Background: an optimization exercise with open tools, aiming at small area. Do not read the settings as production practice.
RTL that was checked went through simulation tests only; none was proved equivalent to the original.
Not every run is shown, and edits may drop behaviour that the tests do not exercise.
The RTL of runs 2 to 7 was laid out without a check of its function.
Treat power and IR drop as tool artefacts here; the default activity estimate runs too high for this design.

File: flow/design.v
module CORDIC_tanInv_sqrt(
    output [15:0] X0,   
    output [15:0] Y0,   
    output [15:0] Z0,   
    input  [15:0] Xin,
    input  [15:0] Yin,
    input  [15:0] Zin,   
    input  clk
);
    wire signed [15:0] x_reg [15:0];
    wire signed [15:0] y_reg [15:0];
    wire signed [15:0] z_reg [15:0];
    wire [15:0] x_reg_sh [15:0];
    wire [15:0] y_reg_sh [15:0];
    wire [15:0] sum_x [15:0];
    wire [15:0] sum_y [15:0];
    wire [15:0] sum_z [15:0];
    wire [15:0] y_co;
    wire [15:0] alpha[15:0];
    assign alpha[0]  = 16'h1921;
    assign alpha[1]  = 16'h0ed6;
    assign alpha[2]  = 16'h07d6;
    assign alpha[3]  = 16'h03fa;
    assign alpha[4]  = 16'h01ff;
    assign alpha[5]  = 16'h00ff;
    assign alpha[6]  = 16'h007f;
    assign alpha[7]  = 16'h003f;
    assign alpha[8]  = 16'h001f;
    assign alpha[9]  = 16'h000f;
    assign alpha[10] = 16'h0007;
    assign alpha[11] = 16'h0003;
    assign alpha[12] = 16'h0001;
    assign alpha[13] = 16'h0001;
    assign alpha[14] = 16'h0001;
    assign alpha[15] = 16'h0000;
    Register rx0(x_reg[0], Xin, clk);
    Register ry0(y_reg[0], Yin, clk);
    Register rz0(z_reg[0], Zin, clk);
    assign x_reg_sh[0] = x_reg[0] >>> 0;
    assign y_reg_sh[0] = y_reg[0] >>> 0;
    not n0(y_co[0], y_reg[0][15]);   
    adder_sub ax0(sum_x[0], , x_reg[0], y_reg_sh[0], y_reg[0][15]);
    adder_sub ay0(sum_y[0], , y_reg[0], x_reg_sh[0], y_co[0]);
    adder_sub az0(sum_z[0], , z_reg[0], alpha[0], y_reg[0][15]);
    genvar i;
    generate
        for (i=1; i<16; i=i+1) begin : vectoring_stages
            Register rx(x_reg[i], sum_x[i-1], clk);
            Register ry(y_reg[i], sum_y[i-1], clk);
            Register rz(z_reg[i], sum_z[i-1], clk);
            assign x_reg_sh[i] = x_reg[i] >>> i;
            assign y_reg_sh[i] = y_reg[i] >>> i;
            not yn(y_co[i], y_reg[i][15]);
            adder_sub ax(sum_x[i], , x_reg[i], y_reg_sh[i], y_reg[i][15]);
            adder_sub ay(sum_y[i], , y_reg[i], x_reg_sh[i], y_co[i]);
            adder_sub az(sum_z[i], , z_reg[i], alpha[i], y_reg[i][15]);
        end
    endgenerate
    Register rx16(X0, sum_x[15], clk);
    Register ry16(Y0, sum_y[15], clk);
    Register rz16(Z0, sum_z[15], clk);
endmodule
module adder_sub(
    output signed [15:0] sum,
    output               carry,     
    input  signed [15:0] in1,
    input  signed [15:0] in2,
    input                cin        
);
    assign carry = 0;   
    assign sum = cin ? (in1 - in2) : (in1 + in2);
endmodule
module Register(
    output reg [15:0] q,
    input      [15:0] d,
    input             clk
);
    always @(posedge clk) begin
        q <= d;
    end
endmodule
File: flow/constraint.sdc
create_clock -name core_clock -period 7.0 [get_ports {clk}]
set_input_delay 1.4000 -clock core_clock [delete_from_list [all_inputs] [get_ports {clk}]]
set_output_delay 1.4000 -clock core_clock [all_outputs]
set_load 0.01 [all_outputs]
File: flow/config.mk
export PLATFORM = sky130hd
export DESIGN_NAME = CORDIC_tanInv_sqrt
export DESIGN_NICKNAME = CORDIC_tanInv_sqrt
export VERILOG_FILES = /design/flow/design.v
export SDC_FILE = /design/flow/constraint.sdc
export NUM_CORES = 4
export LEC_CHECK = 0
export CAP_MARGIN = 20
export CORE_MARGIN = 2
export CORE_UTILIZATION = 45
export SLEW_MARGIN = 20
File: flow/run.sh
#!/bin/bash
# synth_recipe.tcl (not shown) runs the flow's synth.tcl, then flattens the netlist and writes it again
# the make line also repeats each setting of config.mk as NAME=value (left out here)
make -C /OpenROAD-flow-scripts/flow DESIGN_CONFIG=/design/flow/config.mk WORK_HOME=/design/flow/orfs CLKGATE_MAP_FILE= SYNTH_SCRIPT=/design/flow/synth_recipe.tcl finish
Fig. 1: run 1, clock routing
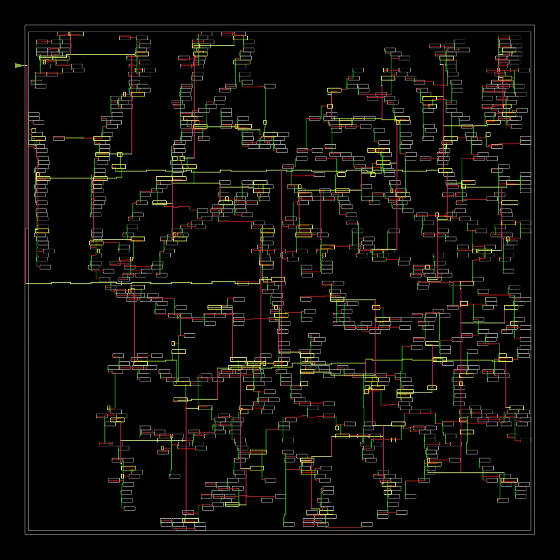
FF+latch count: 815
cts bufs inserted: 92
CTS sink count: 815
latest clock arrival within the worst-skew pair: 0.68 ns
clock skew: 0.02621 ns

Fig. 2: run 1, met1 routing
Bar = 100 µm. Supply wires on this layer in gray.
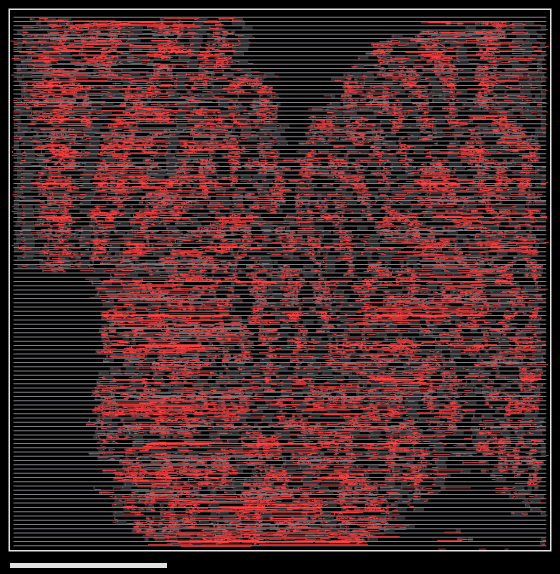
share of all routed wire = 45%
nets with wire on the layer = 6,504
longest straight run = 69.5 µm
wire length on this layer = 51.8 mm
main direction = horizontal
met1 usage: 23.09%
routed wire length: 116.0 mm
routed vias: 40,050

Fig. 3: run 1, the metal 3 layer
Bar = 100 µm.
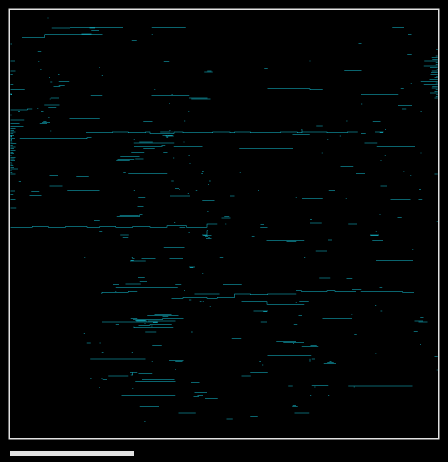
longest straight run = 54.1 µm
nets with wire on the layer = 249
wire length on this layer = 3,310 µm
share of all routed wire = 2.9%
grt met3 use: 2.446%

Fig. 4: run 1, met2 routing
Bar = 100 µm.
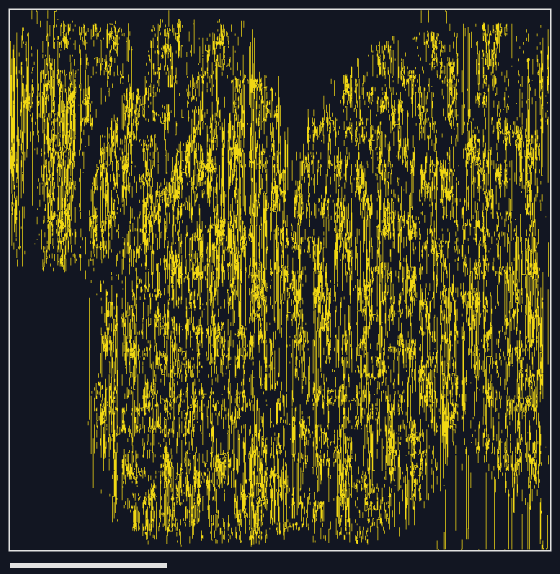
nets with wire on the layer = 5,583
longest straight run = 120 µm

==> results_dict.tcl, run 1 <==
set metrics [dict create \
    status "timing/DRC/antenna clean" \
    postCtsSetupRepairBufs 0 \
    final_nets 6809 \
    highest_layer "met5" \
    holdPathStages 0 \
    drv_cap 0 \
    layout-drive-gt1-share_pct 3.676 \
    wl_met3_mm 3.306 \
    ys.flop_type "dfxtp_1" \
    rows 124 \
    synth_fa_ha_area_share_pct 20.41 \
    synth_area_leader_cell "dfxtp_1" \
    route.antenna.remaining_nets 0 \
    antenna_found_initial 3 \
    cp.arrival_ns 4.21 \
    ctsRootBufferMaster "clkbuf_16" \
    post-dp-hpwl_mm 93.65 \
    grt_pass1_wl_mm 190.5 \
    cp-startpoint "vectoring_stages[11].ry.q[15]$_DFF_P_" \
    clock_path_buffers 3 \
    synthesis.area_um2 52220 \
    fp.dieArea_um2 118800 \
    grt_pass1_vias 39100 \
    period_minus_slack_ns 3.665 \
    synth_xor_area_share_pct 12.96 \
    dieWidth_um 344.7 \
    met2_usage_pct 35.37 \
    finalCritPeriodShare_pct 52.36 \
    setup_violations 0 \
    critPathMaxFanout 30 \
    avgSynthCellArea_um2 9.010 \
    placed_cell_area_um2 54950 \
    die_height_um 344.7 \
    cts_tree "done" \
    critPathSlowestCell "a2111oi_0" \
    cp_num_buf_inv 2 \
    stdcell_count 7526 \
    drtPass1Iterations 5 \
    slowest_delay_ns 0.43 \
    routabilityCongestion 0.8698 \
    synth_area_leaders "dfxtp_1 31%, ha_1 19%, xnor2_1 8.8%" \
    ys_seq_area_share_pct 31.24 \
    cpLargestDelayFamily "compound AO/OA/AOI/OAI gates" \
    relSlewSlack_pct 28.97 \
    globalRouteOverflowTotal 0 \
    ys_seq_elements 815 \
    ys_types 80 \
    layout_commonest_cell "dfxtp_1" \
    fin_ws_ns 3.335 \
    hold_path.class "reg2reg" \
    r2r_cells 13 \
    critPathCaptureType "register" \
    synth_top_cell_area_share_pct 31.24 \
    rsz0062_at_grt "no" \
    dpl_worst_slack_ns 3.316 \
    met1_length_mm 51.79 \
    dp_cells 7355 \
    cts-resized-gates 0 \
    worst_slew_pin_slew_ns 1.056 \
    slew_violations 0 \
    start_kind "register" \
    synth_enable_flop_cells 0 \
    start_util_pct 45.55 \
    syn-num-nets 6668 \
    fp.coreArea_um2 114700 \
    synthSimpleGateAreaFrac_pct 11.86 \
    yosys_warnings 2 \
    drc 0 \
    busiest_layer "met2" \
    utilization_pct 50.70 \
    area.growth.synth_to_final_pct 11.31 \
    io_pins 97 \
    fmaxAchievable_ghz 0.2728 \
    finalSetupTns_ns 0 \
    drt_iter0_markers 1814 \
    crit_path_cell_trace "buf_4, clkinv_1, nor2_1, a21oi_1, ha_1, a21oi_1, o21ai_0, and3_1, a221o_1, a21oi_1, o21ai_1, a2111oi_0, nor3_1" \
    wl_per_cell_um 15.42 \
    async_flop_share_pct 0 \
    cp.depth 13 \
    grt_use_total_pct 19.32 \
    worst-setup-path-type "reg2reg" \
    synth_mux_area_share_pct 0.8074 \
    dr_wl_met2_mm 56.93 \
    viasPerCell 5.322 \
    design_area_um2 58130 \
    cts_max_level 3 \
    io_buffers 96 \
    hold_ws_ns 0.3190 \
    synth_top_family_by_area "adder cells" \
    synth_compound_area_share_pct 19.84 \
    crit_top_cell "a21oi_1" \
    clk_pin_slew_worst_paths_ns 0.06 \
    hold_buffers 0 \
    min_from "vectoring_stages[15].rz.q[1]$_DFF_P_" \
    synthCells 5796 \
    hold_viol_final 0 \
    final_cell_mix "814 x dfxtp_1, 775 x ha_1, 589 x a21oi_1" \
    required_ns 7.54 \
    r2r-start "vectoring_stages[11].ry.q[15]$_DFF_P_" \
    grt_max_degree 53 \
]
==> run 1: cells by family (layout without fill, tap and decap cells) <==
group                    after synthesis  in the layout
XOR/XNOR                             773            773
multiplexers                          40             40
other                                  0              2
flip-flops                           815            815
buffers and inverters                399            615
adder cells (fa/ha/maj)              823            823
AND/OR/NAND/NOR                     1294           1294
AO/OA/AOI/OAI                       1652           1652
==> run 1: synthesized netlist by cell type (8+ instances only) <==
cell type and count:
o21a_1 121, xor2_1 246, nor3b_1 14, o21ai_0 301
fa_1 48, dfxtp_1 815, mux2i_1 23, a21o_1 226
o21bai_1 59, o22ai_1 9, a21boi_0 15, buf_1 8
o2111ai_1 8, nand4_1 22, or3_1 35, and3_1 47
mux2_2 17, o311ai_0 12, a41oi_1 10, ha_1 775
nand2b_1 102, xnor2_1 527, o21ai_1 9, o41ai_1 23
nor3_1 108, or4_1 16, o211ai_1 30, clkbuf_1 53
nand3_1 78, a21oi_1 589, nor4_1 37, nand2_1 271
a311oi_1 9, inv_1 330, a31oi_1 57, a31o_2 10
o31a_1 20, a211oi_1 46, and2_1 17, o31ai_1 12
a211o_1 18, nor2b_1 75, a221oi_1 14, nor2_1 437
==> run 1: cell type report <==
cell class              count  area, µm²
inverters                 333       1250
clock inverters            50      608.1
fillers                 10770      56530
diodes                      2      5.005
well taps                1512       1892
flip-flops and latches    815      16320
repair buffers            113       1089
clock buffers             119       2564
multi-input cells        4582      34400
==> run 1: flip-flops by register name (all words and copies together), names as in the netlist <==
signal and cells:
rz16.q 16, rz0.q 16, vectoring_stages.rz.q 240, vectoring_stages.rx.q 239
vectoring_stages.ry.q 240, rx0.q 16, ry0.q 16, rx16.q 16
ry16.q 16
==> run 1: worst paths after layout <==
kind | end | slack [ns]
max | vectoring_stages[12].ry.q[15]$_DFF_P_ | 3.33
min | rz16.q[1]$_DFF_P_ | 0.32
max reg2reg | vectoring_stages[12].ry.q[15]$_DFF_P_ | 3.33
min reg2reg | rz16.q[1]$_DFF_P_ | 0.32
Fig. 5: run 1, static IR drop
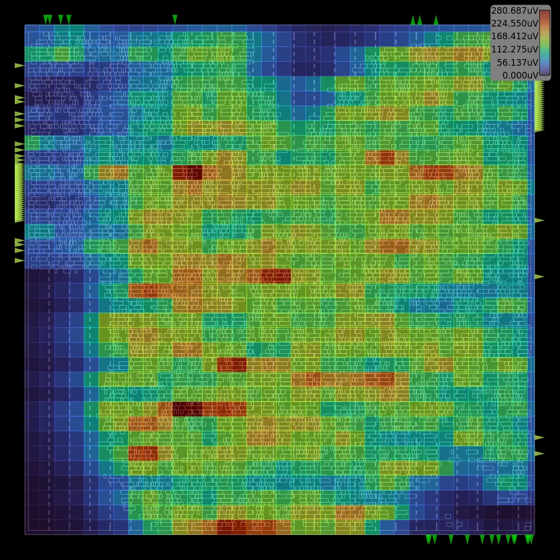

--- run 2: outline of the changes from run 1 ---
flow/design.v: 81 -> 5573 lines; modules unchanged: 0
  CORDIC_tanInv_sqrt: edited, 62 -> 5573 lines
  removed: adder_sub, Register
Fig. 6: run 2, static IR drop
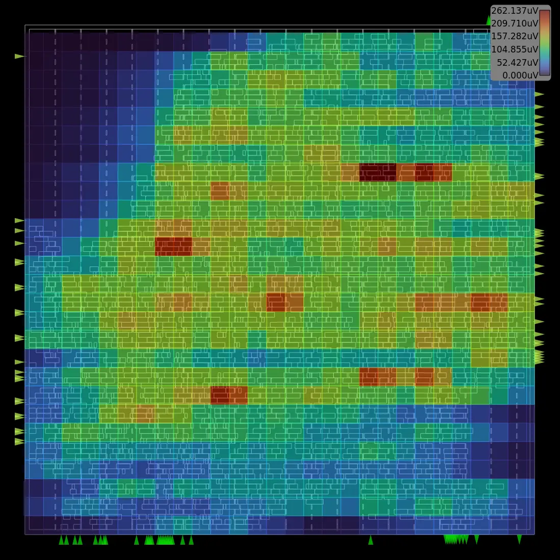

Fig. 7: run 2, met1 routing
Bar = 100 µm. Supply wires on this layer in gray.
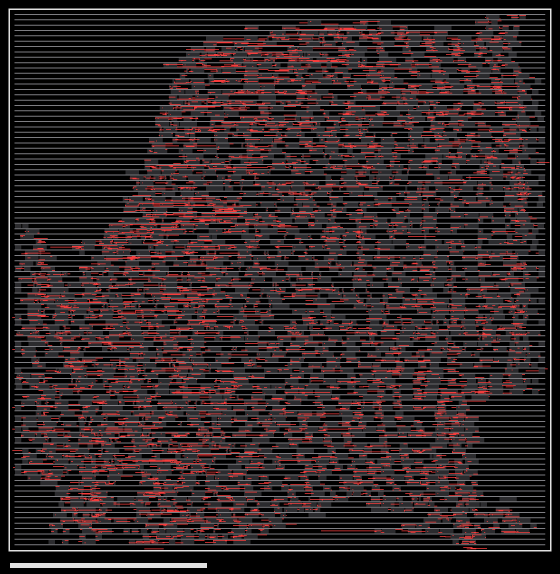
main direction = horizontal
share of all routed wire = 36%
nets with wire on the layer = 2,915
met1 usage: 11.74%
routed wire length: 40.71 mm
routed vias: 14,340

==> results_dict.tcl, run 2 <==
set metrics [dict create \
    status "timing/DRC/antenna clean" \
    wl_per_cell_um 11.97 \
    nFillCells 6136 \
    globalRouteOverflowTotal 0 \
    fp.coreArea_um2 72590 \
    worst_slew_pin_slew_ns 0.9730 \
    fmaxAchievable_ghz 0.1495 \
    fp.dieArea_um2 75220 \
    die_height_um 274.3 \
    hold_viol_final 0 \
    layout-drive-gt1-share_pct 7.166 \
    clk_pin_slew_worst_paths_ns 0.06 \
    synth_enable_flop_cells 0 \
    synth_common_cells "831 x dfxtp_1, 395 x fa_1, 303 x inv_1" \
    worst-setup-path-type "reg2reg" \
    post-dp-hpwl_mm 31.69 \
    syn-num-nets 2981 \
    synth_compound_area_share_pct 0.03807 \
    area.growth.synth_to_final_pct 14.13 \
    ys_seq_area_share_pct 50.62 \
    crit_top_cell "fa_1" \
    start_util_pct 45.28 \
    antenna_found_initial 0 \
    start_kind "register" \
    relSlewSlack_pct 35.05 \
    slew_violations 0 \
    rsz0062_at_grt "no" \
    cts-resized-gates 0 \
    dieWidth_um 274.3 \
    yosysMostFrequentCell "dfxtp_1" \
    drc 0 \
    avgSynthCellArea_um2 14.64 \
    synthesis.area_um2 32870 \
    setup_violations 0 \
    critPathCaptureType "register" \
    synth_area_leader_cell "dfxtp_1" \
    synthCells 2245 \
    finalSetupTns_ns 0 \
    grt_pass1_wl_mm 73.24 \
    period_minus_slack_ns 6.689 \
    drtPass1Iterations 3 \
    cts.sinks 831 \
    yosys_warnings 1 \
    final_cell_mix "829 x dfxtp_1, 395 x fa_1, 303 x inv_1" \
    dp_cells 3251 \
    synthSimpleGateAreaFrac_pct 0.2018 \
    synth_mux_area_share_pct 0 \
    hold_ws_ns 0.3228 \
    finalCritPeriodShare_pct 95.56 \
    io_buffers 96 \
    cts_tree "done" \
    grt_use_total_pct 12.00 \
    hold_buffers 0 \
    drv_cap 0 \
    ys_types 15 \
    synth_fa_ha_area_share_pct 35.18 \
    critPathMaxFanout 4 \
    skew_ns 0.01984 \
    hold_path.class "reg2reg" \
    postCtsSetupRepairBufs 0 \
    critPathSlowestCell "dfxtp_1" \
    synth_top_family_by_area "adder cells" \
    stdcell_count 3401 \
    diodes 0 \
    slowest_delay_ns 0.42 \
    synth_area_leaders "dfxtp_1 51%, fa_1 24%, ha_1 11%" \
    ys_seq_elements 831 \
    synth_xor_area_share_pct 8.851 \
    grt_max_degree 18 \
    synth_top_cell_area_share_pct 50.62 \
    cp.arrival_ns 7.22 \
    crit_path_cell_trace "xor2_1, inv_1, fa_1, fa_1, fa_1, fa_1, fa_1, fa_1, fa_1, fa_1, fa_1, fa_1, fa_1, fa_1, fa_1, fa_1, xnor2_1" \
    ys.flop_type "dfxtp_1" \
    required_ns 7.53 \
    cts_max_level 3 \
    route.antenna.remaining_nets 0 \
    layout_commonest_cell "dfxtp_1" \
    routabilityCongestion 0.7333 \
    viasPerCell 4.216 \
    rows 99 \
    io_pins 97 \
    drt_iter0_markers 208 \
    grt_pass1_vias 16320 \
    clock_path_buffers 3 \
    numCtsBuffers 88 \
    clkLatencyLatePin_ns 0.62 \
    ctsRootBufferMaster "clkbuf_16" \
    async_flop_share_pct 0 \
    final_nets 3118 \
]
Fig. 8: run 2, met2 routing
Bar = 100 µm.
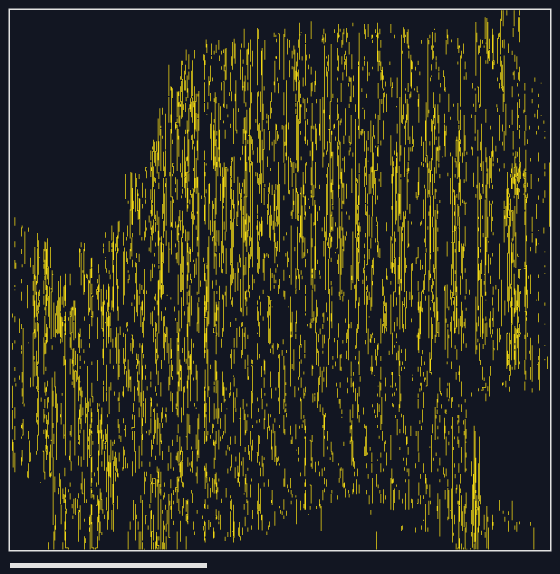
nets with wire on the layer = 2,667
longest straight run = 81.6 µm
share of all routed wire = 57%
main direction = vertical

-- run 2: per-layer routing --
metal,global-route usage [%],part of all wire (%)
met5,0,0
met4,4.334,2.9
met3,2.820,3.8
met2,24.08,57
met1,11.74,36
-- run 2: worst max-delay path: cells and delay by family, from the launching register on --
| family | cells | cell delay [ns] |
|---|---|---|
| adders and majority gates | 14 | 5.64 |
| xor gates and xnor gates | 2 | 0.44 |
| DFF | 1 | 0.42 |
| buffers and inverters | 1 | 0.10 |
-- run 2: cell families after synthesis --
family          after synthesis
flops                       831
fa+ha+maj                   687
buf+inv                     384
xor+xnor                    330
simple gates                 11
compound gates                2
-- run 2: area by class of cell --
cell class                 instances  area [µm²]  share of cell area (%)
sequential                       831       16640                   44.36
multi-input combinational       1030       14560                   38.82
clock buffer                     131        2596                   6.921
timing repair buffer             128        1201                   3.202
tap                              959        1200                   3.199
inverter                         303        1137                   3.032
clock inverter                    19       172.7                  0.4603
-- run 2: final timing paths --
check	start	to	slack [ns]	depth (start not counted)
min	z15_4$_DFF_P_	zo_4$_DFF_P_	0.32	0
max	e0_15$_DFF_P_	e1_15$_DFF_P_	0.31	17
max reg2reg	e0_15$_DFF_P_	e1_15$_DFF_P_	0.31	17
min reg2reg	z15_4$_DFF_P_	zo_4$_DFF_P_	0.32	0
-- run 2: per-stage QoR --
step | cell area (µm²) | worst slack, ns | utilization (%)
2_1_floorplan | 32870 | 0.04020 | -
3_3_place_gp | 34730 | 0.1365 | 47.85
3_5_place_dp | 34730 | 0.09723 | 47.85
4_1_cts | 37500 | 0.05755 | 51.66
5_1_grt | 37510 | 0.03408 | 51.68
6_report | 37510 | 0.3111 | 51.68
Fig. 9: run 2, the metal 3 layer
Bar = 100 µm.
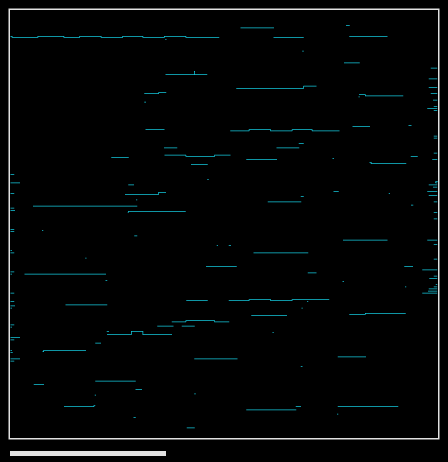

--- run 3 (diff from run 2) ---
--- a/flow/config.mk
+++ b/flow/config.mk
@@ -10,2 +10,3 @@
 export CORE_UTILIZATION = 45
+export CTS_BUF_LIST = sky130_fd_sc_hd__clkbuf_4
 export SLEW_MARGIN = 20
Fig. 10: run 3, the metal 3 layer
Bar = 100 µm.
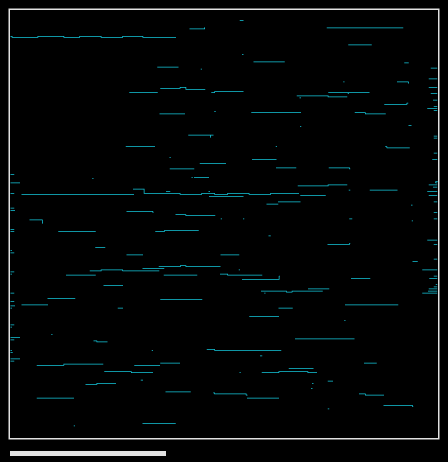
share of all routed wire = 4.9%
longest straight run = 71.8 µm
nets with wire on the layer = 73
wire length on this layer = 2,030 µm
main direction = horizontal

Fig. 11: run 3, met1 routing
Bar = 100 µm. Supply wires on this layer in gray.
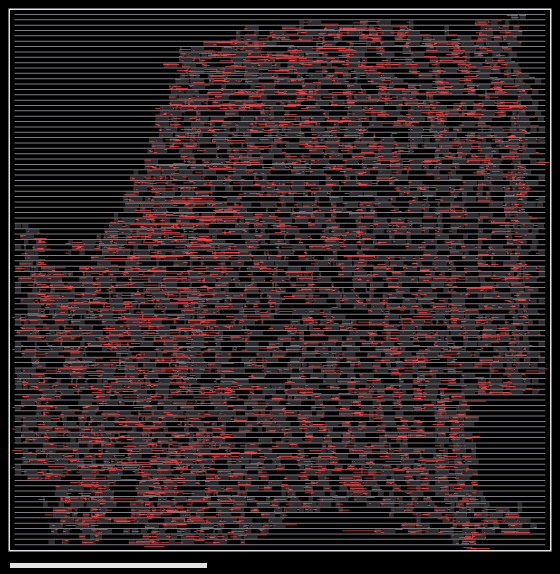
wire length on this layer = 14,400 µm
longest straight run = 25.1 µm
nets with wire on the layer = 3,036

==> results_dict.tcl, run 3 <==
set metrics [dict create \
    relSlewSlack_pct 35.07 \
    synthesis.area_um2 32870 \
    clock_path_buffers 3 \
    status "timing/DRC/antenna clean" \
    utilization_pct 51.52 \
    io_pins 97 \
    hold_buffers 0 \
    async_flop_share_pct 0 \
    synth_common_cells "831 x dfxtp_1, 395 x fa_1, 303 x inv_1" \
    cts.sinks 831 \
    grt_max_degree 19 \
    ctsRootBufferMaster "clkbuf_4" \
    min_from "z15_5$_DFF_P_" \
    yosysMostFrequentCell "dfxtp_1" \
    synthCells 2245 \
    die_height_um 274.3 \
    rsz0062_at_grt "no" \
    start_kind "register" \
    r2r-start "e1_15$_DFF_P_" \
    synth_top_cell_area_share_pct 50.62 \
    cp.arrival_ns 7.65 \
    hold_path.class "reg2reg" \
    routabilityCongestion 0.7333 \
    period_minus_slack_ns 6.716 \
    grt_use_total_pct 12.40 \
    synth_area_leader_cell "dfxtp_1" \
    setup_violations 0 \
    critPathCaptureType "register" \
    grt_pass1_vias 17420 \
    finalCritPeriodShare_pct 95.94 \
    fp.dieArea_um2 75220 \
    cts_tree "done" \
    layout-drive-gt1-share_pct 14.07 \
    drv_cap 0 \
    grt_pass1_wl_mm 75.06 \
    hold_viol_final 0 \
    dieWidth_um 274.3 \
    yosys_warnings 1 \
    drtPass1Iterations 4 \
    viasPerCell 4.169 \
    fmaxAchievable_ghz 0.1489 \
    crit_top_cell "fa_1" \
    io_buffers 96 \
    crit_path_cell_trace "xor2_1, inv_1, fa_1, fa_1, fa_1, fa_1, fa_1, fa_1, fa_1, fa_1, fa_1, fa_1, fa_1, fa_1, fa_1, fa_1, inv_1, ha_1, xor2_1" \
    drc 0 \
    synth_enable_flop_cells 0 \
    slowest_delay_ns 0.45 \
    drt_wl_total_mm 41.57 \
    final_nets 3239 \
    synth_area_leaders "dfxtp_1 51%, fa_1 24%, ha_1 11%" \
    worst_slew_pin_slew_ns 0.9727 \
    finalSetupTns_ns 0 \
    antenna_found_initial 2 \
    ys.flop_type "dfxtp_1" \
    cts_max_level 4 \
    worst-setup-path-type "reg2reg" \
    ys_seq_area_share_pct 50.62 \
    rows 99 \
    post-dp-hpwl_mm 31.69 \
    drt_iter0_markers 229 \
    syn-num-nets 2981 \
    cpLargestDelayFamily "adder cells" \
    ys_seq_elements 831 \
    layout_commonest_cell "dfxtp_1" \
    avgSynthCellArea_um2 14.64 \
    route.antenna.remaining_nets 0 \
    clk_pin_slew_worst_paths_ns 0.06 \
    final_cell_mix "829 x dfxtp_1, 395 x fa_1, 303 x inv_1" \
    ys_types 15 \
    skew_ns 0.06792 \
    cp_num_buf_inv 2 \
    slew_violations 0 \
    required_ns 7.93 \
    wl_per_cell_um 11.45 \
    area.growth.synth_to_final_pct 13.78 \
    cp-startpoint "e1_15$_DFF_P_" \
    start_util_pct 45.28 \
    globalRouteOverflowTotal 0 \
    critPathMaxFanout 6 \
    critPathSlowestCell "fa_1" \
]
Fig. 12: run 3, clock routing
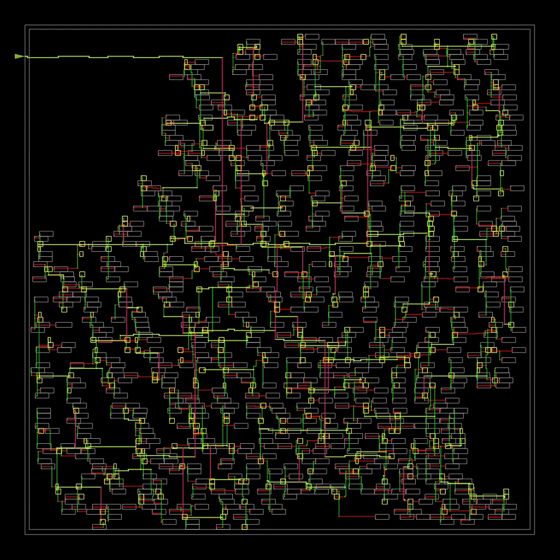
# clk buffers: 301
cts bufs inserted: 209
latest clock arrival within the worst-skew pair: 1.02 ns

run 3: cell counts after synthesis:
No cell type changed its count.
run 3: area by class of cell:
class	count	area [µm²]
tap	959	1200
sequential	831	16640
multi-input combinational	1030	14560
fill	6298	35190
clock inverter	72	387.9
timing repair buffer	128	1201
clock buffer	301	2260
inverter	303	1137
antenna	5	12.51
run 3: logic make-up after synthesis:
kind of cell	synth area share, %
xor gates and xnor gates	8.851
adders and majority gates	35.18
AOI/OAI and AO/OA	0.03806
DFF	50.62
and+or+nand+nor	0.2018
buffers and inverters	5.116
run 3: metal layers:
| layer | global-route usage (%) | share of wire [%] | wire (µm) |
|---|---|---|---|
| met1 | 11.07 | 35 | 14370 |
| met2 | 24.44 | 58 | 24190 |
| met3 | 4.125 | 4.9 | 2029 |
| met4 | 6.064 | 2.4 | 979 |
| met5 | 0 | 0 | 0 |
run 3: path summary, 6_finish.rpt:
path / cells past startpoint / slack (ns) / endpoint
setup / recovery: 19 / 0.28 / x2_15$_DFF_P_
hold / removal: 0 / 0.28 / zo_5$_DFF_P_
setup reg to reg: 19 / 0.28 / x2_15$_DFF_P_
hold reg to reg: 0 / 0.28 / zo_5$_DFF_P_
run 3: repair_timing:
| item | CTS | global route |
|---|---|---|
| resized for setup | 0 | 3 |
| hold endpoints to repair | 0 | 0 |
| setup buffers | 0 | 0 |
| setup endpoints to repair | 0 | 5 |
run 3: stage by stage:
stage / setup WS (ns) / cells / hold WS [ns] / instance area (µm²)
6_report: 0.2842 / 3629 / 0.2839 / 37400
5_1_grt: 0.003179 / 3629 / 0.2599 / 37400
4_1_cts: 0.08236 / 3624 / 0.2811 / 37380
3_5_place_dp: 0.09723 / 3251 / 0.3121 / 34730
3_3_place_gp: 0.1365 / 3251 / 0.3099 / 34730
2_1_floorplan: 0.04020 / 2245 / 0.3096 / 32870
Fig. 13: run 3, static IR drop
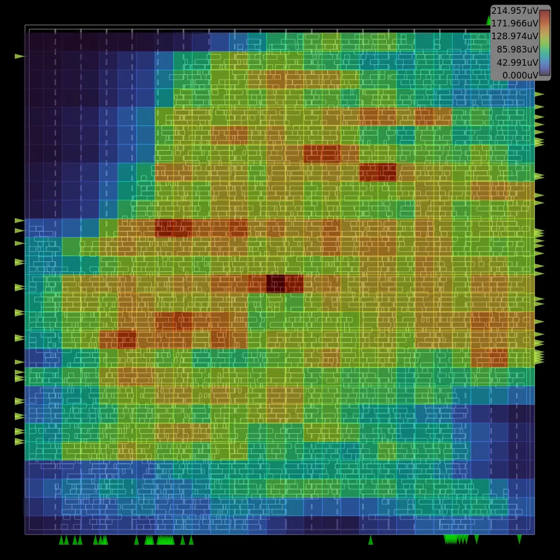

--- run 4 (diff from run 3) ---
--- a/flow/config.mk
+++ b/flow/config.mk
@@ -10,3 +10,5 @@
 export CORE_UTILIZATION = 45
-export CTS_BUF_LIST = sky130_fd_sc_hd__clkbuf_4
+export CTS_BUF_LIST = sky130_fd_sc_hd__clkbuf_8
+export CTS_CLUSTER_DIAMETER = 50
+export CTS_CLUSTER_SIZE = 16
 export SLEW_MARGIN = 20
Fig. 14: run 4, static IR drop
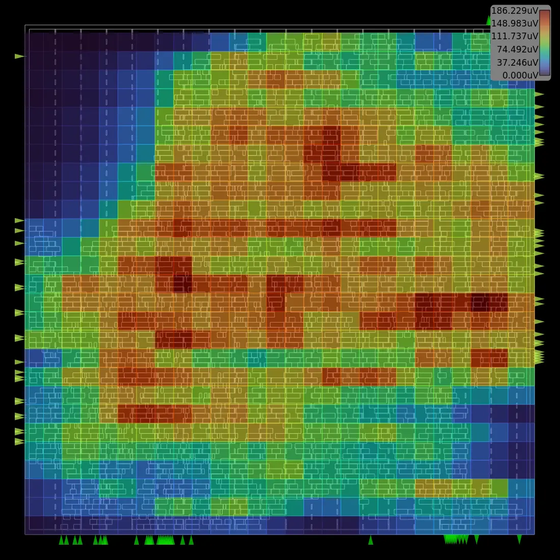

Fig. 15: run 4, clock routing
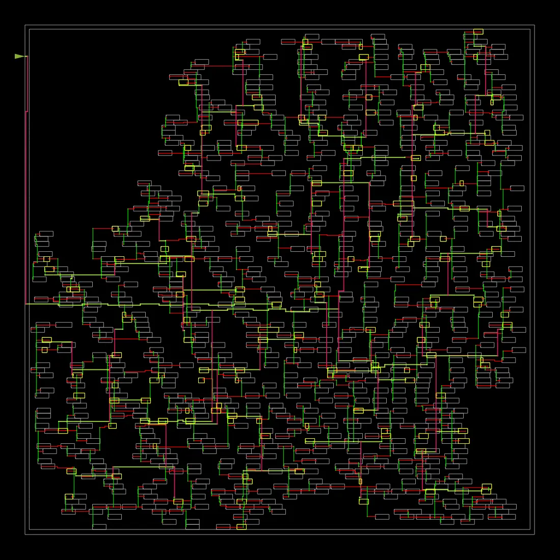
latest clock arrival within the worst-skew pair: 0.69 ns
FF+latch count: 831
clock skew: 0.04286 ns
cts bufs inserted: 86

==> results_dict.tcl, run 4 <==
set metrics [dict create \
    status "timing/DRC/antenna clean" \
    globalRouteOverflowTotal 0 \
    route.antenna.remaining_nets 0 \
    post-dp-hpwl_mm 31.69 \
    die_height_um 274.3 \
    cts_tree "done" \
    ys_seq_area_share_pct 50.62 \
    slew_violations 0 \
    fmaxAchievable_ghz 0.1495 \
    cts_max_level 3 \
    design_area_um2 36650 \
    ys.flop_type "dfxtp_1" \
    drc 0 \
    start_util_pct 45.28 \
    hold_path.class "reg2reg" \
    setup_violations 0 \
    critPathCaptureType "register" \
    antenna_found_initial 1 \
    synth_enable_flop_cells 0 \
    start_kind "register" \
    synth_common_cells "831 x dfxtp_1, 395 x fa_1, 303 x inv_1" \
    wl_per_cell_um 11.89 \
    layout_commonest_cell "dfxtp_1" \
    synth_area_leader_cell "dfxtp_1" \
    finalCritPeriodShare_pct 95.59 \
    worst-setup-path-type "reg2reg" \
    drt_iter0_markers 271 \
    routabilityCongestion 0.7333 \
    placed_cell_area_um2 34730 \
    final_cell_mix "829 x dfxtp_1, 394 x fa_1, 308 x inv_1" \
    r2r_slack_ns 0.31 \
    rsz0062_at_grt "no" \
    cp.arrival_ns 7.29 \
    finalSetupTns_ns 0 \
    rows 99 \
    syn-num-nets 2981 \
    worst_slew_pin_slew_ns 0.9682 \
    drtPass1Iterations 4 \
    cts.sinks 831 \
    yosys_warnings 1 \
    viasPerCell 4.208 \
    relSlewSlack_pct 35.36 \
    synth_top_cell_area_share_pct 50.62 \
    synthesis.area_um2 32870 \
    ys_seq_elements 831 \
    hold_viol_final 0 \
    final_nets 3116 \
    io_buffers 96 \
    period_minus_slack_ns 6.691 \
    fp.coreArea_um2 72590 \
    nFillCells 6276 \
    clock_path_buffers 3 \
    fp.dieArea_um2 75220 \
    postCtsSetupRepairBufs 0 \
    grt_pass1_vias 16230 \
    multi_input_area_um2 14570 \
    stdcell_count 3410 \
    layout-drive-gt1-share_pct 8.204 \
    avgSynthCellArea_um2 14.64 \
    drv_cap 0 \
    grt_max_degree 18 \
    area.growth.synth_to_final_pct 11.50 \
    ys_types 15 \
    seq_area_um2 16640 \
    async_flop_share_pct 0 \
    grt_pass1_wl_mm 73.02 \
    cts-resized-gates 0 \
    drt_wl_total_mm 40.56 \
    hold_buffers 0 \
    dp_cells 3251 \
    synth_area_leaders "dfxtp_1 51%, fa_1 24%, ha_1 11%" \
    critPathMaxFanout 4 \
    synthCells 2245 \
    yosysMostFrequentCell "dfxtp_1" \
    dieWidth_um 274.3 \
    vias 14350 \
    required_ns 7.60 \
    io_pins 97 \
    ctsRootBufferMaster "clkbuf_8" \
    grt_use_total_pct 11.95 \
    clk_pin_slew_worst_paths_ns 0.09 \
]
Fig. 16: run 4, the metal 3 layer
Bar = 100 µm.
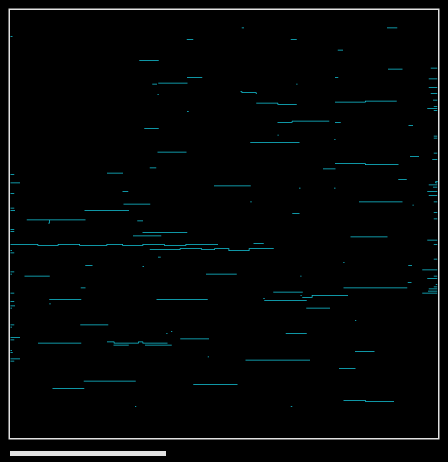
share of all routed wire = 3.7%
wire length on this layer = 1,500 µm

-- run 4: cell type report --
| cell class | count | share of cell area, % |
|---|---|---|
| antenna | 1 | 0.006828 |
| clock buffer | 95 | 3.568 |
| clock inverter | 63 | 1.615 |
| inverter | 303 | 3.103 |
| multi-input combinational | 1030 | 39.75 |
| sequential | 831 | 45.41 |
| tap | 959 | 3.274 |
| timing repair buffer | 128 | 3.278 |
-- run 4: routing by layer --
metal	wire length, µm	part of all wire (%)	track usage, %
met1	14610	36	11.74
met5	0	0	0
met2	23090	57	23.88
met3	1497	3.7	2.461
met4	1363	3.4	4.977
-- run 4: final timing paths --
check	from	end	cells past startpoint
hold / removal	z0_0$_DFF_P_	z1_0$_DFF_P_	0
setup reg to reg	e0_15$_DFF_P_	e1_15$_DFF_P_	17
hold reg to reg	z0_0$_DFF_P_	z1_0$_DFF_P_	0
setup / recovery	e0_15$_DFF_P_	e1_15$_DFF_P_	17
-- run 4: worst max-delay path, cell delays in order (launching register included) --
cell	delay (ns)
dfxtp_1	0.43
xor2_1	0.26
inv_1	0.10
fa_1	0.42
fa_1	0.39
fa_1	0.39
fa_1	0.40
fa_1	0.40
fa_1	0.40
fa_1	0.39
fa_1	0.40
fa_1	0.40
fa_1	0.41
fa_1	0.42
fa_1	0.42
fa_1	0.41
fa_1	0.39
xnor2_1	0.18
-- run 4: cells by family (layout without fill, tap and decap cells) --
family | Yosys count | count (layout) | share of synthesized area [%]
XOR/XNOR | 330 | 330 | 8.851
other | 0 | 1 | 0
adder cells (fa/ha/maj) | 687 | 687 | 35.18
flip-flops | 831 | 831 | 50.62
buffers and inverters | 384 | 589 | 5.116
AND/OR/NAND/NOR | 11 | 11 | 0.2018
AO/OA/AOI/OAI | 2 | 2 | 0.03806
-- run 4: per-stage QoR --
stage                     setup WS, ns  utilization, %  hold slack [ns]
after floorplan                0.04020               -           0.3096
after global placement          0.1365           47.85           0.3099
after detailed placement       0.09723           47.85           0.3121
after CTS                      0.03338           50.46           0.3312
after global routing           0.01575           50.49           0.3411
final                           0.3090           50.49           0.3285
Fig. 17: run 4, the metal 4 layer
Bar = 100 µm. Supply wires on this layer in gray.
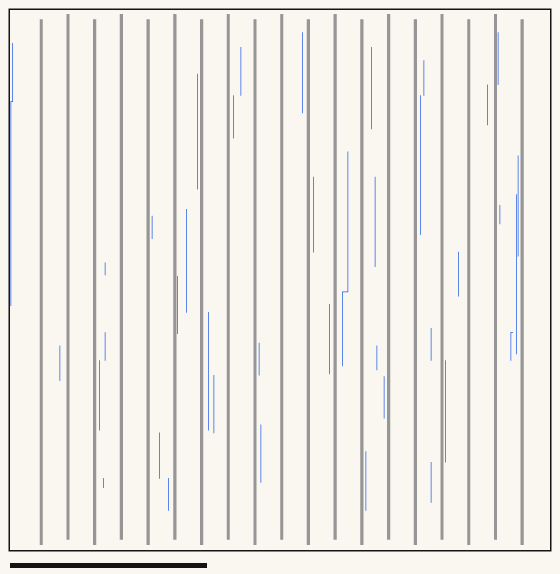

--- run 5 (diff from run 4) ---
--- a/flow/config.mk
+++ b/flow/config.mk
@@ -10,5 +10,5 @@
 export CORE_UTILIZATION = 45
-export CTS_BUF_LIST = sky130_fd_sc_hd__clkbuf_8
-export CTS_CLUSTER_DIAMETER = 50
-export CTS_CLUSTER_SIZE = 16
+export CTS_BUF_LIST = sky130_fd_sc_hd__clkbuf_16
+export CTS_CLUSTER_DIAMETER = 60
+export CTS_CLUSTER_SIZE = 30
 export SLEW_MARGIN = 20
Fig. 18: run 5, the metal 4 layer
Bar = 100 µm. Supply wires on this layer in gray.
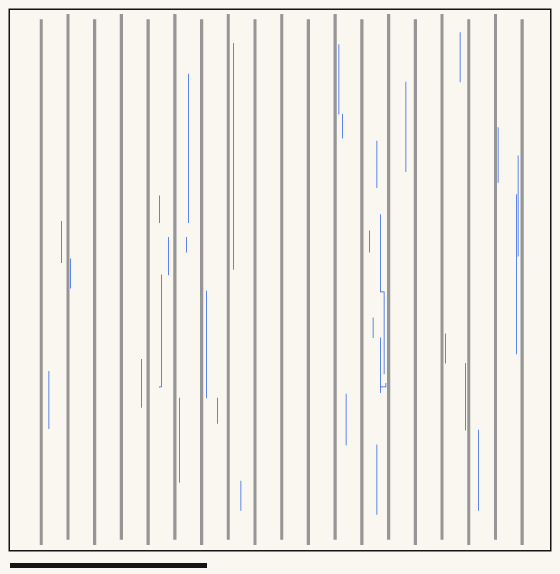
share of all routed wire = 2.7%
longest straight run = 115 µm
wire length on this layer = 1,090 µm
main direction = vertical
routed vias: 14,160
routed wire length: 40.14 mm

Fig. 19: run 5, the metal 3 layer
Bar = 100 µm.
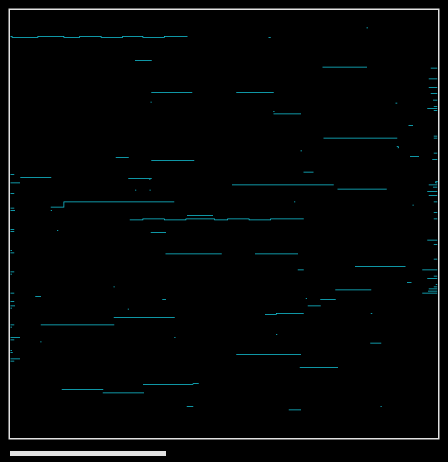
wire length on this layer = 1,280 µm
longest straight run = 70.6 µm
nets with wire on the layer = 62
main direction = horizontal

==> results_dict.tcl, run 5 <==
set metrics [dict create \
    synth_area_leader_cell "dfxtp_1" \
    fmaxAchievable_ghz 0.1492 \
    critPathMaxFanout 7 \
    drtPass1Iterations 4 \
    globalRouteOverflowTotal 0 \
    seq_area_um2 16640 \
    post-dp-hpwl_mm 31.69 \
    yosysMostFrequentCell "dfxtp_1" \
    worst_slew_pin_slew_ns 0.9695 \
    fp.dieArea_um2 75220 \
    start_util_pct 45.28 \
    required_ns 7.55 \
    layout_commonest_cell "dfxtp_1" \
    async_flop_share_pct 0 \
    nFillCells 6191 \
    io_pins 97 \
    grt_pass1_wl_mm 72.15 \
    clk_pin_slew_worst_paths_ns 0.09 \
    dpl_worst_slack_ns 0.09723 \
    routabilityCongestion 0.7333 \
    grt_max_degree 31 \
    area.growth.synth_to_final_pct 11.96 \
    multi_input_area_um2 14560 \
    antenna_found_initial 0 \
    start_kind "register" \
    final_cell_mix "829 x dfxtp_1, 395 x fa_1, 304 x inv_1" \
    final_nets 3085 \
    synth_common_cells "831 x dfxtp_1, 395 x fa_1, 303 x inv_1" \
    layout-drive-gt1-share_pct 6.260 \
    diodes 0 \
    worst-setup-path-type "reg2reg" \
    relSlewSlack_pct 35.28 \
    viasPerCell 4.220 \
    slew_violations 0 \
    synth_area_leaders "dfxtp_1 51%, fa_1 24%, ha_1 11%" \
    ctsRootBufferMaster "clkbuf_16" \
    ys.flop_type "dfxtp_1" \
    clkLatencyLatePin_ns 0.64 \
    synth_top_cell_area_share_pct 50.62 \
    fin_ws_ns 0.2973 \
    finalCritPeriodShare_pct 95.75 \
    ys_seq_elements 831 \
    period_minus_slack_ns 6.703 \
    rsz0062_at_grt "no" \
    cts_max_level 2 \
    ys_seq_area_share_pct 50.62 \
    rows 99 \
    grt_use_total_pct 11.72 \
    yosys_warnings 1 \
    drc 0 \
    setup_violations 0 \
    drt_iter0_markers 294 \
    clock_path_buffers 3 \
    status "timing/DRC/antenna clean" \
    cp.arrival_ns 7.25 \
    critPathCaptureType "register" \
    route.antenna.remaining_nets 0 \
    finalSetupTns_ns 0 \
    cts_tree "done" \
    fp.coreArea_um2 72590 \
    numCtsBuffers 55 \
    dieWidth_um 274.3 \
    cts.sinks 831 \
    syn-num-nets 2981 \
    grt_pass1_vias 15970 \
    synth_enable_flop_cells 0 \
    synthesis.area_um2 32870 \
]
Fig. 20: run 5, met1 routing
Bar = 100 µm. Supply wires on this layer in gray.
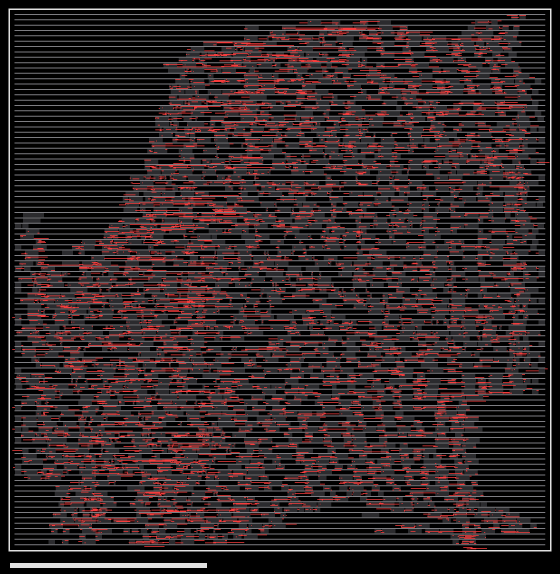
share of all routed wire = 37%
nets with wire on the layer = 2,883
longest straight run = 49.2 µm
main direction = horizontal
wire length on this layer = 14,700 µm
met1 usage: 11.76%

run 5: cell counts after synthesis:
No cell type changed its count.
run 5: stage by stage:
stage	utilization, %	hold slack, ns	std cells	area, µm²
2_1_floorplan	-	0.3096	2245	32870
3_3_place_gp	47.85	0.3099	3251	34730
3_5_place_dp	47.85	0.3121	3251	34730
4_1_cts	50.68	0.3292	3355	36780
5_1_grt	50.69	0.3333	3355	36800
6_report	50.69	0.3264	3355	36800
run 5: logic make-up (layout without fill, tap and decap cells):
kind of cell	Yosys count	after routing	synth area share [%]
compound gates	2	2	0.03806
xor+xnor	330	330	8.851
fa+ha+maj	687	687	35.18
buf+inv	384	535	5.116
simple gates	11	11	0.2018
flops	831	831	50.62
run 5: final timing paths:
check           startpoint            end  slack [ns]  cells past startpoint
max          e2_15$_DFF_P_  x3_15$_DFF_P_        0.30                     19
min          z15_1$_DFF_P_   zo_1$_DFF_P_        0.33                      0
max reg2reg  e2_15$_DFF_P_  x3_15$_DFF_P_        0.30                     19
min reg2reg  z15_1$_DFF_P_   zo_1$_DFF_P_        0.33                      0
run 5: per-layer routing:
metal / GRT usage [%] / wire length [µm]
met1: 11.76 / 14720
met2: 23.97 / 23050
met3: 2.005 / 1284
met4: 3.761 / 1092
met5: 0 / 0
run 5: layout make-up:
type                       instances  area share (%)
clock buffer                      57           3.876
clock inverter                    47           1.704
inverter                         303           3.091
multi-input combinational       1030           39.58
sequential                       831           45.22
tap                              959           3.261
timing repair buffer             128           3.264
run 5: timing repair:
action | 4_1_cts | 5_1_grt
endpoints found under the setup margin | 0 | 5
hold buffers | 0 | 0
buffers inserted | 0 | 0
gates resized for setup | 0 | 4
run 5: critical path: stages, from the launching register on:
cell	delay, ns
dfxtp_1	0.60
xor2_1	0.27
inv_1	0.11
fa_1	0.44
fa_1	0.39
fa_1	0.40
fa_1	0.39
fa_1	0.39
fa_1	0.39
fa_1	0.39
fa_1	0.39
fa_1	0.39
fa_1	0.40
fa_1	0.40
fa_1	0.41
fa_1	0.37
inv_1	0.06
ha_1	0.15
ha_1	0.15
xor2_1	0.13
Fig. 21: run 5, clock routing
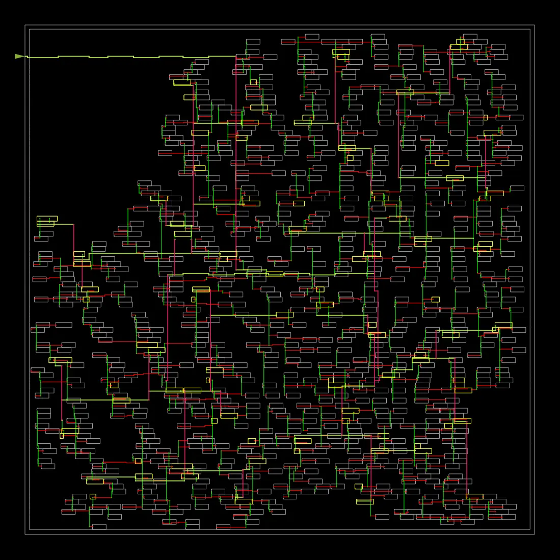

--- run 6: outline of the changes from run 5 ---
flow/design.v: 5573 -> 5227 lines; modules unchanged: 0
  CORDIC_tanInv_sqrt: edited, 5573 -> 5227 lines
--- a/flow/config.mk
+++ b/flow/config.mk
@@ -9,6 +9,6 @@
 export CORE_MARGIN = 2
 export CORE_UTILIZATION = 45
-export CTS_BUF_LIST = sky130_fd_sc_hd__clkbuf_16
-export CTS_CLUSTER_DIAMETER = 60
-export CTS_CLUSTER_SIZE = 30
+export CTS_BUF_LIST = sky130_fd_sc_hd__clkbuf_8
+export CTS_CLUSTER_DIAMETER = 50
+export CTS_CLUSTER_SIZE = 16
 export SLEW_MARGIN = 20
Fig. 22: run 6, clock routing
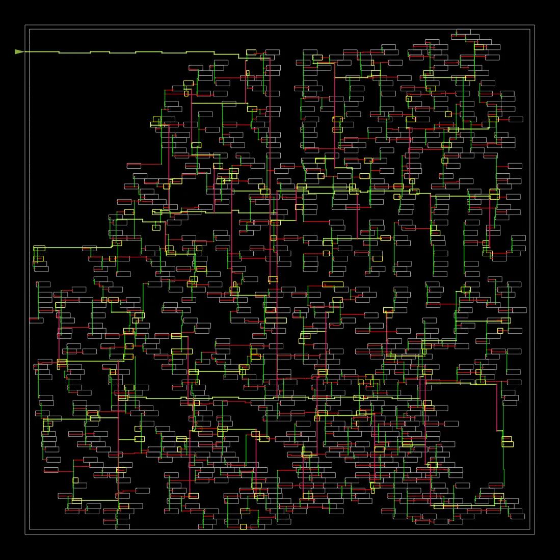
clock skew: 0.03168 ns
cts bufs inserted: 87
CTS sink count: 840
FF+latch count: 840

Fig. 23: run 6, static IR drop
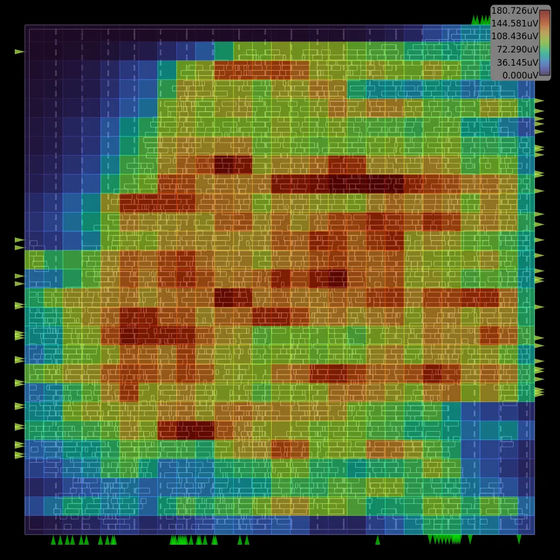

Fig. 24: run 6, met2 routing
Bar = 100 µm.
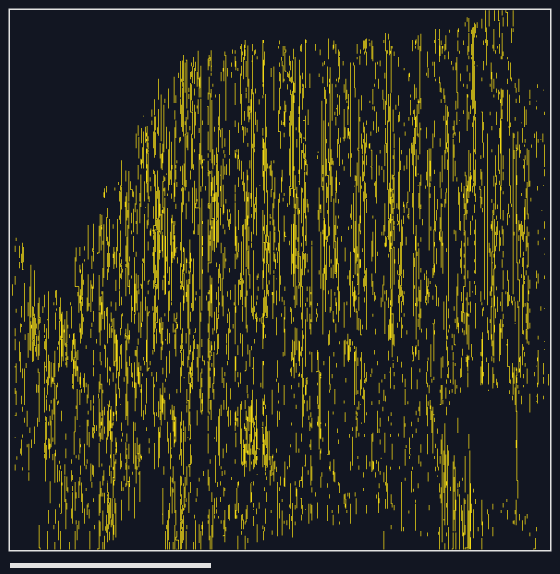
wire length on this layer = 22.5 mm
nets with wire on the layer = 2,438

==> results_dict.tcl, run 6 <==
set metrics [dict create \
    placed_cell_area_um2 33310 \
    clkLatencyLatePin_ns 0.69 \
    final_nets 2930 \
    slowest_delay_ns 0.63 \
    post-dp-hpwl_mm 30.32 \
    layout_commonest_cell "dfxtp_1" \
    ctsRootBufferMaster "clkbuf_8" \
    hold_viol_final 0 \
    finalSetupTns_ns 0 \
    min_from "z12_5$_DFF_P_" \
    synth_enable_flop_cells 0 \
    rsz0062_at_grt "no" \
    drc 0 \
    io_buffers 96 \
    crit_path_cell_trace "xnor2_1, ha_1, fa_1, fa_1, fa_1, fa_1, fa_1, fa_1, fa_1, fa_1, fa_1, fa_1, fa_1, fa_1, fa_1, fa_1, xnor2_1" \
    dp_cells 3168 \
    synth_mux_area_share_pct 0.1785 \
    synthesis.area_um2 31550 \
    ys.flop_type "dfxtp_1" \
    critPathSlowestCell "dfxtp_1" \
    yosys_warnings 1 \
    area.growth.synth_to_final_pct 11.60 \
    globalRouteOverflowTotal 0 \
    synthSimpleGateAreaFrac_pct 0.1547 \
    grt_max_degree 20 \
    slew_violations 0 \
    clock_path_buffers 3 \
    cp.arrival_ns 7.29 \
    synth_top_family_by_area "adder cells" \
    start_util_pct 45.28 \
    drt_wl_total_mm 39.11 \
    critPathCaptureType "register" \
    io_pins 97 \
    synth_compound_area_share_pct 0.2142 \
    utilization_pct 50.54 \
    period_minus_slack_ns 6.728 \
    yosysMostFrequentCell "dfxtp_1" \
    clk_pin_slew_worst_paths_ns 0.09 \
    worstHoldEndpoint "z13_5$_DFF_P_" \
    status "timing/DRC/antenna clean" \
    required_ns 7.56 \
    dpl_worst_slack_ns 0.2545 \
    r2r_end "e3_15$_DFF_P_" \
    dieWidth_um 268.8 \
    fp.coreArea_um2 69660 \
    r2r_cells 17 \
    layout-drive-gt1-share_pct 7.589 \
    synth_common_cells "840 x dfxtp_1, 370 x fa_1, 360 x inv_1" \
    stdcell_count 3326 \
    start_kind "register" \
    final_cell_mix "840 x dfxtp_1, 370 x fa_1, 366 x inv_1" \
    worst_slew_pin_slew_ns 0.9508 \
    drtPass1Iterations 3 \
    hold_ws_ns 0.2968 \
    setup_violations 0 \
    relSlewSlack_pct 36.53 \
    critPathMaxFanout 9 \
    syn-num-nets 2803 \
    hold_path.class "reg2reg" \
    crit_top_cell "fa_1" \
]
-- run 6: cell types whose count changed after synthesis, sizes merged, moves of 3 or more --
cell   delta
xor2     -21
nand2     +4
ha       -98
fa       -25
or2      -10
mux2      +5
dfxtp     +9
xnor2     +9
inv      +57
o21a      +3
-- run 6: worst max-delay path, delay by kind of cell (launching register included) --
family / cells / cell delay, ns
flops: 1 / 0.63
xor+xnor: 2 / 0.27
fa+ha+maj: 15 / 5.71
-- run 6: worst max-delay path by stage --
stage | from | endpoint | slack [ns]
after floorplan | e0_15$_DFF_P_ | e1_15$_DFF_P_ | 0.25
after global placement | e0_15$_DFF_P_ | e1_15$_DFF_P_ | 0.29
after detailed placement | e2_15$_DFF_P_ | e3_15$_DFF_P_ | 0.25
after CTS | e2_15$_DFF_P_ | e3_15$_DFF_P_ | 0.21
after global routing | e1_15$_DFF_P_ | e2_15$_DFF_P_ | 0.003
final | e2_15$_DFF_P_ | e3_15$_DFF_P_ | 0.27
-- run 6: area by class of cell --
| class | instances | area (µm²) |
|---|---|---|
| multi-input cells | 908 | 12820 |
| clock inverters | 61 | 575.6 |
| well taps | 940 | 1176 |
| diodes | 1 | 2.502 |
| repair buffers | 120 | 1141 |
| fillers | 6021 | 34460 |
| flip-flops and latches | 840 | 16820 |
| clock buffers | 96 | 1321 |
| inverters | 360 | 1351 |
-- run 6: metal layers --
layer / global-route usage, % / share of wire [%] / wire length [µm] / vias to the layer above
met5: 0 / 0 / 0 / -
met4: 4.640 / 2.9 / 1152 / 0
met3: 2.776 / 3.7 / 1433 / 83
met2: 24.14 / 57 / 22450 / 161
met1: 11.93 / 36 / 14070 / 6539
li1: - / - / - / 6706
-- run 6: logic make-up after synthesis --
family / count (synthesis)
AO/OA/AOI/OAI: 10
XOR/XNOR: 318
adder cells (fa/ha/maj): 565
buffers and inverters: 442
flip-flops: 840
multiplexers: 5
AND/OR/NAND/NOR: 10
Fig. 25: run 6, the metal 4 layer
Bar = 100 µm. Supply wires on this layer in gray.
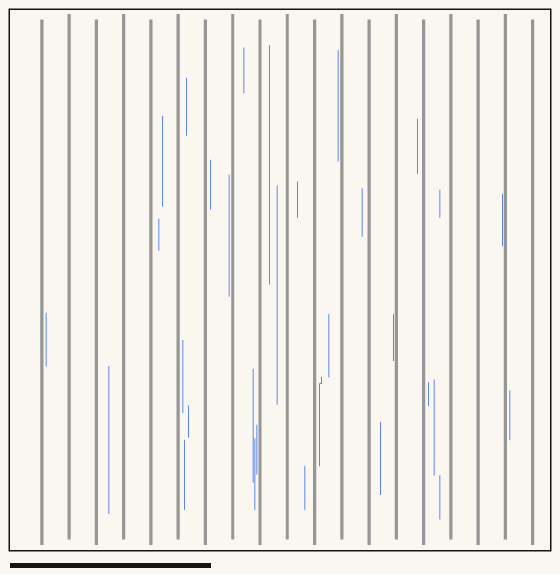

--- run 7: outline of the changes from run 6 ---
flow/design.v: 5227 -> 4640 lines; modules unchanged: 0
  CORDIC_tanInv_sqrt: edited, 5227 -> 4632 lines
  fa_m: new, 4 lines
  ha_m: new, 4 lines
==> module fa_m as of run 7 <==
module fa_m(input a, input b, input c, output s, output co);
    assign s = a ^ b ^ c;
    assign co = (a & b) | (a & c) | (b & c);
endmodule
==> module ha_m as of run 7 <==
module ha_m(input a, input b, output s, output co);
    assign s = a ^ b;
    assign co = a & b;
endmodule
--- a/flow/config.mk
+++ b/flow/config.mk
@@ -6,4 +6,5 @@
 export NUM_CORES = 4
 export LEC_CHECK = 0
+export ABC_AREA = 1
 export CAP_MARGIN = 20
 export CORE_MARGIN = 2
@@ -13,2 +14,3 @@
 export CTS_CLUSTER_SIZE = 16
 export SLEW_MARGIN = 20
+export SYNTH_HIERARCHICAL = 1
Fig. 26: run 7, the metal 4 layer
Bar = 100 µm. Supply wires on this layer in gray.
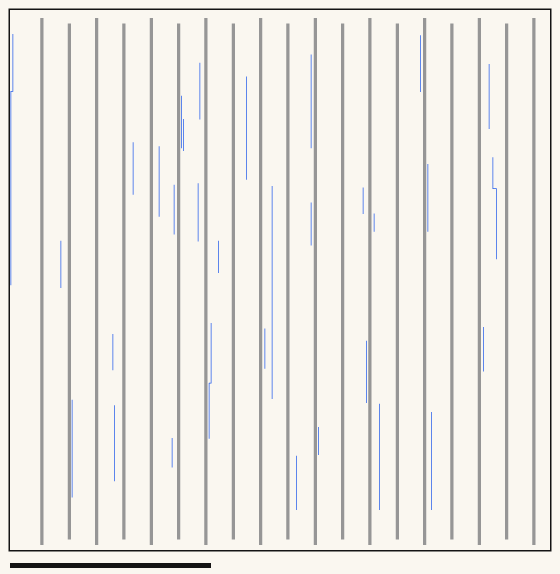
nets with wire on the layer = 12
share of all routed wire = 2.8%
wire length on this layer = 1,130 µm

Fig. 27: run 7, met2 routing
Bar = 100 µm.
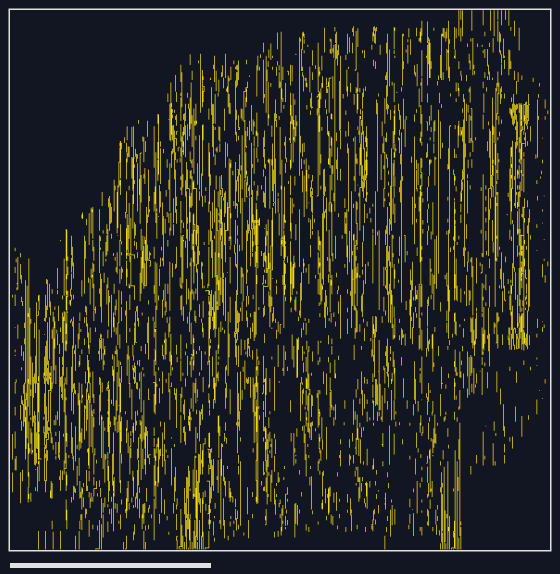
wire length on this layer = 23.3 mm
share of all routed wire = 58%

Fig. 28: run 7, the metal 3 layer
Bar = 100 µm.
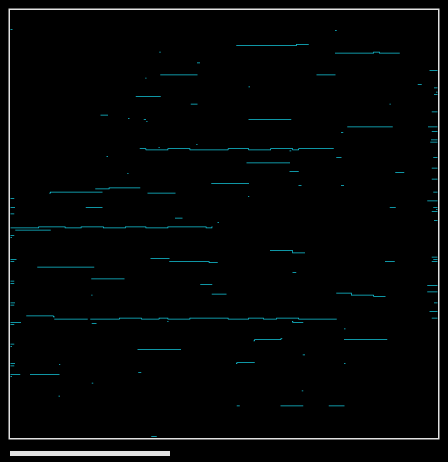
nets with wire on the layer = 59
main direction = horizontal
share of all routed wire = 3.3%
longest straight run = 37.5 µm
wire length on this layer = 1,320 µm

==> results_dict.tcl, run 7 <==
set metrics [dict create \
    final_cell_mix "840 x dfxtp_1, 403 x fa_1, 254 x xnor2_1" \
    ys.flop_type "dfxtp_1" \
    post-dp-hpwl_mm 31.69 \
    rsz0062_at_grt "no" \
    period_minus_slack_ns 6.723 \
    finalSetupTns_ns 0 \
    grt_max_degree 19 \
    synth_common_cells "840 x dfxtp_1, 403 x fa_1, 254 x xnor2_1" \
    dieWidth_um 268.1 \
    yosys_warnings 7 \
    postCtsSetupRepairBufs 0 \
    hold_viol_final 0 \
    grt_pass1_wl_mm 71.09 \
    io_pins 97 \
    drc 0 \
    route.antenna.remaining_nets 0 \
    worst-setup-path-type "reg2reg" \
    slew_violations 0 \
    finalCritPeriodShare_pct 96.05 \
    drt_wl_total_mm 40.28 \
    dpl_worst_slack_ns 0.2445 \
    cts_tree "done" \
    critPathCaptureType "register" \
    crit_top_cell "fa_1" \
    synth_top_cell_area_share_pct 53.58 \
    clkLatencyLatePin_ns 0.68 \
    synth_area_leader_cell "dfxtp_1" \
    hold_buffers 0 \
    synth_enable_flop_cells 0 \
    setup_violations 0 \
    die_height_um 268.1 \
    antenna_found_initial 1 \
    cts_max_level 3 \
    grt_use_total_pct 12.41 \
    wl_per_cell_um 12.78 \
    r2r_slack_ns 0.28 \
    holdPathStages 0 \
    ys_seq_area_share_pct 53.58 \
    drtPass1Iterations 4 \
    start_kind "register" \
    crit_path_cell_trace "xnor2_1, ha_1, fa_1, fa_1, fa_1, fa_1, fa_1, fa_1, fa_1, fa_1, fa_1, fa_1, fa_1, fa_1, fa_1, fa_1, xnor2_1" \
    fp.coreArea_um2 68830 \
    synthesis.area_um2 31380 \
    drv_cap 0 \
    yosysMostFrequentCell "dfxtp_1" \
    cts.sinks 840 \
    start_util_pct 45.60 \
    fin_ws_ns 0.2765 \
    drt_iter0_markers 358 \
    grt_pass1_vias 15330 \
    async_flop_share_pct 0 \
    routabilityCongestion 0.7622 \
    ys_seq_elements 840 \
    hold_ws_ns 0.3227 \
    numCtsBuffers 85 \
    globalRouteOverflowTotal 0 \
    vias 13050 \
    area.growth.synth_to_final_pct 11.39 \
    hold_path.class "reg2reg" \
    fp.dieArea_um2 71870 \
    ys_types 14 \
    syn-num-nets 2670 \
    status "timing/DRC/antenna clean" \
    critPathMaxFanout 8 \
    cp.depth 17 \
    design_area_um2 34960 \
    slowest_delay_ns 0.59 \
    synth_area_leaders "dfxtp_1 54%, fa_1 26%, ha_1 7.7%" \
    nFillCells 5795 \
    clock_path_buffers 3 \
    cp_num_buf_inv 0 \
    worst_slew_pin_slew_ns 0.8741 \
    skew_ns 0.04823 \
    fmaxAchievable_ghz 0.1487 \
    ctsRootBufferMaster "clkbuf_8" \
    avgSynthCellArea_um2 15.51 \
    cp.arrival_ns 7.27 \
    r2r_cells 17 \
    critPathSlowestCell "dfxtp_1" \
    io_buffers 96 \
    layout-drive-gt1-share_pct 8.243 \
    clk_pin_slew_worst_paths_ns 0.09 \
    layout_commonest_cell "dfxtp_1" \
    cpLargestDelayFamily "adder cells" \
    required_ns 7.55 \
    cts-resized-gates 0 \
    relSlewSlack_pct 41.65 \
    final_nets 2796 \
    viasPerCell 4.138 \
    rows 96 \
    synthCells 2024 \
    placed_cell_area_um2 33040 \
]
run 7: worst reg2reg max path: cells and delay by family (launching register included):
kind                     cells  cell delay [ns]
adder cells (fa/ha/maj)     15             5.78
flip-flops                   1             0.59
XOR/XNOR                     2             0.26
run 7: through the flow:
| step | cells | utilization (%) |
|---|---|---|
| finish | 3153 | 50.79 |
| global route | 3153 | 50.79 |
| CTS | 3151 | 50.77 |
| detailed placement | 2994 | 48.01 |
| global placement | 2994 | 48.01 |
| floorplan | 2024 | - |
run 7: routing by layer:
layer  GRT usage, %  wire length, µm
met2          24.76            23260
met5              0                0
met3          2.685             1317
met4          4.484             1126
met1          12.41            14580
run 7: path summary, 6_finish.rpt:
check / start / endpoint
hold reg to reg: z7_7$_DFF_P_ / z8_7$_DFF_P_
setup / recovery: e6_15$_DFF_P_ / e7_15$_DFF_P_
setup reg to reg: e6_15$_DFF_P_ / e7_15$_DFF_P_
hold / removal: z7_7$_DFF_P_ / z8_7$_DFF_P_
run 7: layout make-up:
type | instances | area [µm²] | area share [%]
inverters | 160 | 600.6 | 1.718
diodes | 2 | 5.005 | 0.01432
clock inverters | 64 | 619.3 | 1.772
flip-flops and latches | 840 | 16820 | 48.11
repair buffers | 123 | 1171 | 3.350
clock buffers | 93 | 1280 | 3.662
well taps | 931 | 1165 | 3.332
multi-input cells | 940 | 13300 | 38.04
run 7: cells by family after synthesis:
group | count (synthesis) | synth area share [%]
xor+xnor | 290 | 8.093
fa+ha+maj | 597 | 33.44
buf+inv | 244 | 4.039
flops | 840 | 53.58
simple gates | 53 | 0.8412
run 7: per-module statistics from Yosys, one instance, submodules excluded:
module	times used	cell area, µm²	flip-flops and latches	cells
CORDIC_tanInv_sqrt	1	20910	840	1429
fa_m	403	20.02	0	1
ha_m	192	12.51	0	1

==> screenshots <==
The metal 4 layer.
Bar = 100 µm. Supply wires on this layer in gray.
(a)
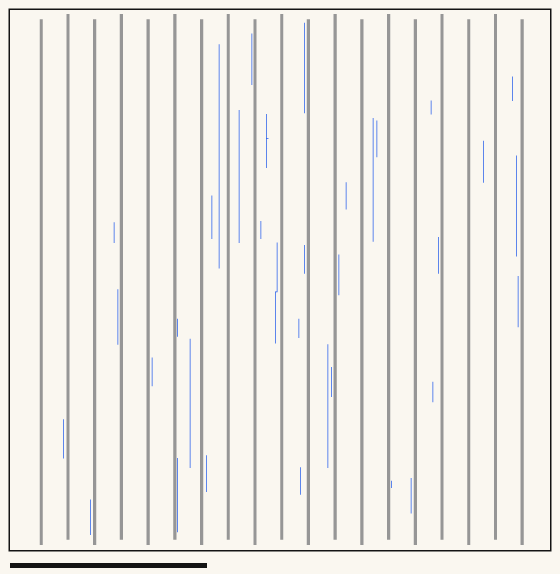
(b)
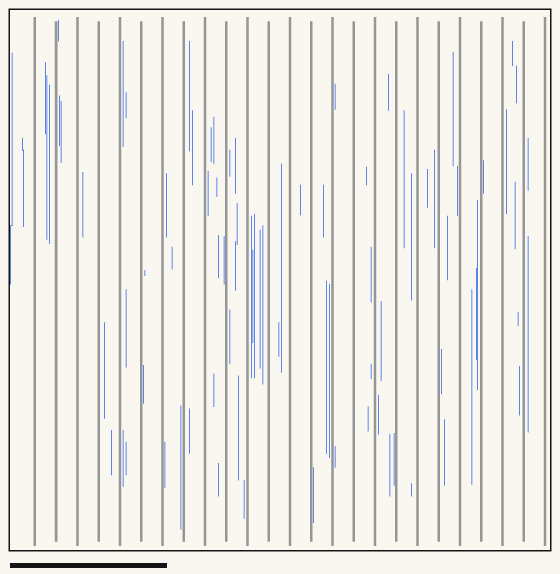
The one with the largest die is (b).
| picture | from |
|---|---|
| (b) | run 1 |
| (a) | run 3 |

## what the ideal ports hide
The results above use ideal ports. As a check the final layouts listed here were re-extracted and re-timed, cells and wires unchanged.
Step 1 (the two cells are an assumption about what drives the block):
set clk [get_ports {clk}]
set_driving_cell -lib_cell sky130_fd_sc_hd__clkbuf_16 $clk
set_driving_cell -lib_cell sky130_fd_sc_hd__buf_2 [delete_from_list [all_inputs] $clk]
Step 2 also shifts input and output timing later by t, the mid clock arrival at the registers, as if the neighbouring blocks saw the same clock.
Three values: ideal ports, drivers, drivers and shift; two values: the first two.
run	t (ns)	setup WS [ns]	clock arrival spread, ns
run 1	0.740	3.335 / 3.335 / 3.335	0.027 / 0.027
run 2	0.673	0.311 / 0.311 / 0.311	0.021 / 0.021
run 3	1.040	0.284 / 0.284 / 0.284	0.073 / 0.073
run 4	0.724	0.309 / 0.309 / 0.309	0.047 / 0.047
run 5	0.678	0.297 / 0.297 / 0.297	0.049 / 0.049
run 6	0.731	0.272 / 0.272 / 0.272	0.044 / 0.044
run 7	0.714	0.277 / 0.277 / 0.277	0.057 / 0.057
After both steps every run listed still meets setup and hold.
